This design comes from an exercise in tuning for small area on the open sky130 flow, not from production work.
At most, simulation tests tie the RTL to the original design; equivalence was not proved.
The series may have gaps, and a smaller design here may also do less where the tests do not look.
Function not checked in run 2: the RTL went through the layout flow alone.

[flow/run.sh]
#!/bin/bash
# synth_recipe.tcl (not shown) runs the flow's synth.tcl, then flattens the netlist and writes it again
# the make line also repeats each setting of config.mk as NAME=value (left out here)
make -C /OpenROAD-flow-scripts/flow DESIGN_CONFIG=/design/flow/config.mk WORK_HOME=/design/flow/orfs CLKGATE_MAP_FILE= SYNTH_SCRIPT=/design/flow/synth_recipe.tcl finish
[flow/config.mk]
export PLATFORM = sky130hd
export DESIGN_NAME = adsb_frontend
export DESIGN_NICKNAME = adsb_frontend
export VERILOG_FILES = /design/flow/design.v
export SDC_FILE = /design/flow/constraint.sdc
export NUM_CORES = 4
export LEC_CHECK = 0
export CAP_MARGIN = 20
export CORE_MARGIN = 2
export CORE_UTILIZATION = 35
export PLACE_DENSITY = 0.45
export SLEW_MARGIN = 20
[flow/constraint.sdc]
create_clock -name core_clock -period 12.0 [get_ports {clk}]
set_input_delay 2.4000 -clock core_clock [delete_from_list [all_inputs] [get_ports {clk}]]
set_output_delay 2.4000 -clock core_clock [all_outputs]
set_load 0.01 [all_outputs]
[flow/design.v]
`default_nettype none
`timescale 1 ns / 1 ps
module axis_fir (
    input  wire               clk,
    input  wire               aresetn,
    input  wire               accept,       
    input  wire               upd,          
    input  wire        [75:1] live,         
    input  wire        [15:0] din,
    output logic       [23:0] acc
);
    logic [15:0] r [1:75];
    always_ff @(posedge clk) begin
        if (accept) begin
            r[1] <= din;
            for (int k = 2; k < 76; k = k + 1) r[k] <= r[k-1];
        end
    end
    function automatic [15:0] pm(input logic l, input logic [15:0] v);
        pm = l ? v : 16'd0;
    endfunction
    function automatic [15:0] nm(input logic l, input logic [15:0] v);
        nm = l ? ~v : 16'hffff;
    endfunction
    wire [15:0] p21 = pm(live[21], r[21]), p23 = pm(live[23], r[23]), p25 = pm(live[25], r[25]);
    wire [15:0] p26 = pm(live[26], r[26]), p27 = pm(live[27], r[27]), p28 = pm(live[28], r[28]);
    wire [15:0] p29 = pm(live[29], r[29]), p30 = pm(live[30], r[30]), p31 = pm(live[31], r[31]);
    wire [15:0] p33 = pm(live[33], r[33]), p34 = pm(live[34], r[34]), p63 = pm(live[63], r[63]);
    wire [15:0] p67 = pm(live[67], r[67]), p74 = pm(live[74], r[74]);
    wire [15:0] n1  = nm(live[1],  r[1]),  n8  = nm(live[8],  r[8]),  n12 = nm(live[12], r[12]);
    wire [15:0] n41 = nm(live[41], r[41]), n42 = nm(live[42], r[42]), n44 = nm(live[44], r[44]);
    wire [15:0] n45 = nm(live[45], r[45]), n46 = nm(live[46], r[46]), n47 = nm(live[47], r[47]);
    wire [15:0] n48 = nm(live[48], r[48]), n49 = nm(live[49], r[49]), n50 = nm(live[50], r[50]);
    wire [15:0] n52 = nm(live[52], r[52]), n54 = nm(live[54], r[54]), n75 = nm(live[75], r[75]);
    function automatic [16:0] e17(input logic [15:0] v); e17 = {v[15], v}; endfunction
    function automatic [17:0] e18(input logic [16:0] v); e18 = {v[16], v}; endfunction
    function automatic [18:0] e19(input logic [17:0] v); e19 = {v[17], v}; endfunction
    function automatic [19:0] e20(input logic [18:0] v); e20 = {v[18], v}; endfunction
    function automatic [20:0] e21(input logic [19:0] v); e21 = {v[19], v}; endfunction
    wire [16:0] a1, a2, a3, a4, a5, a6, a7, a8, a9, a10, a11, a12, a13, a14;
    rca #(17) l1a (.a(e17(p21)), .b(e17(n1)),  .ci(1'b1), .s(a1));
    rca #(17) l1b (.a(e17(p23)), .b(e17(n8)),  .ci(1'b1), .s(a2));
    rca #(17) l1c (.a(e17(p25)), .b(e17(n12)), .ci(1'b1), .s(a3));
    rca #(17) l1d (.a(e17(p26)), .b(e17(n41)), .ci(1'b1), .s(a4));
    rca #(17) l1e (.a(e17(p27)), .b(e17(n42)), .ci(1'b1), .s(a5));
    rca #(17) l1f (.a(e17(p28)), .b(e17(n44)), .ci(1'b1), .s(a6));
    rca #(17) l1g (.a(e17(p29)), .b(e17(n45)), .ci(1'b1), .s(a7));
    rca #(17) l1h (.a(e17(p30)), .b(e17(n46)), .ci(1'b1), .s(a8));
    rca #(17) l1i (.a(e17(p31)), .b(e17(n47)), .ci(1'b1), .s(a9));
    rca #(17) l1j (.a(e17(p33)), .b(e17(n48)), .ci(1'b1), .s(a10));
    rca #(17) l1k (.a(e17(p34)), .b(e17(n49)), .ci(1'b1), .s(a11));
    rca #(17) l1l (.a(e17(p63)), .b(e17(n50)), .ci(1'b1), .s(a12));
    rca #(17) l1m (.a(e17(p67)), .b(e17(n52)), .ci(1'b1), .s(a13));
    rca #(17) l1n (.a(e17(p74)), .b(e17(n54)), .ci(1'b1), .s(a14));
    wire [17:0] b1, b2, b3, b4, b5, b6, b7, b8;
    rca #(18) l2a (.a(e18(a1)),  .b(e18(a2)),  .ci(1'b0), .s(b1));
    rca #(18) l2b (.a(e18(a3)),  .b(e18(a4)),  .ci(1'b0), .s(b2));
    rca #(18) l2c (.a(e18(a5)),  .b(e18(a6)),  .ci(1'b0), .s(b3));
    rca #(18) l2d (.a(e18(a7)),  .b(e18(a8)),  .ci(1'b0), .s(b4));
    rca #(18) l2e (.a(e18(a9)),  .b(e18(a10)), .ci(1'b0), .s(b5));
    rca #(18) l2f (.a(e18(a11)), .b(e18(a12)), .ci(1'b0), .s(b6));
    rca #(18) l2g (.a(e18(a13)), .b(e18(a14)), .ci(1'b0), .s(b7));
    assign b8 = {{2{n75[15]}}, n75};
    wire [18:0] c1, c2, c3, c4;
    rca #(19) l3a (.a(e19(b1)), .b(e19(b2)), .ci(1'b0), .s(c1));
    rca #(19) l3b (.a(e19(b3)), .b(e19(b4)), .ci(1'b0), .s(c2));
    rca #(19) l3c (.a(e19(b5)), .b(e19(b6)), .ci(1'b0), .s(c3));
    rca #(19) l3d (.a(e19(b7)), .b(e19(b8)), .ci(1'b1), .s(c4));
    wire [19:0] d1, d2;
    rca #(20) l4a (.a(e20(c1)), .b(e20(c2)), .ci(1'b0), .s(d1));
    rca #(20) l4b (.a(e20(c3)), .b(e20(c4)), .ci(1'b0), .s(d2));
    wire [20:0] f1, dsum;
    rca #(21) l5a (.a(e21(d1)), .b(e21(d2)), .ci(1'b0), .s(f1));
    rca #(21) l6a (.a(f1), .b({{5{din[15]}}, din}), .ci(1'b0), .s(dsum));
    logic [20:0] dreg;
    always_ff @(posedge clk) dreg <= dsum;
    wire [23:0] accn;
    rca #(24) la (.a(acc), .b({{3{dreg[20]}}, dreg}), .ci(1'b0), .s(accn));
    always_ff @(posedge clk) begin
        if (!aresetn) acc <= 24'd0;
        else if (upd) acc <= accn;
    end
endmodule
`default_nettype wire
`default_nettype none
`timescale 1 ns / 1 ps
module rca #(
    parameter integer W = 8
)(
    input  wire [W-1:0] a,
    input  wire [W-1:0] b,
    input  wire         ci,
    output wire [W-1:0] s
);
    wire [W:0] c;
    assign c[0] = ci;
    genvar j;
    generate for (j = 0; j < W; j = j + 1) begin : bit_
        assign s[j]   = a[j] ^ b[j] ^ c[j];
        assign c[j+1] = (a[j] & b[j]) | (c[j] & (a[j] ^ b[j]));
    end endgenerate
endmodule
module cordic #(
    parameter integer I = 2,
    parameter integer W = 33,
    parameter integer WO = W     
)(
    input  wire          clk,
    input  wire [W-1:0]  x,
    input  wire [W-1:0]  y,
    output logic [WO-1:0] xo,
    output logic [WO-1:0] yo
);
    wire s = y[W-1];
    wire [W-1:0] t = $signed(y) >>> I;
    wire [W-1:0] u;
    wire c;
    generate if (W == 33) begin : g_signed
        assign u = $signed(x) >>> I;
        assign c = x[W-1] & (|x[I-1:0]);
    end else begin : g_unsigned
        assign u = x >> I;
        assign c = 1'b0;
    end endgenerate
    wire nzy = |y[I-1:0];
    wire [W-1:0] xn, yn;
    rca #(.W(W)) ax (.a(x), .b(t ^ {W{s}}),  .ci(s & ~nzy),  .s(xn));
    rca #(.W(W)) ay (.a(y), .b(u ^ {W{~s}}), .ci(~(s ^ c)),  .s(yn));
    always_ff @(posedge clk) begin
        xo <= xn[WO-1:0];
        yo <= yn[WO-1:0];
    end
endmodule
`default_nettype wire
`default_nettype none
`timescale 1 ns / 1 ps
module adsb_frontend (
    input  wire         clk,
    input  wire         aresetn,
    input  wire         s_valid,
    input  wire  [31:0] s_data,
    output logic        m_valid,
    output logic [15:0] m_mag
);
    localparam integer NST = 19;    
    wire accept = s_valid & aresetn;
    logic [6:0] cnt;
    always_ff @(posedge clk) begin
        if (!aresetn) cnt <= 7'd0;
        else if (s_valid && cnt != 7'd75) cnt <= cnt + 7'd1;
    end
    wire [75:1] live;
    genvar k;
    generate for (k = 1; k < 76; k = k + 1) begin : lv
        assign live[k] = (cnt >= k);
    end endgenerate
    logic [NST:1] vs;
    always_ff @(posedge clk) begin
        if (!aresetn) vs <= '0;
        else vs <= {vs[NST-1:1], s_valid};
    end
    assign m_valid = vs[NST];
    wire [23:0] fi, fq;
    axis_fir fir_i (.clk(clk), .aresetn(aresetn), .accept(accept), .upd(vs[1]), .live(live),
                    .din(s_data[31:16]), .acc(fi));
    axis_fir fir_q (.clk(clk), .aresetn(aresetn), .accept(accept), .upd(vs[1]), .live(live),
                    .din(s_data[15:0]), .acc(fq));
    function automatic [15:0] clip(input logic [23:0] v);
        if (!v[23] && v[22]) clip = 16'h7fff;
        else if (v[23] && !v[22]) clip = 16'h8000;
        else clip = v[22:7];
    endfunction
    wire [15:0] si = clip(fi);
    wire [15:0] sq = clip(fq);
    wire ni = si[15];
    wire nq = sq[15] & (sq != 16'h8000);
    wire [16:0] ay;
    rca #(17) u_ay (.a({1'b0, si ^ {16{ni}}}), .b(17'd0), .ci(ni), .s(ay));
    wire [17:0] axo = {{2{sq[15]}}, sq} ^ {18{nq}};    
    wire [17:0] s0n, d0n;
    rca #(18) u_s0 (.a({1'b0, ay}), .b(axo),  .ci(nq),  .s(s0n));
    rca #(18) u_d0 (.a({1'b0, ay}), .b(~axo), .ci(~nq), .s(d0n));
    logic [17:0] s0, d0;
    always_ff @(posedge clk) begin
        s0 <= s0n;
        d0 <= d0n;
    end
    wire nd = d0[17];
    wire [18:0] x2n, y2n;
    rca #(19) u_x2 (.a({s0, 1'b0}), .b({1'b0, d0 ^ {18{nd}}}), .ci(nd),  .s(x2n));
    rca #(19) u_y2 (.a({d0, 1'b0}), .b({s0[17], s0} ^ {19{~nd}}),           .ci(~nd), .s(y2n));
    logic [18:0] x2s, y2s;
    always_ff @(posedge clk) begin
        x2s <= x2n;
        y2s <= y2n;
    end
    function automatic signed [32:0] gain(input logic signed [18:0] v);
        logic signed [32:0] w;
        w = v;
        gain = (w <<< 14) + (w <<< 12) - (w <<< 9) - (w <<< 6) - (w <<< 3) + (w <<< 1);
    endfunction
    logic [32:0] x2, y2;
    always_ff @(posedge clk) begin
        x2 <= gain(x2s);
        y2 <= gain(y2s);
    end
    wire [32:0] x3, y3;
    wire [31:0] xs [4:16];
    wire [31:0] ys [4:16];
    cordic #(.I(2), .W(33), .WO(33)) st2 (.clk(clk), .x(x2), .y(y2), .xo(x3), .yo(y3));
    cordic #(.I(3), .W(33), .WO(32)) st3 (.clk(clk), .x(x3), .y(y3), .xo(xs[4]), .yo(ys[4]));
    genvar i;
    generate for (i = 4; i < 16; i = i + 1) begin : it
        cordic #(.I(i), .W(32), .WO(32)) st (.clk(clk), .x(xs[i]), .y(ys[i]), .xo(xs[i+1]), .yo(ys[i+1]));
    end endgenerate
    assign m_mag = xs[16][31:16];
endmodule
`default_nettype wire
Figure 1. Path with the least slack (run 1).
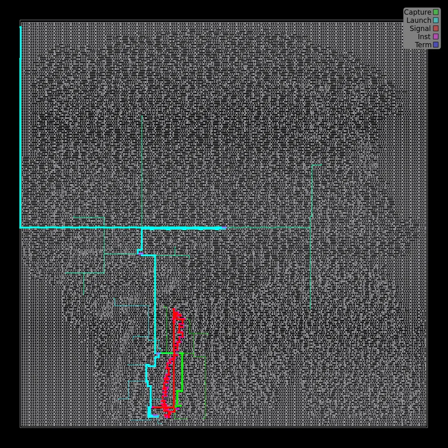
Layout Utilization: 0.415
final worst-path setup slack: -0.0160 ns

Figure 2. Close-up of the layout (run 1).
Region (489, 150) to (529, 190) um. Cells in gray, sequential cells in the stronger gray; small squares are vias.
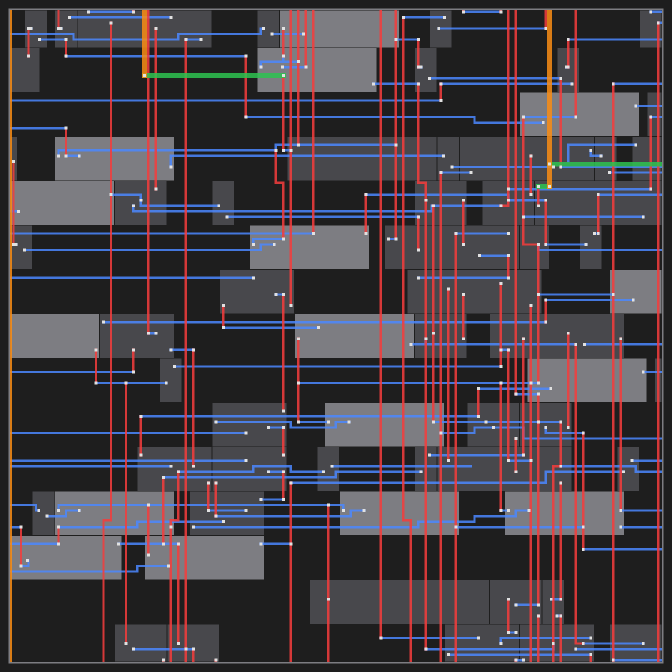
met2 -> red
met1 -> blue
met3 -> green
met4 -> orange
netlist names of flops here include = `it.st.xo` (8), `it.st.yo` (7)
most frequent = inv_1 (17), dfxtp_1 (15), ha_1 (9)
cells with their middle in the window = 60
sequential cells in the window = 15

==> flow_summary.json, run 1 <==
{
  "place_inst": 16329,
  "layout_commonest_cell": "edfxtp_1",
  "ys_async_sr_fraction": 0,
  "seq_area_um2": 94300,
  "yosysUniqueCellTypes": 65,
  "finClkSkew_ns": 0.0708,
  "n_all_inverters": 1923,
  "slew_headroom": 0.256,
  "so_faults": "setup timing",
  "first_pass_iters": 5,
  "clockNetworkAreaShare": 0.0739,
  "die_y_um": 679,
  "worstHoldPathCells": 0,
  "yosysWarningCount": 17,
  "reg.largest.list": "fir_i.r (1200), fir_q.r (1200), it.st.xo (368)",
  "fin_crit_sh": 1.00,
  "outcome": "complete, but fails checks",
  "yosysTopAreaCell": "edfxtp_1",
  "ys.flop_type": "edfxtp_1",
  "post_cts_buffers": 46,
  "path_delay_family": "adder cells",
  "place_area_um2": 169000,
  "post_cts_resized": 1191,
  "cts-root-buf": "clkbuf_16",
  "synthAdderAreaFrac": 0.267,
  "ant_nets": 0,
  "avgSynthCellArea_um2": 15.7,
  "n_fill_cell": 40840,
  "min_from": "fir_q.r[11][12]$_DFFE_PP_",
  "setup-violations-final": 2,
  "comb.multi_input.count": 4544,
  "layout_common_cells": "edfxtp_1 (2,400), inv_1 (1,890), fa_2 (1,172)",
  "syn2layout_area_growth_pct": 18.0,
  "grt_pass1_vias": 82912,
  "wl_per_cell_um": 19.4,
  "finalWorstSetupSlack_ns": -0.0160,
  "buffers": 443,
  "rrSetupSlack_ns": -0.02,
  "drv_slew": 0,
  "syn_area_um2": 159000,
  "met2_usage": 0.237,
  "buf_share": 0.0219,
  "synth-xor-area-share": 0.0373,
  "tightestPinTransition_ns": 1.12,
  "met1_length_mm": 156,
  "synth_edf_count": 2400,
  "nClkBuffers": 477,
  "grtUsageMet3": 0.0178,
  "gr-usage-met1": 0.209,
  "synthTopCellsByArea": "edfxtp_1 (45%), fa_1 (23%), dfxtp_1 (14%)",
  "final_cells": 17141,
  "cts_tree": "yes",
  "design.seq.count": 3504,
  "top_usage_layer": "met2",
  "synth.top_cell.area_share": 0.452,
  "port_buffers": 51,
  "synth_compound_area_frac": 0.00976,
  "n_tap_cell": 5976,
  "fin_crit_ns": 12.02,
  "rows": 247,
  "crit_type": "register to register",
  "dieArea_um2": 461000,
  "endpoint": "st3.yo[31]$_DFF_P_",
  "cpPeakStageDelay_ns": 0.37,
  "worstPathMaxFanout": 2,
  "dominant_cells": "flip-flops and latches",
  "rsz0062_at_grt": "yes",
  "grt.overflow.total": 0,
  "cp_slowest_cell": "dfxtp_4",
  "clock-sinks": 3504,
  "wirelength_mm": 333,
  "gp_congestion": 0.782,
  "drc": 0,
  "tns_ns": -0.0263,
  "hold_end": "fir_q.r[12][12]$_DFFE_PP_",
  "fmax_ghz": 0.0832,
  "htreeDepth": 5,
  "clock_path_buffers": 4,
  "diodes": 7,
  "drtIter0Drc": 4275
}
Figure 3. Cell area per tile (run 1).
34 x 34 tiles, from dark purple (low) to yellow (high), 0 to 100% covered.
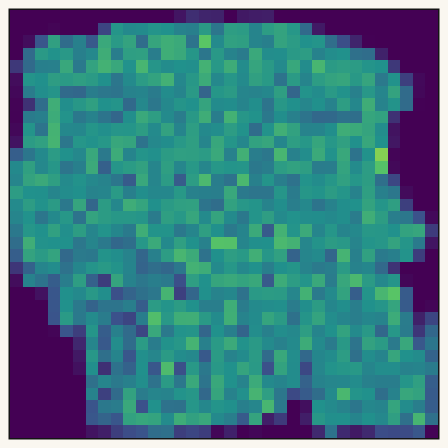
tiles over 75% full = 0.10%
nearly empty tiles = 14%
fullest tile = 81%
Starting Density: 0.352
Core Region: 453,000 um^2

Figure 4. Signal routing as the flow saved it (run 1).
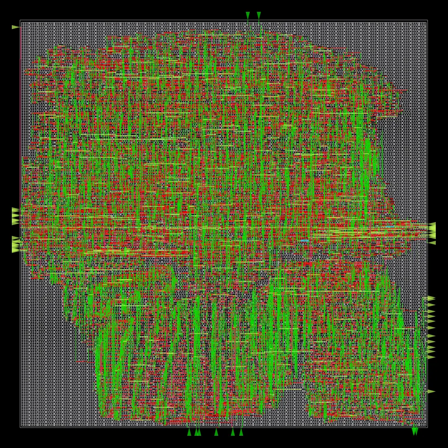
met3 wire len: 10.3 mm
GRT Total Usage: 0.146
top layer in use: met5

==> run 2, diff against run 1 <==
==> flow/design.v (replaced) <==
`default_nettype none
`timescale 1 ns / 1 ps
module axis_fir (
    input  wire               clk,
    input  wire               aresetn,
    input  wire               accept,       
    input  wire               upd,          
    input  wire        [75:0] live,         
    input  wire        [15:0] din,
    output logic signed [23:0] acc
);
    logic [15:0] r [0:75];
    always_ff @(posedge clk) begin
        if (accept) begin
            r[0] <= din;
            for (int k = 1; k < 76; k = k + 1) r[k] <= r[k-1];
        end
    end
    wire signed [23:0] m [0:75];
    genvar k;
    generate for (k = 0; k < 76; k = k + 1) begin : mk
        assign m[k] = live[k] ? {{8{r[k][15]}}, r[k]} : 24'sd0;
    end endgenerate
    logic signed [23:0] pos, neg;
    assign pos = m[0] + m[21] + m[23] + m[25] + m[26] + m[27] + m[28] + m[29]
               + m[30] + m[31] + m[33] + m[34] + m[63] + m[67] + m[74];
    assign neg = m[1] + m[8] + m[12] + m[41] + m[42] + m[44] + m[45] + m[46]
               + m[47] + m[48] + m[49] + m[50] + m[52] + m[54] + m[75];
    always_ff @(posedge clk) begin
        if (!aresetn) acc <= 24'sd0;
        else if (upd) acc <= acc + pos - neg;
    end
endmodule
`default_nettype wire
`default_nettype none
`timescale 1 ns / 1 ps
module cordic #(
    parameter integer I = 1
)(
    input  wire               clk,
    input  wire signed [32:0] x,
    input  wire signed [32:0] y,
    output logic signed [32:0] xo,
    output logic signed [32:0] yo
);
    wire s = y[32];
    wire signed [32:0] t = y >>> I;
    wire signed [32:0] u = x >>> I;
    wire nzy = |y[I-1:0];
    wire nzx = |x[I-1:0];
    wire c   = x[32] & nzx;
    always_ff @(posedge clk) begin
        xo <= x + (s ? ~t : t) + {32'd0, s & ~nzy};
        yo <= y + (s ? u : ~u) + {32'd0, s ? c : ~c};
    end
endmodule
`default_nettype wire
`default_nettype none
`timescale 1 ns / 1 ps
module adsb_frontend (
    input  wire         clk,
    input  wire         aresetn,
    input  wire         s_valid,
    input  wire  [31:0] s_data,
    output logic        m_valid,
    output logic [15:0] m_mag
);
    localparam integer NST = 19;    
    wire accept = s_valid & aresetn;
    logic [6:0] cnt;
    always_ff @(posedge clk) begin
        if (!aresetn) cnt <= 7'd0;
        else if (s_valid && cnt != 7'd76) cnt <= cnt + 7'd1;
    end
    wire [75:0] live;
    genvar k;
    generate for (k = 0; k < 76; k = k + 1) begin : lv
        assign live[k] = (cnt > k);
    end endgenerate
    logic [NST:1] vs;
    always_ff @(posedge clk) begin
        if (!aresetn) vs <= '0;
        else vs <= {vs[NST-1:1], s_valid};
    end
    assign m_valid = vs[NST];
    logic signed [23:0] fi, fq;
    axis_fir fir_i (.clk(clk), .aresetn(aresetn), .accept(accept), .upd(vs[1]), .live(live),
                    .din(s_data[31:16]), .acc(fi));
    axis_fir fir_q (.clk(clk), .aresetn(aresetn), .accept(accept), .upd(vs[1]), .live(live),
                    .din(s_data[15:0]), .acc(fq));
    function automatic logic signed [15:0] clip(input logic signed [23:0] v);
        logic signed [16:0] sv;
        sv = v[23:7];
        if (sv > 17'sd32767) clip = 16'sh7fff;
        else if (sv < -17'sd32768) clip = 16'sh8000;
        else clip = sv[15:0];
    endfunction
    wire signed [15:0] si = clip(fi);
    wire signed [15:0] sq = clip(fq);
    wire signed [17:0] ax = (sq[15] && sq != 16'sh8000) ? -{{2{sq[15]}}, sq} : {{2{sq[15]}}, sq};
    wire signed [17:0] ay = si[15] ? -{{2{si[15]}}, si} : {{2{si[15]}}, si};
    logic signed [17:0] sum0, dif0;
    always_ff @(posedge clk) begin
        sum0 <= ay + ax;
        dif0 <= ay - ax;
    end
    function automatic logic signed [32:0] gain(input logic signed [17:0] v);
        logic signed [32:0] w;
        w = v;
        gain = (w <<< 15) + (w <<< 13) - (w <<< 10) - (w <<< 7) - (w <<< 4) + (w <<< 2);
    endfunction
    logic signed [32:0] x1, y1;
    always_ff @(posedge clk) begin
        x1 <= gain(sum0);
        y1 <= gain(dif0);
    end
    wire signed [32:0] xs [1:16];
    wire signed [32:0] ys [1:16];
    assign xs[1] = x1;
    assign ys[1] = y1;
    genvar i;
    generate for (i = 1; i < 16; i = i + 1) begin : it
        cordic #(.I(i)) st (.clk(clk), .x(xs[i]), .y(ys[i]), .xo(xs[i+1]), .yo(ys[i+1]));
    end endgenerate
    assign m_mag = xs[16][31:16];
endmodule
`default_nettype wire
Figure 5. Close-up of the layout (run 2).
Region (530, 163) to (570, 203) um. Cells in gray, sequential cells in the stronger gray; small squares are vias.
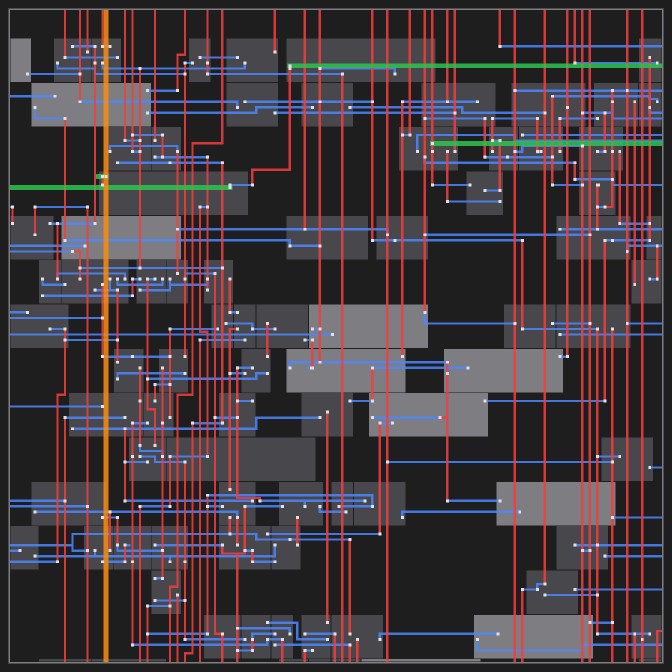
met3 -> green
met1 -> blue
met2 -> red
met4 -> orange
netlist names of flops here include = `it.st.xo` (5), `it.st.yo` (3)
most frequent = xor2_1 (10), ha_1 (8), dfxtp_1 (8)
sequential cells in the window = 8
cells with their middle in the window = 73

==> flow_summary.json, run 2 <==
{
  "outcome": "complete, no violations",
  "cts_tree": "yes",
  "synthAdderAreaFrac": 0.197,
  "first_pass_iters": 5,
  "ys.flop_type": "edfxtp_1",
  "dominant_cells": "flip-flops and latches",
  "wl_per_cell_um": 20.9,
  "rsz0062_at_grt": "no",
  "met1_length_mm": 225,
  "finalWorstSetupSlack_ns": 2.07,
  "crit_type": "register to register",
  "buffers": 148,
  "setup-violations-final": 0,
  "path_delay_family": "adder cells",
  "gp_congestion": 0.814,
  "finClkSkew_ns": 0.113,
  "min_from": "fir_i.r[15][0]$_DFFE_PP_",
  "grtUsageMet3": 0.0204,
  "top_usage_layer": "met2",
  "synthTopCellsByArea": "edfxtp_1 (39%), fa_1 (13%), dfxtp_1 (12%)",
  "drtIter0Drc": 7648,
  "port_buffers": 51,
  "clock_path_buffers": 4,
  "n_all_inverters": 1442,
  "clock-sinks": 3539,
  "cp_slowest_cell": "dfxtp_1",
  "place_area_um2": 196000,
  "drc": 0,
  "layout_common_cells": "edfxtp_1 (2,432), inv_1 (1,436), fa_1 (1,206)",
  "wirelength_mm": 473,
  "post_cts_buffers": 0,
  "yosysTopAreaCell": "edfxtp_1",
  "synth.top_cell.area_share": 0.392,
  "grt_pass1_vias": 112075,
  "post_cts_resized": 0,
  "ant_nets": 0,
  "buf_share": 0.00663,
  "syn2layout_area_growth_pct": 12.4,
  "slew_headroom": 0.132,
  "avgSynthCellArea_um2": 12.4,
  "fin_crit_sh": 0.828,
  "highest_layer": "met4",
  "grt_usage": 0.174
}
Figure 6. Cell area per tile (run 2).
37 x 37 tiles, from dark purple (low) to yellow (high), 0 to 100% covered.
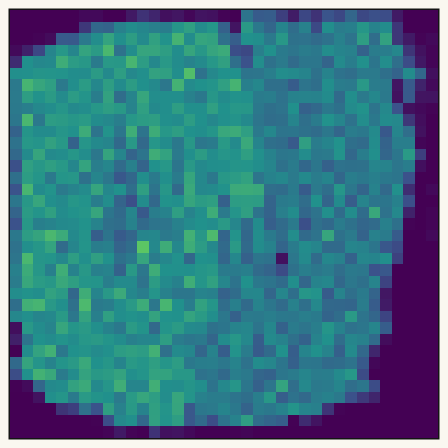
emptiest ninth of the die = south-east
mean over tiles = 37%
nearly empty tiles = 13%
fullest tile = 74%
Starting Density: 0.352
Core Region: 530,000 um^2
Layout Utilization: 0.395

## Run 3: files that changed since run 2, shown whole
==> flow/design.v <==
`default_nettype none
`timescale 1 ns / 1 ps
module axis_fir (
    input  wire               clk,
    input  wire               aresetn,
    input  wire               accept,       
    input  wire               upd,          
    input  wire        [75:1] live,         
    input  wire        [15:0] din,
    output logic       [23:0] acc
);
    logic [15:0] r [1:75];
    always_ff @(posedge clk) begin
        if (accept) begin
            r[1] <= din;
            for (int k = 2; k < 76; k = k + 1) r[k] <= r[k-1];
        end
    end
    function automatic [15:0] ob(input logic l, input logic [15:0] v);
        ob = {~(l & v[15]), v[14:0] & {15{l}}};
    endfunction
    wire [15:0] p21 = ob(live[21], r[21]);
    wire [15:0] p23 = ob(live[23], r[23]);
    wire [15:0] p25 = ob(live[25], r[25]);
    wire [15:0] p26 = ob(live[26], r[26]);
    wire [15:0] p27 = ob(live[27], r[27]);
    wire [15:0] p28 = ob(live[28], r[28]);
    wire [15:0] p29 = ob(live[29], r[29]);
    wire [15:0] p30 = ob(live[30], r[30]);
    wire [15:0] p31 = ob(live[31], r[31]);
    wire [15:0] p33 = ob(live[33], r[33]);
    wire [15:0] p34 = ob(live[34], r[34]);
    wire [15:0] p63 = ob(live[63], r[63]);
    wire [15:0] p67 = ob(live[67], r[67]);
    wire [15:0] p74 = ob(live[74], r[74]);
    wire [15:0] n1 = ob(live[1], r[1]);
    wire [15:0] n8 = ob(live[8], r[8]);
    wire [15:0] n12 = ob(live[12], r[12]);
    wire [15:0] n41 = ob(live[41], r[41]);
    wire [15:0] n42 = ob(live[42], r[42]);
    wire [15:0] n44 = ob(live[44], r[44]);
    wire [15:0] n45 = ob(live[45], r[45]);
    wire [15:0] n46 = ob(live[46], r[46]);
    wire [15:0] n47 = ob(live[47], r[47]);
    wire [15:0] n48 = ob(live[48], r[48]);
    wire [15:0] n49 = ob(live[49], r[49]);
    wire [15:0] n50 = ob(live[50], r[50]);
    wire [15:0] n52 = ob(live[52], r[52]);
    wire [15:0] n54 = ob(live[54], r[54]);
    wire [15:0] n75 = ob(live[75], r[75]);
    wire [16:0] tp1_0;
    rca #(16) u_tp1_0 (.a(p21), .b(p23), .ci(1'b0), .s(tp1_0[15:0]), .co(tp1_0[16]));
    wire [16:0] tp1_1;
    rca #(16) u_tp1_1 (.a(p25), .b(p26), .ci(1'b0), .s(tp1_1[15:0]), .co(tp1_1[16]));
    wire [16:0] tp1_2;
    rca #(16) u_tp1_2 (.a(p27), .b(p28), .ci(1'b0), .s(tp1_2[15:0]), .co(tp1_2[16]));
    wire [16:0] tp1_3;
    rca #(16) u_tp1_3 (.a(p29), .b(p30), .ci(1'b0), .s(tp1_3[15:0]), .co(tp1_3[16]));
    wire [16:0] tp1_4;
    rca #(16) u_tp1_4 (.a(p31), .b(p33), .ci(1'b0), .s(tp1_4[15:0]), .co(tp1_4[16]));
    wire [16:0] tp1_5;
    rca #(16) u_tp1_5 (.a(p34), .b(p63), .ci(1'b0), .s(tp1_5[15:0]), .co(tp1_5[16]));
    wire [16:0] tp1_6;
    rca #(16) u_tp1_6 (.a(p67), .b(p74), .ci(1'b0), .s(tp1_6[15:0]), .co(tp1_6[16]));
    wire [17:0] tp2_0;
    rca #(17) u_tp2_0 (.a(tp1_0), .b(tp1_1), .ci(1'b0), .s(tp2_0[16:0]), .co(tp2_0[17]));
    wire [17:0] tp2_1;
    rca #(17) u_tp2_1 (.a(tp1_2), .b(tp1_3), .ci(1'b0), .s(tp2_1[16:0]), .co(tp2_1[17]));
    wire [17:0] tp2_2;
    rca #(17) u_tp2_2 (.a(tp1_4), .b(tp1_5), .ci(1'b0), .s(tp2_2[16:0]), .co(tp2_2[17]));
    wire [18:0] tp3_0;
    rca #(18) u_tp3_0 (.a(tp2_0), .b(tp2_1), .ci(1'b0), .s(tp3_0[17:0]), .co(tp3_0[18]));
    wire [18:0] tp3_1;
    rca #(18) u_tp3_1 (.a(tp2_2), .b({1'd0, tp1_6}), .ci(1'b0), .s(tp3_1[17:0]), .co(tp3_1[18]));
    wire [19:0] tp4_0;
    rca #(19) u_tp4_0 (.a(tp3_0), .b(tp3_1), .ci(1'b0), .s(tp4_0[18:0]), .co(tp4_0[19]));
    wire [16:0] tn1_0;
    rca #(16) u_tn1_0 (.a(n1), .b(n8), .ci(1'b0), .s(tn1_0[15:0]), .co(tn1_0[16]));
    wire [16:0] tn1_1;
    rca #(16) u_tn1_1 (.a(n12), .b(n41), .ci(1'b0), .s(tn1_1[15:0]), .co(tn1_1[16]));
    wire [16:0] tn1_2;
    rca #(16) u_tn1_2 (.a(n42), .b(n44), .ci(1'b0), .s(tn1_2[15:0]), .co(tn1_2[16]));
    wire [16:0] tn1_3;
    rca #(16) u_tn1_3 (.a(n45), .b(n46), .ci(1'b0), .s(tn1_3[15:0]), .co(tn1_3[16]));
    wire [16:0] tn1_4;
    rca #(16) u_tn1_4 (.a(n47), .b(n48), .ci(1'b0), .s(tn1_4[15:0]), .co(tn1_4[16]));
    wire [16:0] tn1_5;
    rca #(16) u_tn1_5 (.a(n49), .b(n50), .ci(1'b0), .s(tn1_5[15:0]), .co(tn1_5[16]));
    wire [16:0] tn1_6;
    rca #(16) u_tn1_6 (.a(n52), .b(n54), .ci(1'b0), .s(tn1_6[15:0]), .co(tn1_6[16]));
    wire [17:0] tn2_0;
    rca #(17) u_tn2_0 (.a(tn1_0), .b(tn1_1), .ci(1'b0), .s(tn2_0[16:0]), .co(tn2_0[17]));
    wire [17:0] tn2_1;
    rca #(17) u_tn2_1 (.a(tn1_2), .b(tn1_3), .ci(1'b0), .s(tn2_1[16:0]), .co(tn2_1[17]));
    wire [17:0] tn2_2;
    rca #(17) u_tn2_2 (.a(tn1_4), .b(tn1_5), .ci(1'b0), .s(tn2_2[16:0]), .co(tn2_2[17]));
    wire [17:0] tn2_3;
    rca #(17) u_tn2_3 (.a(tn1_6), .b({1'd0, n75}), .ci(1'b0), .s(tn2_3[16:0]), .co(tn2_3[17]));
    wire [18:0] tn3_0;
    rca #(18) u_tn3_0 (.a(tn2_0), .b(tn2_1), .ci(1'b0), .s(tn3_0[17:0]), .co(tn3_0[18]));
    wire [18:0] tn3_1;
    rca #(18) u_tn3_1 (.a(tn2_2), .b(tn2_3), .ci(1'b0), .s(tn3_1[17:0]), .co(tn3_1[18]));
    wire [19:0] tn4_0;
    rca #(19) u_tn4_0 (.a(tn3_0), .b(tn3_1), .ci(1'b0), .s(tn4_0[18:0]), .co(tn4_0[19]));
    wire [20:0] dsum;
    rca #(21) u_d (.a({1'b0, tp4_0}), .b(~{1'b0, tn4_0}), .ci(1'b1), .s(dsum), .co());
    logic [20:0] dreg;
    always_ff @(posedge clk) dreg <= dsum;
    wire [23:0] t, accn;
    rca #(24) lt (.a({{3{dreg[20]}}, dreg}), .b({8'd0, ~r[1][15], r[1][14:0]}), .ci(1'b0), .s(t), .co());
    rca #(24) la (.a(acc), .b(t), .ci(1'b0), .s(accn), .co());
    always_ff @(posedge clk) begin
        if (!aresetn) acc <= 24'd0;
        else if (upd) acc <= accn;
    end
endmodule
`default_nettype wire
`default_nettype none
`timescale 1 ns / 1 ps
module rca #(
    parameter integer W = 8
)(
    input  wire [W-1:0] a,
    input  wire [W-1:0] b,
    input  wire         ci,
    output wire [W-1:0] s,
    output wire         co
);
    wire [W:0] c;
    assign c[0] = ci;
    genvar j;
    generate for (j = 0; j < W; j = j + 1) begin : bit_
        assign s[j]   = a[j] ^ b[j] ^ c[j];
        assign c[j+1] = (a[j] & b[j]) | (c[j] & (a[j] ^ b[j]));
    end endgenerate
    assign co = c[W];
endmodule
module cordic #(
    parameter integer I = 2,
    parameter integer W = 33,
    parameter integer WO = W     
)(
    input  wire            clk,
    input  wire [W-1:0]    x,
    input  wire [W-2:0]    m,
    input  wire            s,
    output logic [WO-1:0]  xo,
    output logic [WO-2:0]  mo,
    output logic           so
);
    wire [W-1:0] xn;
    generate if (W == 33) begin : g_xcs
        assign xn = x + ({1'b0, m} >> I) + {32'd0, s & (&m[I-1:0])};
    end else begin : g_xrc
        rca #(.W(W)) ax (.a(x), .b({1'b0, m} >> I), .ci(s & (&m[I-1:0])), .s(xn), .co());
    end endgenerate
    wire [W-1:0] xs;
    wire c;
    generate if (W == 33) begin : g_signed
        assign xs = $signed(x) >>> I;
        assign c  = x[W-1] & (|x[I-1:0]);
    end else begin : g_unsigned
        assign xs = x >> I;
        assign c  = 1'b0;
    end endgenerate
    wire [W-1:0] r;
    generate if (W == 33) begin : g_ycs
        assign r = {1'b0, m} + ~xs + {32'd0, ~c};
    end else begin : g_yrc
        rca #(.W(W)) ay (.a({1'b0, m}), .b(~xs), .ci(~c), .s(r), .co());
    end endgenerate
    wire rs = r[W-1];
    always_ff @(posedge clk) begin
        xo <= xn[WO-1:0];
        mo <= r[WO-2:0] ^ {(WO-1){rs}};
        so <= s ^ rs;
    end
endmodule
`default_nettype wire
`default_nettype none
`timescale 1 ns / 1 ps
module adsb_frontend (
    input  wire         clk,
    input  wire         aresetn,
    input  wire         s_valid,
    input  wire  [31:0] s_data,
    output logic        m_valid,
    output logic [15:0] m_mag
);
    localparam integer NST = 18;    
    wire accept = s_valid & aresetn;
    logic [6:0] cnt;
    wire  [6:0] cnt_n = !aresetn ? 7'd0 : ((s_valid && cnt != 7'd75) ? cnt + 7'd1 : cnt);
    always_ff @(posedge clk) cnt <= cnt_n;
    wire  [75:1] live;
    genvar k;
    generate for (k = 1; k < 76; k = k + 1) begin : lv
        if (k == 1 || k == 8 || k == 12 || k == 21 || k == 23 || (k >= 25 && k <= 31) ||
            k == 33 || k == 34 || k == 41 || k == 42 || (k >= 44 && k <= 50) || k == 52 ||
            k == 54 || k == 63 || k == 67 || k == 74 || k == 75) begin : used
            logic q;
            always_ff @(posedge clk) q <= (cnt_n >= k);
            assign live[k] = q;
        end else begin : unused
            assign live[k] = 1'b0;
        end
    end endgenerate
    logic [NST:1] vs;
    always_ff @(posedge clk) begin
        if (!aresetn) vs <= '0;
        else vs <= {vs[NST-1:1], s_valid};
    end
    assign m_valid = vs[NST];
    wire [23:0] fi, fq;
    axis_fir fir_i (.clk(clk), .aresetn(aresetn), .accept(accept), .upd(vs[1]), .live(live),
                    .din(s_data[31:16]), .acc(fi));
    axis_fir fir_q (.clk(clk), .aresetn(aresetn), .accept(accept), .upd(vs[1]), .live(live),
                    .din(s_data[15:0]), .acc(fq));
    function automatic [15:0] clip(input logic [23:0] v);
        if (!v[23] && v[22]) clip = 16'h7fff;
        else if (v[23] && !v[22]) clip = 16'h8000;
        else clip = v[22:7];
    endfunction
    wire [15:0] si = clip(fi);
    wire [15:0] sq = clip(fq);
    wire ni = si[15];
    wire nq = sq[15] & (sq != 16'h8000);
    wire [16:0] ay;
    rca #(17) u_ay (.a({1'b0, si ^ {16{ni}}}), .b(17'd0), .ci(ni), .s(ay), .co());
    wire [17:0] axo = {{2{sq[15]}}, sq} ^ {18{nq}};    
    wire [17:0] s0n, d0n;
    rca #(18) u_s0 (.a({1'b0, ay}), .b(axo),  .ci(nq),  .s(s0n), .co());
    rca #(18) u_d0 (.a({1'b0, ay}), .b(~axo), .ci(~nq), .s(d0n), .co());
    logic [17:0] s0, d0;
    always_ff @(posedge clk) begin
        s0 <= s0n;
        d0 <= d0n;
    end
    wire nd = d0[17];
    wire [18:0] x2n, y2n;
    rca #(19) u_x2 (.a({s0, 1'b0}), .b({1'b0, d0 ^ {18{nd}}}), .ci(nd),  .s(x2n), .co());
    rca #(19) u_y2 (.a({d0, 1'b0}), .b({s0[17], s0} ^ {19{~nd}}),           .ci(~nd), .s(y2n), .co());
    logic [18:0] x2s, y2s;
    always_ff @(posedge clk) begin
        x2s <= x2n;
        y2s <= y2n;
    end
    function automatic signed [32:0] gain(input logic signed [18:0] v);
        logic signed [32:0] w;
        w = v;
        gain = (w <<< 14) + (w <<< 12) - (w <<< 9) - (w <<< 6) - (w <<< 3) + (w <<< 1);
    endfunction
    wire [32:0] x2 = gain(x2s);
    wire [32:0] y2 = gain(y2s);
    wire        s2 = y2[32];
    wire [31:0] m2 = y2[31:0] ^ {32{s2}};
    wire [32:0] x3n = x2 + ({1'b0, m2} >> 2) + {32'd0, s2 & (&m2[1:0])};
    wire [32:0] xs2 = $signed(x2) >>> 2;
    wire [32:0] r2  = {1'b0, m2} + ~xs2 + {32'd0, ~(x2[32] & (|x2[1:0]))};
    logic [32:0] x3;
    logic [31:0] m3;
    logic        s3;
    always_ff @(posedge clk) begin
        x3 <= x3n;
        m3 <= r2[31:0] ^ {32{r2[32]}};
        s3 <= s2 ^ r2[32];
    end
    wire [31:0] xs [4:16];
    wire [30:0] ms [4:16];
    wire        ss [4:16];
    cordic #(.I(3), .W(33), .WO(32)) st3 (.clk(clk), .x(x3), .m(m3), .s(s3), .xo(xs[4]), .mo(ms[4]), .so(ss[4]));
    genvar i;
    generate for (i = 4; i < 16; i = i + 1) begin : it
        cordic #(.I(i), .W(32), .WO(32)) st (.clk(clk), .x(xs[i]), .m(ms[i]), .s(ss[i]),
                                             .xo(xs[i+1]), .mo(ms[i+1]), .so(ss[i+1]));
    end endgenerate
    assign m_mag = xs[16][31:16];
endmodule
`default_nettype wire
==> flow/config.mk <==
export PLATFORM = sky130hd
export DESIGN_NAME = adsb_frontend
export DESIGN_NICKNAME = adsb_frontend
export VERILOG_FILES = /design/flow/design.v
export SDC_FILE = /design/flow/constraint.sdc
export NUM_CORES = 4
export LEC_CHECK = 0
export CAP_MARGIN = 20
export CORE_MARGIN = 2
export CORE_UTILIZATION = 55
export CTS_BUF_LIST = sky130_fd_sc_hd__clkbuf_16
export CTS_CLUSTER_DIAMETER = 80
export CTS_CLUSTER_SIZE = 25
export PLACE_DENSITY = 0.65
export SETUP_SLACK_MARGIN = 0.1
export SLEW_MARGIN = 20
Figure 7. Close-up of the layout (run 3).
Region (381, 114) to (421, 154) um. Cells in gray, sequential cells in the stronger gray; small squares are vias.
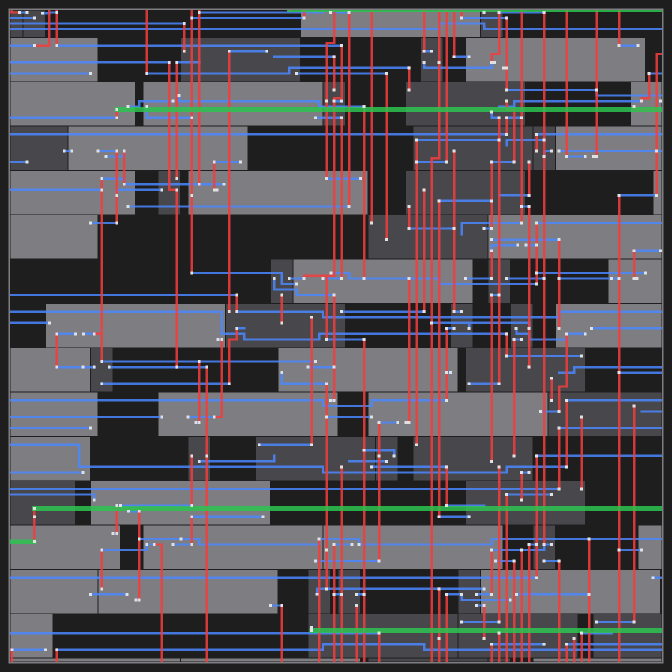
met3 -> green
met1 -> blue
met2 -> red
most frequent = edfxtp_1 (21), nand2_1 (16), fa_1 (13)
netlist names of flops here include = `fir_i.r` (21)
sequential cells in the window = 21
cells with their middle in the window = 52

==> flow_summary.json, run 3 <==
{
  "slew_headroom": 0.162,
  "post_cts_buffers": 0,
  "hpwl_mm": 222,
  "post_cts_resized": 183,
  "gr-usage-met1": 0.305,
  "rsz0062_at_grt": "yes",
  "via_per_inst": 5.13,
  "n_all_inverters": 1088,
  "initial_core_util": 0.553,
  "syn-instance-count": 9657,
  "path_depth": 34,
  "yosysWarningCount": 16,
  "hold_end": "fir_q.r[62][15]$_DFFE_PP_",
  "ys.flop_type": "edfxtp_1",
  "cp_slowest_cell": "fa_2",
  "place_area_um2": 160000,
  "synth.top_cell.area_share": 0.466,
  "fin_crit_sh": 0.974,
  "highest_layer": "met5",
  "path_delay_family": "adder cells",
  "avgSynthCellArea_um2": 16.0,
  "reg.largest.list": "fir_i.r (1200), fir_q.r (1200), it.st.xo (368)",
  "wirelength_mm": 290,
  "outcome": "complete, no violations",
  "min_from": "fir_q.r[61][15]$_DFFE_PP_",
  "drtIter0Drc": 5284,
  "wl_per_cell_um": 21.1,
  "buf_share": 0.0103,
  "maxCapViolCount": 0,
  "comb.multi_input.count": 4933,
  "clock-sinks": 3468,
  "yosysMostFrequentCell": "edfxtp_1",
  "buffers": 182,
  "cts_tree": "yes",
  "rows": 194,
  "multi_input_area_um2": 57400,
  "yosysUniqueCellTypes": 82,
  "fp.coreArea_um2": 280000,
  "clock_path_buffers": 4,
  "crit_path_start_kind": "register",
  "grt_pass1_vias": 76595,
  "num_vias": 70410,
  "r2r_start": "st3.mo[3]$_DFF_P_",
  "end_kind": "register",
  "gp_congestion": 0.864,
  "synth_commonest_cells": "edfxtp_1 (2,400), fa_1 (1,650), inv_1 (1,088), dfxtp_1 (1,068), nand2_1 (883)",
  "layout_commonest_cell": "edfxtp_1",
  "met1_length_mm": 132,
  "post-route-cell-area_um2": 167000,
  "top_usage_layer": "met2",
  "grt.overflow.total": 0,
  "synthAdderAreaFrac": 0.258,
  "grtUsageMet3": 0.0254,
  "place_inst": 13374,
  "dieArea_um2": 285000,
  "finClkSkew_ns": 0.0583,
  "dominant_cells": "flip-flops and latches",
  "ys_async_sr_fraction": 0,
  "clockNetworkAreaShare": 0.0331,
  "syn2layout_area_growth_pct": 7.87,
  "setup-violations-final": 0,
  "synthTopCellsByArea": "edfxtp_1 (47%), fa_1 (21%), dfxtp_1 (14%)",
  "yosysTopAreaCell": "edfxtp_1",
  "port_buffers": 51,
  "cp-startpoint": "st3.mo[3]$_DFF_P_",
  "fmax_ghz": 0.0856,
  "critPathBufInv": 0,
  "die_y_um": 534,
  "grt_usage": 0.210,
  "first_pass_iters": 5,
  "crit_type": "register to register",
  "ant_nets": 0,
  "met2_usage": 0.344,
  "drc": 0,
  "layout_common_cells": "edfxtp_1 (2,400), fa_1 (1,425), inv_1 (1,150)"
}
Figure 8. Path with the least slack (run 3).
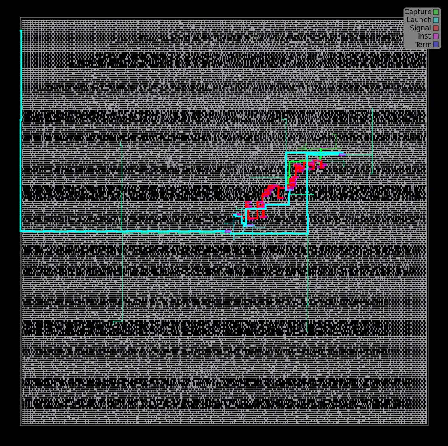
Layout Utilization: 0.597
TNS Setup: 0 ns
Post-Layout Cell Count: 13,713
final worst-path setup slack: 0.315 ns
fin crit period: 11.68 ns

--- run 4 (changed files replaced; the others as in run 3) ---
==> flow/design.v <==
`default_nettype none
`timescale 1 ns / 1 ps
module axis_fir (
    input  wire               clk,
    input  wire               aresetn,
    input  wire               accept,       
    input  wire               upd,          
    input  wire        [75:1] live,         
    input  wire        [15:0] din,
    output logic       [23:0] acc
);
    logic [15:0] r [1:75];
    logic [19:0] q;
    always_ff @(posedge clk) begin
        if (accept) begin
            r[1] <= din;
            for (int k = 2; k < 76; k = k + 1) r[k] <= r[k-1];
        end
    end
    function automatic [15:0] ob(input logic l, input logic [15:0] v);
        ob = {~(l & v[15]), v[14:0] & {15{l}}};
    endfunction
    wire [15:0] q24 = ob(live[24], r[24]), q31 = ob(live[31], r[31]);
    wire [15:0] q43 = ob(live[43], r[43]), q50 = ob(live[50], r[50]);
    wire [16:0] qa, qb;
    wire [19:0] qt, qn;
    rca #(16) u_qa (.a(q24), .b(q50), .ci(1'b0), .s(qa[15:0]), .co(qa[16]));
    rca #(16) u_qb (.a(q31), .b(q43), .ci(1'b0), .s(qb[15:0]), .co(qb[16]));
    rca #(20) u_qt (.a(q), .b({3'd0, qa}), .ci(1'b0), .s(qt), .co());
    rca #(20) u_qn (.a(qt), .b(~{3'd0, qb}), .ci(1'b1), .s(qn), .co());
    always_ff @(posedge clk) begin
        if (!aresetn) q <= 20'd0;
        else if (accept) q <= qn;
    end
    wire [15:0] p21 = ob(live[21], r[21]);
    wire [15:0] p23 = ob(live[23], r[23]);
    wire [15:0] p33 = ob(live[33], r[33]);
    wire [15:0] p34 = ob(live[34], r[34]);
    wire [15:0] p63 = ob(live[63], r[63]);
    wire [15:0] p67 = ob(live[67], r[67]);
    wire [15:0] p74 = ob(live[74], r[74]);
    wire [15:0] n1 = ob(live[1], r[1]);
    wire [15:0] n8 = ob(live[8], r[8]);
    wire [15:0] n12 = ob(live[12], r[12]);
    wire [15:0] n41 = ob(live[41], r[41]);
    wire [15:0] n42 = ob(live[42], r[42]);
    wire [15:0] n52 = ob(live[52], r[52]);
    wire [15:0] n54 = ob(live[54], r[54]);
    wire [15:0] n75 = ob(live[75], r[75]);
    wire [16:0] tp1_0;
    rca #(16) u_tp1_0 (.a(p21), .b(p23), .ci(1'b0), .s(tp1_0[15:0]), .co(tp1_0[16]));
    wire [16:0] tp1_1;
    rca #(16) u_tp1_1 (.a(p33), .b(p34), .ci(1'b0), .s(tp1_1[15:0]), .co(tp1_1[16]));
    wire [16:0] tp1_2;
    rca #(16) u_tp1_2 (.a(p63), .b(p67), .ci(1'b0), .s(tp1_2[15:0]), .co(tp1_2[16]));
    wire [17:0] tp2_0;
    rca #(17) u_tp2_0 (.a(tp1_0), .b(tp1_1), .ci(1'b0), .s(tp2_0[16:0]), .co(tp2_0[17]));
    wire [17:0] tp2_1;
    rca #(17) u_tp2_1 (.a(tp1_2), .b({1'd0, p74}), .ci(1'b0), .s(tp2_1[16:0]), .co(tp2_1[17]));
    wire [18:0] tp3_0;
    rca #(18) u_tp3_0 (.a(tp2_0), .b(tp2_1), .ci(1'b0), .s(tp3_0[17:0]), .co(tp3_0[18]));
    wire [16:0] tn1_0;
    rca #(16) u_tn1_0 (.a(n1), .b(n8), .ci(1'b0), .s(tn1_0[15:0]), .co(tn1_0[16]));
    wire [16:0] tn1_1;
    rca #(16) u_tn1_1 (.a(n12), .b(n41), .ci(1'b0), .s(tn1_1[15:0]), .co(tn1_1[16]));
    wire [16:0] tn1_2;
    rca #(16) u_tn1_2 (.a(n42), .b(n52), .ci(1'b0), .s(tn1_2[15:0]), .co(tn1_2[16]));
    wire [16:0] tn1_3;
    rca #(16) u_tn1_3 (.a(n54), .b(n75), .ci(1'b0), .s(tn1_3[15:0]), .co(tn1_3[16]));
    wire [17:0] tn2_0;
    rca #(17) u_tn2_0 (.a(tn1_0), .b(tn1_1), .ci(1'b0), .s(tn2_0[16:0]), .co(tn2_0[17]));
    wire [17:0] tn2_1;
    rca #(17) u_tn2_1 (.a(tn1_2), .b(tn1_3), .ci(1'b0), .s(tn2_1[16:0]), .co(tn2_1[17]));
    wire [18:0] tn3_0;
    rca #(18) u_tn3_0 (.a(tn2_0), .b(tn2_1), .ci(1'b0), .s(tn3_0[17:0]), .co(tn3_0[18]));
    wire [20:0] pq, dsum;
    rca #(21) u_pq (.a({2'd0, tp3_0}), .b({q[19], q}), .ci(1'b0), .s(pq), .co());
    rca #(21) u_d (.a(pq), .b(~{2'd0, tn3_0}), .ci(1'b1), .s(dsum), .co());
    logic [20:0] dreg;
    always_ff @(posedge clk) dreg <= dsum;
    wire [23:0] t, accn;
    rca #(24) lt (.a({{3{dreg[20]}}, dreg}), .b({8'd0, ~r[1][15], r[1][14:0]}), .ci(1'b0), .s(t), .co());
    rca #(24) la (.a(acc), .b(t), .ci(1'b0), .s(accn), .co());
    always_ff @(posedge clk) begin
        if (!aresetn) acc <= 24'd0;
        else if (upd) acc <= accn;
    end
endmodule
`default_nettype wire
`default_nettype none
`timescale 1 ns / 1 ps
module rca #(
    parameter integer W = 8
)(
    input  wire [W-1:0] a,
    input  wire [W-1:0] b,
    input  wire         ci,
    output wire [W-1:0] s,
    output wire         co
);
    wire [W:0] c;
    assign c[0] = ci;
    genvar j;
    generate for (j = 0; j < W; j = j + 1) begin : bit_
        assign s[j]   = a[j] ^ b[j] ^ c[j];
        assign c[j+1] = (a[j] & b[j]) | (c[j] & (a[j] ^ b[j]));
    end endgenerate
    assign co = c[W];
endmodule
module cordic #(
    parameter integer I = 2,
    parameter integer W = 33,
    parameter integer WO = W     
)(
    input  wire            clk,
    input  wire [W-1:0]    x,
    input  wire [W-2:0]    m,
    input  wire            s,
    output logic [WO-1:0]  xo,
    output logic [WO-2:0]  mo,
    output logic           so
);
    wire [W-1:0] xn;
    generate if (W == 33) begin : g_xcs
        assign xn = x + ({1'b0, m} >> I) + {32'd0, s & (&m[I-1:0])};
    end else begin : g_xrc
        rca #(.W(W)) ax (.a(x), .b({1'b0, m} >> I), .ci(s & (&m[I-1:0])), .s(xn), .co());
    end endgenerate
    wire [W-1:0] xs;
    wire c;
    generate if (W == 33) begin : g_signed
        assign xs = $signed(x) >>> I;
        assign c  = x[W-1] & (|x[I-1:0]);
    end else begin : g_unsigned
        assign xs = x >> I;
        assign c  = 1'b0;
    end endgenerate
    wire [W-1:0] r;
    generate if (W == 33) begin : g_ycs
        assign r = {1'b0, m} + ~xs + {32'd0, ~c};
    end else begin : g_yrc
        rca #(.W(W)) ay (.a({1'b0, m}), .b(~xs), .ci(~c), .s(r), .co());
    end endgenerate
    wire rs = r[W-1];
    always_ff @(posedge clk) begin
        xo <= xn[WO-1:0];
        mo <= r[WO-2:0] ^ {(WO-1){rs}};
        so <= s ^ rs;
    end
endmodule
`default_nettype wire
`default_nettype none
`timescale 1 ns / 1 ps
module adsb_frontend (
    input  wire         clk,
    input  wire         aresetn,
    input  wire         s_valid,
    input  wire  [31:0] s_data,
    output logic        m_valid,
    output logic [15:0] m_mag
);
    localparam integer NST = 18;    
    wire accept = s_valid & aresetn;
    logic [6:0] cnt;
    wire  [6:0] cnt_n = !aresetn ? 7'd0 : ((s_valid && cnt != 7'd75) ? cnt + 7'd1 : cnt);
    always_ff @(posedge clk) cnt <= cnt_n;
    wire  [75:1] live;
    genvar k;
    generate for (k = 1; k < 76; k = k + 1) begin : lv
        if (k == 1 || k == 8 || k == 12 || k == 21 || k == 23 || k == 24 || k == 31 ||
            k == 33 || k == 34 || k == 41 || k == 42 || k == 43 || k == 50 || k == 52 ||
            k == 54 || k == 63 || k == 67 || k == 74 || k == 75) begin : used
            logic q;
            always_ff @(posedge clk) q <= (cnt_n >= k);
            assign live[k] = q;
        end else begin : unused
            assign live[k] = 1'b0;
        end
    end endgenerate
    logic [NST:1] vs;
    always_ff @(posedge clk) begin
        if (!aresetn) vs <= '0;
        else vs <= {vs[NST-1:1], s_valid};
    end
    assign m_valid = vs[NST];
    wire [23:0] fi, fq;
    axis_fir fir_i (.clk(clk), .aresetn(aresetn), .accept(accept), .upd(vs[1]), .live(live),
                    .din(s_data[31:16]), .acc(fi));
    axis_fir fir_q (.clk(clk), .aresetn(aresetn), .accept(accept), .upd(vs[1]), .live(live),
                    .din(s_data[15:0]), .acc(fq));
    function automatic [15:0] clip(input logic [23:0] v);
        if (!v[23] && v[22]) clip = 16'h7fff;
        else if (v[23] && !v[22]) clip = 16'h8000;
        else clip = v[22:7];
    endfunction
    wire [15:0] si = clip(fi);
    wire [15:0] sq = clip(fq);
    wire ni = si[15];
    wire nq = sq[15] & (sq != 16'h8000);
    wire [16:0] ay;
    rca #(17) u_ay (.a({1'b0, si ^ {16{ni}}}), .b(17'd0), .ci(ni), .s(ay), .co());
    wire [17:0] axo = {{2{sq[15]}}, sq} ^ {18{nq}};    
    wire [17:0] s0n, d0n;
    rca #(18) u_s0 (.a({1'b0, ay}), .b(axo),  .ci(nq),  .s(s0n), .co());
    rca #(18) u_d0 (.a({1'b0, ay}), .b(~axo), .ci(~nq), .s(d0n), .co());
    logic [17:0] s0, d0;
    always_ff @(posedge clk) begin
        s0 <= s0n;
        d0 <= d0n;
    end
    wire nd = d0[17];
    wire [18:0] x2n, y2n;
    rca #(19) u_x2 (.a({s0, 1'b0}), .b({1'b0, d0 ^ {18{nd}}}), .ci(nd),  .s(x2n), .co());
    rca #(19) u_y2 (.a({d0, 1'b0}), .b({s0[17], s0} ^ {19{~nd}}),           .ci(~nd), .s(y2n), .co());
    logic [18:0] x2s, y2s;
    always_ff @(posedge clk) begin
        x2s <= x2n;
        y2s <= y2n;
    end
    function automatic signed [32:0] gain(input logic signed [18:0] v);
        logic signed [32:0] w;
        w = v;
        gain = (w <<< 14) + (w <<< 12) - (w <<< 9) - (w <<< 6) - (w <<< 3) + (w <<< 1);
    endfunction
    wire [32:0] x2 = gain(x2s);
    wire [32:0] y2 = gain(y2s);
    wire        s2 = y2[32];
    wire [31:0] m2 = y2[31:0] ^ {32{s2}};
    wire [32:0] x3n = x2 + ({1'b0, m2} >> 2) + {32'd0, s2 & (&m2[1:0])};
    wire [32:0] xs2 = $signed(x2) >>> 2;
    wire [32:0] r2  = {1'b0, m2} + ~xs2 + {32'd0, ~(x2[32] & (|x2[1:0]))};
    logic [32:0] x3;
    logic [31:0] m3;
    logic        s3;
    always_ff @(posedge clk) begin
        x3 <= x3n;
        m3 <= r2[31:0] ^ {32{r2[32]}};
        s3 <= s2 ^ r2[32];
    end
    wire [31:0] xs [4:16];
    wire [30:0] ms [4:16];
    wire        ss [4:16];
    cordic #(.I(3), .W(33), .WO(32)) st3 (.clk(clk), .x(x3), .m(m3), .s(s3), .xo(xs[4]), .mo(ms[4]), .so(ss[4]));
    genvar i;
    generate for (i = 4; i < 16; i = i + 1) begin : it
        cordic #(.I(i), .W(32), .WO(32)) st (.clk(clk), .x(xs[i]), .m(ms[i]), .s(ss[i]),
                                             .xo(xs[i+1]), .mo(ms[i+1]), .so(ss[i+1]));
    end endgenerate
    assign m_mag = xs[16][31:16];
endmodule
`default_nettype wire
Figure 9. Cell area per tile (run 4).
26 x 26 tiles, from dark purple (low) to yellow (high), 0 to 100% covered.
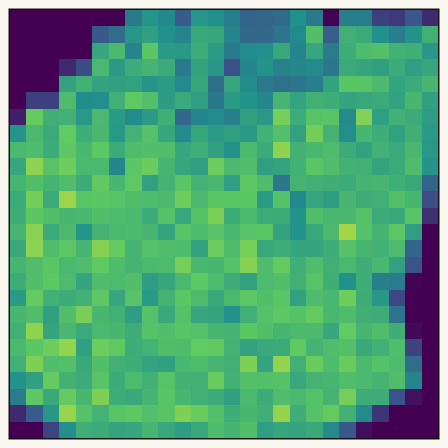
fullest tile = 86%
mean over tiles = 57%
nearly empty tiles = 7.1%
tiles over 75% full = 8.1%
emptiest ninth of the die = north-west
Starting Density: 0.552
Core Region: 270,000 um^2
Layout Utilization: 0.596

==> flow_summary.json, run 4 <==
{
  "syn-instance-count": 9236,
  "grt.overflow.total": 0,
  "buf_share": 0.00974,
  "dieArea_um2": 275000,
  "layout_common_cells": "edfxtp_1 (2,400), inv_1 (1,285), fa_1 (1,117)",
  "synthTopCellsByArea": "edfxtp_1 (48%), fa_1 (18%), dfxtp_1 (15%)",
  "slew_headroom": 0.277,
  "min_from": "fir_i.r[22][13]$_DFFE_PP_",
  "fmax_ghz": 0.0854,
  "hold_end": "fir_i.r[23][13]$_DFFE_PP_",
  "yosysMostFrequentCell": "edfxtp_1",
  "post_cts_buffers": 0,
  "ys_async_sr_fraction": 0,
  "num_vias": 67761,
  "grtUsageMet3": 0.0286,
  "maxCapViolCount": 0,
  "seq_area_um2": 94100,
  "path_depth": 34,
  "cp_slowest_cell": "fa_2",
  "via_per_inst": 5.17,
  "finClkSkew_ns": 0.0760,
  "wirelength_mm": 277,
  "reg.largest.list": "fir_i.r (1200), fir_q.r (1200), it.st.xo (368)",
  "crit_type": "register to register",
  "yosysUniqueCellTypes": 82,
  "synth_commonest_cells": "edfxtp_1 (2,400), fa_1 (1,366), inv_1 (1,208), dfxtp_1 (1,098), nand2_1 (653)",
  "drtIter0Drc": 5839,
  "die_y_um": 524,
  "wl_per_cell_um": 21.1,
  "multi_input_area_um2": 50900,
  "met2_usage": 0.322,
  "gr-usage-met1": 0.310,
  "rsz0062_at_grt": "yes",
  "yosysWarningCount": 16,
  "syn2layout_area_growth_pct": 8.00,
  "setup-violations-final": 0,
  "comb.multi_input.count": 4377,
  "avgSynthCellArea_um2": 16.1,
  "r2r_start": "st3.mo[3]$_DFF_P_",
  "place_area_um2": 154000,
  "layout_commonest_cell": "edfxtp_1",
  "clock_path_buffers": 4,
  "first_pass_iters": 5,
  "synthAdderAreaFrac": 0.229,
  "fin_crit_sh": 0.976,
  "ant_nets": 0,
  "top_usage_layer": "met2",
  "port_buffers": 51,
  "crit_path_start_kind": "register",
  "end_kind": "register",
  "tns_ns": 0,
  "n_all_inverters": 1209,
  "place_inst": 12785,
  "clockNetworkAreaShare": 0.0334,
  "yosysTopAreaCell": "edfxtp_1",
  "outcome": "complete, no violations",
  "hpwl_mm": 207,
  "met1_length_mm": 127,
  "pre_cts_ws_ns": -2.16,
  "rows": 191,
  "cp-startpoint": "st3.mo[3]$_DFF_P_",
  "grt_pass1_vias": 72378,
  "path_delay_family": "adder cells",
  "synth.top_cell.area_share": 0.484,
  "post-route-cell-area_um2": 161000,
  "worstHoldPathCells": 0,
  "buffers": 152,
  "rrSetupSlack_ns": 0.29,
  "gp_congestion": 0.881,
  "post_cts_resized": 194,
  "clock-sinks": 3498,
  "dominant_cells": "flip-flops and latches",
  "clock_latency_ns": 0.91,
  "highest_layer": "met5",
  "ys.flop_type": "edfxtp_1",
  "grt_usage": 0.206,
  "drc": 0
}
Figure 10. Path with the least slack (run 4).
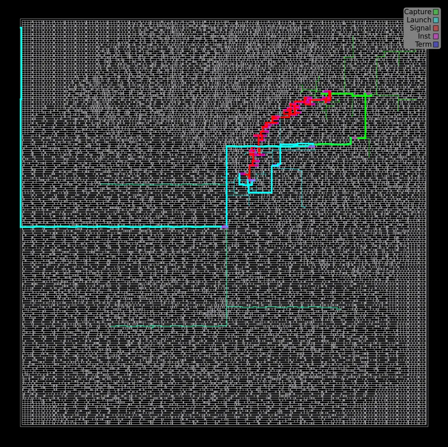
Post-Layout Cell Count: 13,116
fin crit period: 11.71 ns
final worst-path setup slack: 0.286 ns

==> run 5, diff against run 4 <==
--- a/flow/design.v
+++ b/flow/design.v
@@ -11,5 +11,5 @@
 );
     logic [15:0] r [1:75];
-    logic [19:0] q;
+    logic [20:0] q;
     always_ff @(posedge clk) begin
         if (accept) begin
@@ -21,20 +21,19 @@
         ob = {~(l & v[15]), v[14:0] & {15{l}}};
     endfunction
-    wire [15:0] q24 = ob(live[24], r[24]), q31 = ob(live[31], r[31]);
-    wire [15:0] q43 = ob(live[43], r[43]), q50 = ob(live[50], r[50]);
+    wire [15:0] q24 = ob(live[24], r[24]), q34 = ob(live[34], r[34]);
+    wire [15:0] q40 = ob(live[40], r[40]), q50 = ob(live[50], r[50]);
     wire [16:0] qa, qb;
-    wire [19:0] qt, qn;
+    wire [20:0] qt, qn;
     rca #(16) u_qa (.a(q24), .b(q50), .ci(1'b0), .s(qa[15:0]), .co(qa[16]));
-    rca #(16) u_qb (.a(q31), .b(q43), .ci(1'b0), .s(qb[15:0]), .co(qb[16]));
-    rca #(20) u_qt (.a(q), .b({3'd0, qa}), .ci(1'b0), .s(qt), .co());
-    rca #(20) u_qn (.a(qt), .b(~{3'd0, qb}), .ci(1'b1), .s(qn), .co());
-    always_ff @(posedge clk) begin
-        if (!aresetn) q <= 20'd0;
+    rca #(16) u_qb (.a(q34), .b(q40), .ci(1'b0), .s(qb[15:0]), .co(qb[16]));
+    rca #(21) u_qt (.a(q), .b({4'd0, qa}), .ci(1'b0), .s(qt), .co());
+    rca #(21) u_qn (.a(qt), .b(~{4'd0, qb}), .ci(1'b1), .s(qn), .co());
+    always_ff @(posedge clk) begin
+        if (!aresetn) q <= 21'd0;
         else if (accept) q <= qn;
     end
     wire [15:0] p21 = ob(live[21], r[21]);
     wire [15:0] p23 = ob(live[23], r[23]);
-    wire [15:0] p33 = ob(live[33], r[33]);
-    wire [15:0] p34 = ob(live[34], r[34]);
+    wire [15:0] p43 = ob(live[43], r[43]);
     wire [15:0] p63 = ob(live[63], r[63]);
     wire [15:0] p67 = ob(live[67], r[67]);
@@ -43,6 +42,5 @@
     wire [15:0] n8 = ob(live[8], r[8]);
     wire [15:0] n12 = ob(live[12], r[12]);
-    wire [15:0] n41 = ob(live[41], r[41]);
-    wire [15:0] n42 = ob(live[42], r[42]);
+    wire [15:0] n32 = ob(live[32], r[32]);
     wire [15:0] n52 = ob(live[52], r[52]);
     wire [15:0] n54 = ob(live[54], r[54]);
@@ -51,29 +49,25 @@
     rca #(16) u_tp1_0 (.a(p21), .b(p23), .ci(1'b0), .s(tp1_0[15:0]), .co(tp1_0[16]));
     wire [16:0] tp1_1;
-    rca #(16) u_tp1_1 (.a(p33), .b(p34), .ci(1'b0), .s(tp1_1[15:0]), .co(tp1_1[16]));
+    rca #(16) u_tp1_1 (.a(p43), .b(p63), .ci(1'b0), .s(tp1_1[15:0]), .co(tp1_1[16]));
     wire [16:0] tp1_2;
-    rca #(16) u_tp1_2 (.a(p63), .b(p67), .ci(1'b0), .s(tp1_2[15:0]), .co(tp1_2[16]));
+    rca #(16) u_tp1_2 (.a(p67), .b(p74), .ci(1'b0), .s(tp1_2[15:0]), .co(tp1_2[16]));
     wire [17:0] tp2_0;
     rca #(17) u_tp2_0 (.a(tp1_0), .b(tp1_1), .ci(1'b0), .s(tp2_0[16:0]), .co(tp2_0[17]));
-    wire [17:0] tp2_1;
-    rca #(17) u_tp2_1 (.a(tp1_2), .b({1'd0, p74}), .ci(1'b0), .s(tp2_1[16:0]), .co(tp2_1[17]));
     wire [18:0] tp3_0;
-    rca #(18) u_tp3_0 (.a(tp2_0), .b(tp2_1), .ci(1'b0), .s(tp3_0[17:0]), .co(tp3_0[18]));
+    rca #(18) u_tp3_0 (.a(tp2_0), .b({1'd0, tp1_2}), .ci(1'b0), .s(tp3_0[17:0]), .co(tp3_0[18]));
     wire [16:0] tn1_0;
     rca #(16) u_tn1_0 (.a(n1), .b(n8), .ci(1'b0), .s(tn1_0[15:0]), .co(tn1_0[16]));
     wire [16:0] tn1_1;
-    rca #(16) u_tn1_1 (.a(n12), .b(n41), .ci(1'b0), .s(tn1_1[15:0]), .co(tn1_1[16]));
+    rca #(16) u_tn1_1 (.a(n12), .b(n32), .ci(1'b0), .s(tn1_1[15:0]), .co(tn1_1[16]));
     wire [16:0] tn1_2;
-    rca #(16) u_tn1_2 (.a(n42), .b(n52), .ci(1'b0), .s(tn1_2[15:0]), .co(tn1_2[16]));
-    wire [16:0] tn1_3;
-    rca #(16) u_tn1_3 (.a(n54), .b(n75), .ci(1'b0), .s(tn1_3[15:0]), .co(tn1_3[16]));
+    rca #(16) u_tn1_2 (.a(n52), .b(n54), .ci(1'b0), .s(tn1_2[15:0]), .co(tn1_2[16]));
     wire [17:0] tn2_0;
     rca #(17) u_tn2_0 (.a(tn1_0), .b(tn1_1), .ci(1'b0), .s(tn2_0[16:0]), .co(tn2_0[17]));
     wire [17:0] tn2_1;
-    rca #(17) u_tn2_1 (.a(tn1_2), .b(tn1_3), .ci(1'b0), .s(tn2_1[16:0]), .co(tn2_1[17]));
+    rca #(17) u_tn2_1 (.a(tn1_2), .b({1'd0, n75}), .ci(1'b0), .s(tn2_1[16:0]), .co(tn2_1[17]));
     wire [18:0] tn3_0;
     rca #(18) u_tn3_0 (.a(tn2_0), .b(tn2_1), .ci(1'b0), .s(tn3_0[17:0]), .co(tn3_0[18]));
     wire [20:0] pq, dsum;
-    rca #(21) u_pq (.a({2'd0, tp3_0}), .b({q[19], q}), .ci(1'b0), .s(pq), .co());
+    rca #(21) u_pq (.a({2'd0, tp3_0}), .b(q), .ci(1'b0), .s(pq), .co());
     rca #(21) u_d (.a(pq), .b(~{2'd0, tn3_0}), .ci(1'b1), .s(dsum), .co());
     logic [20:0] dreg;
@@ -168,7 +162,7 @@
     genvar k;
     generate for (k = 1; k < 76; k = k + 1) begin : lv
-        if (k == 1 || k == 8 || k == 12 || k == 21 || k == 23 || k == 24 || k == 31 ||
-            k == 33 || k == 34 || k == 41 || k == 42 || k == 43 || k == 50 || k == 52 ||
-            k == 54 || k == 63 || k == 67 || k == 74 || k == 75) begin : used
+        if (k == 1 || k == 8 || k == 12 || k == 21 || k == 23 || k == 24 || k == 32 ||
+            k == 34 || k == 40 || k == 43 || k == 50 || k == 52 || k == 54 || k == 63 ||
+            k == 67 || k == 74 || k == 75) begin : used
             logic q;
             always_ff @(posedge clk) q <= (cnt_n >= k);
Figure 11. Signal routing as the flow saved it (run 5).
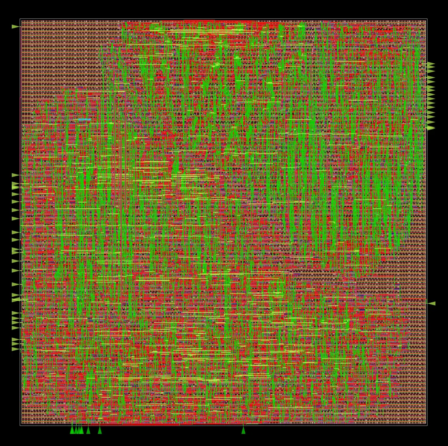
wire length per cell: 21.1 um
met3 wire len: 11.3 mm
GRT Total Usage: 0.208

==> flow_summary.json, run 5 <==
{
  "outcome": "complete, no violations",
  "fmax_ghz": 0.0856,
  "fin_crit_sh": 0.973,
  "yosysMostFrequentCell": "edfxtp_1",
  "highest_layer": "met5",
  "place_area_um2": 153000,
  "crit_path_frequent_cell": "fa_2",
  "clock_latency_ns": 0.86,
  "via_per_inst": 5.13,
  "multi_input_area_um2": 49300,
  "fp.coreArea_um2": 267000,
  "yosysWarningCount": 16,
  "rrSetupSlack_ns": 0.32,
  "syn-instance-count": 9148,
  "grt.overflow.total": 0,
  "synthAdderAreaFrac": 0.223,
  "synth_compound_area_frac": 0.0268,
  "comb.multi_input.count": 4282,
  "n_all_inverters": 1225,
  "tns_ns": 0,
  "rsz0062_at_grt": "yes",
  "end_kind": "register",
  "grt_pass1_vias": 71206,
  "first_pass_iters": 6,
  "buf_share": 0.0100,
  "hpwl_mm": 204,
  "initial_core_util": 0.552,
  "path_depth": 34,
  "buffers": 167,
  "ant_nets": 0,
  "port_buffers": 51,
  "layout_common_cells": "edfxtp_1 (2,400), inv_1 (1,306), dfxtp_1 (1,075)",
  "die_y_um": 522,
  "syn2layout_area_growth_pct": 8.20,
  "setup-violations-final": 0,
  "post_cts_resized": 192,
  "post-route-cell-area_um2": 160000,
  "clock_path_buffers": 3,
  "cp_slowest_cell": "fa_2",
  "met2_usage": 0.341,
  "min_from": "fir_i.r[49][10]$_DFFE_PP_",
  "synth.top_cell.area_share": 0.489,
  "dieArea_um2": 272000,
  "clock-sinks": 3498,
  "r2r_start": "it[4].st.mo[2]$_DFF_P_",
  "gp_congestion": 0.871,
  "clockNetworkAreaShare": 0.0349,
  "drc": 0,
  "hold_end": "fir_i.r[50][10]$_DFFE_PP_",
  "yosysTopAreaCell": "edfxtp_1",
  "crit_type": "register to register",
  "ys_async_sr_fraction": 0,
  "avgSynthCellArea_um2": 16.1,
  "seq_area_um2": 94100,
  "drtIter0Drc": 5419,
  "syn_area_um2": 148000,
  "fin_crit_ns": 11.68,
  "met1_length_mm": 124,
  "top_usage_layer": "met2",
  "ys.flop_type": "edfxtp_1",
  "num_vias": 66923,
  "yosysUniqueCellTypes": 72,
  "layout_commonest_cell": "edfxtp_1",
  "dominant_cells": "flip-flops and latches",
  "synthTopCellsByArea": "edfxtp_1 (49%), fa_1 (18%), dfxtp_1 (15%)",
  "grtUsageMet3": 0.0246,
  "rows": 190,
  "synth_commonest_cells": "edfxtp_1 (2,400), fa_1 (1,300), inv_1 (1,225), dfxtp_1 (1,098), nand2_1 (606)",
  "final_cells": 13043,
  "wirelength_mm": 276,
  "pre_cts_ws_ns": -2.12,
  "post_cts_buffers": 0,
  "crit_path_start_kind": "register",
  "maxCapViolCount": 0,
  "reg.largest.list": "fir_i.r (1200), fir_q.r (1200), it.st.xo (368)",
  "slew_headroom": 0.204,
  "cp-startpoint": "it[4].st.mo[2]$_DFF_P_",
  "path_delay_family": "adder cells",
  "gr-usage-met1": 0.301,
  "place_inst": 12706,
  "cts_tree": "yes",
  "seq_area_frac_synth": 0.638
}
Figure 12. Path with the least slack (run 5).
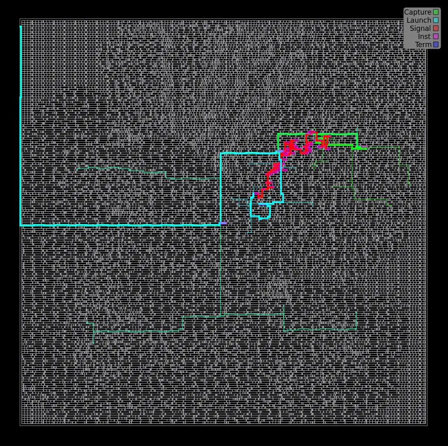
Layout Utilization: 0.597
final worst-path setup slack: 0.322 ns

==> run 6, diff against run 5 <==
--- a/flow/config.mk
+++ b/flow/config.mk
@@ -6,11 +6,11 @@
 export NUM_CORES = 4
 export LEC_CHECK = 0
-export CAP_MARGIN = 20
+export CAP_MARGIN = 10
 export CORE_MARGIN = 2
 export CORE_UTILIZATION = 55
 export CTS_BUF_LIST = sky130_fd_sc_hd__clkbuf_16
 export CTS_CLUSTER_DIAMETER = 80
-export CTS_CLUSTER_SIZE = 25
+export CTS_CLUSTER_SIZE = 28
 export PLACE_DENSITY = 0.65
-export SETUP_SLACK_MARGIN = 0.1
-export SLEW_MARGIN = 20
+export SETUP_SLACK_MARGIN = 0.05
+export SLEW_MARGIN = 10
Figure 13. Signal routing as the flow saved it (run 6).
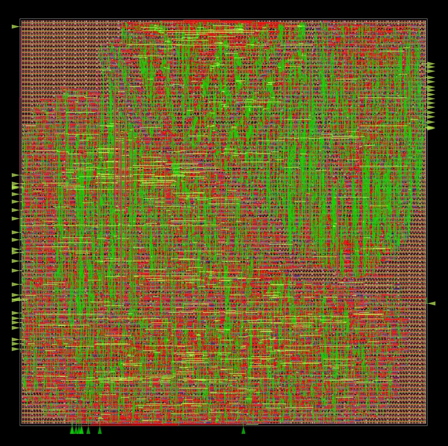
wire length per cell: 21.2 um
final WL: 276 mm

==> flow_summary.json, run 6 <==
{
  "hpwl_mm": 204,
  "layout_commonest_cell": "edfxtp_1",
  "synth_commonest_cells": "edfxtp_1 (2,400), fa_1 (1,300), inv_1 (1,225), dfxtp_1 (1,098), nand2_1 (606)",
  "rrSetupSlack_ns": 0.30,
  "pre_cts_ws_ns": -2.12,
  "place_area_um2": 153000,
  "drc": 0,
  "synth.top_cell.area_share": 0.489,
  "cp-startpoint": "it[4].st.mo[2]$_DFF_P_",
  "gr-usage-met1": 0.302,
  "gp_congestion": 0.871,
  "reg.largest.list": "fir_i.r (1200), fir_q.r (1200), it.st.xo (368)",
  "seq_area_um2": 94100,
  "dieArea_um2": 272000,
  "cts_tree": "yes",
  "synthTopCellsByArea": "edfxtp_1 (49%), fa_1 (18%), dfxtp_1 (15%)",
  "syn_area_um2": 148000,
  "dominant_cells": "flip-flops and latches",
  "clockNetworkAreaShare": 0.0336,
  "met1_length_mm": 124,
  "syn-instance-count": 9148,
  "syn2layout_area_growth_pct": 7.94,
  "maxCapViolCount": 0,
  "place_inst": 12706,
  "layout_common_cells": "edfxtp_1 (2,400), inv_1 (1,280), dfxtp_1 (1,075)",
  "avgSynthCellArea_um2": 16.1,
  "multi_input_area_um2": 49300,
  "cp_slowest_cell": "fa_2",
  "r2r_start": "it[4].st.mo[2]$_DFF_P_",
  "rsz0062_at_grt": "no",
  "buffers": 161,
  "hold_end": "fir_i.r[58][12]$_DFFE_PP_",
  "die_y_um": 522,
  "yosysMostFrequentCell": "edfxtp_1",
  "fp.coreArea_um2": 267000,
  "first_pass_iters": 6,
  "post-route-cell-area_um2": 159000,
  "end_kind": "register",
  "grt_pass1_vias": 70929,
  "outcome": "complete, no violations",
  "min_from": "fir_i.r[57][12]$_DFFE_PP_",
  "drtIter0Drc": 5260,
  "seq_area_frac_synth": 0.638,
  "crit_path_frequent_cell": "fa_2",
  "ys.flop_type": "edfxtp_1",
  "synth_compound_area_frac": 0.0268,
  "yosysTopAreaCell": "edfxtp_1",
  "fin_crit_ns": 11.70,
  "clock_path_buffers": 3
}
Figure 14. Path with the least slack (run 6).
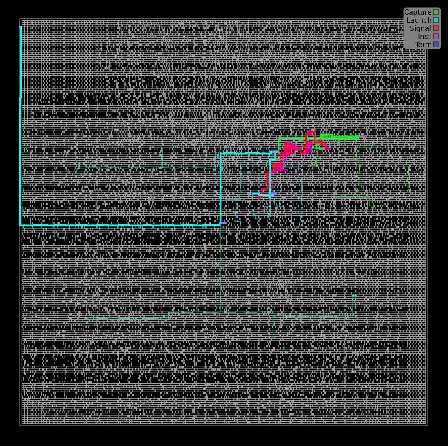
Layout Utilization: 0.595
final worst-path setup slack: 0.300 ns


==> screenshots <==
Cell area per tile.
shot_01.png
26 x 26 tiles, from dark purple (low) to yellow (high), 0 to 100% covered.
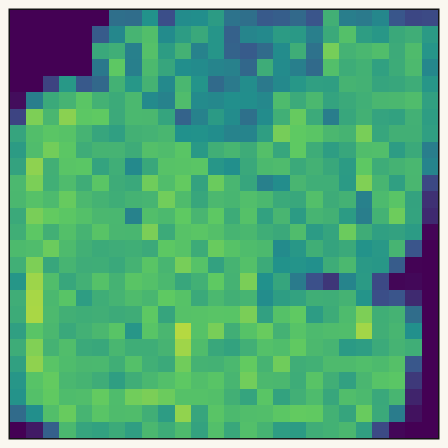
shot_02.png
27 x 27 tiles, from dark purple (low) to yellow (high), 0 to 100% covered.
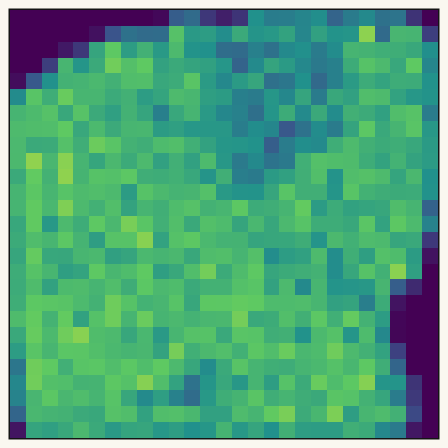
shot_02.png comes from run 3.
shot_01.png comes from run 5.

Key to shot_01.png:
mean over tiles = 57%
tiles over 75% full = 8.3%
emptiest ninth of the die = north-west
fullest tile = 89%

## separate check: timing with driven ports
The results above use ideal ports. As a check the final layouts listed here were re-extracted and re-timed, cells and wires unchanged.
Step 1 assumes that a clkbuf_16 drives the clock port and a buf_2 every other input.
Step 2 times the ports against the registers' clock, not the clock port: input delays grow and output delays shrink by t, the midpoint of the rising clock arrivals with the driver on.
Three values: no drivers, after step 1, after step 2; two values: the first two.
run	shift t [ns]	setup WS [ns]	worst hold slack (ns)
run 1	1.054	-0.016 / -0.016 / -0.016	0.368 / 0.368 / 0.368
run 2	1.086	2.068 / 2.068 / 2.068	0.364 / 0.364 / 0.364
run 3	0.968	0.315 / 0.315 / 0.315	0.401 / 0.401 / 0.401
run 4	0.962	0.286 / 0.286 / 0.286	0.383 / 0.383 / 0.383
run 5	0.933	0.322 / 0.322 / 0.322	0.406 / 0.406 / 0.406
run 6	0.922	0.300 / 0.300 / 0.300	0.410 / 0.410 / 0.410
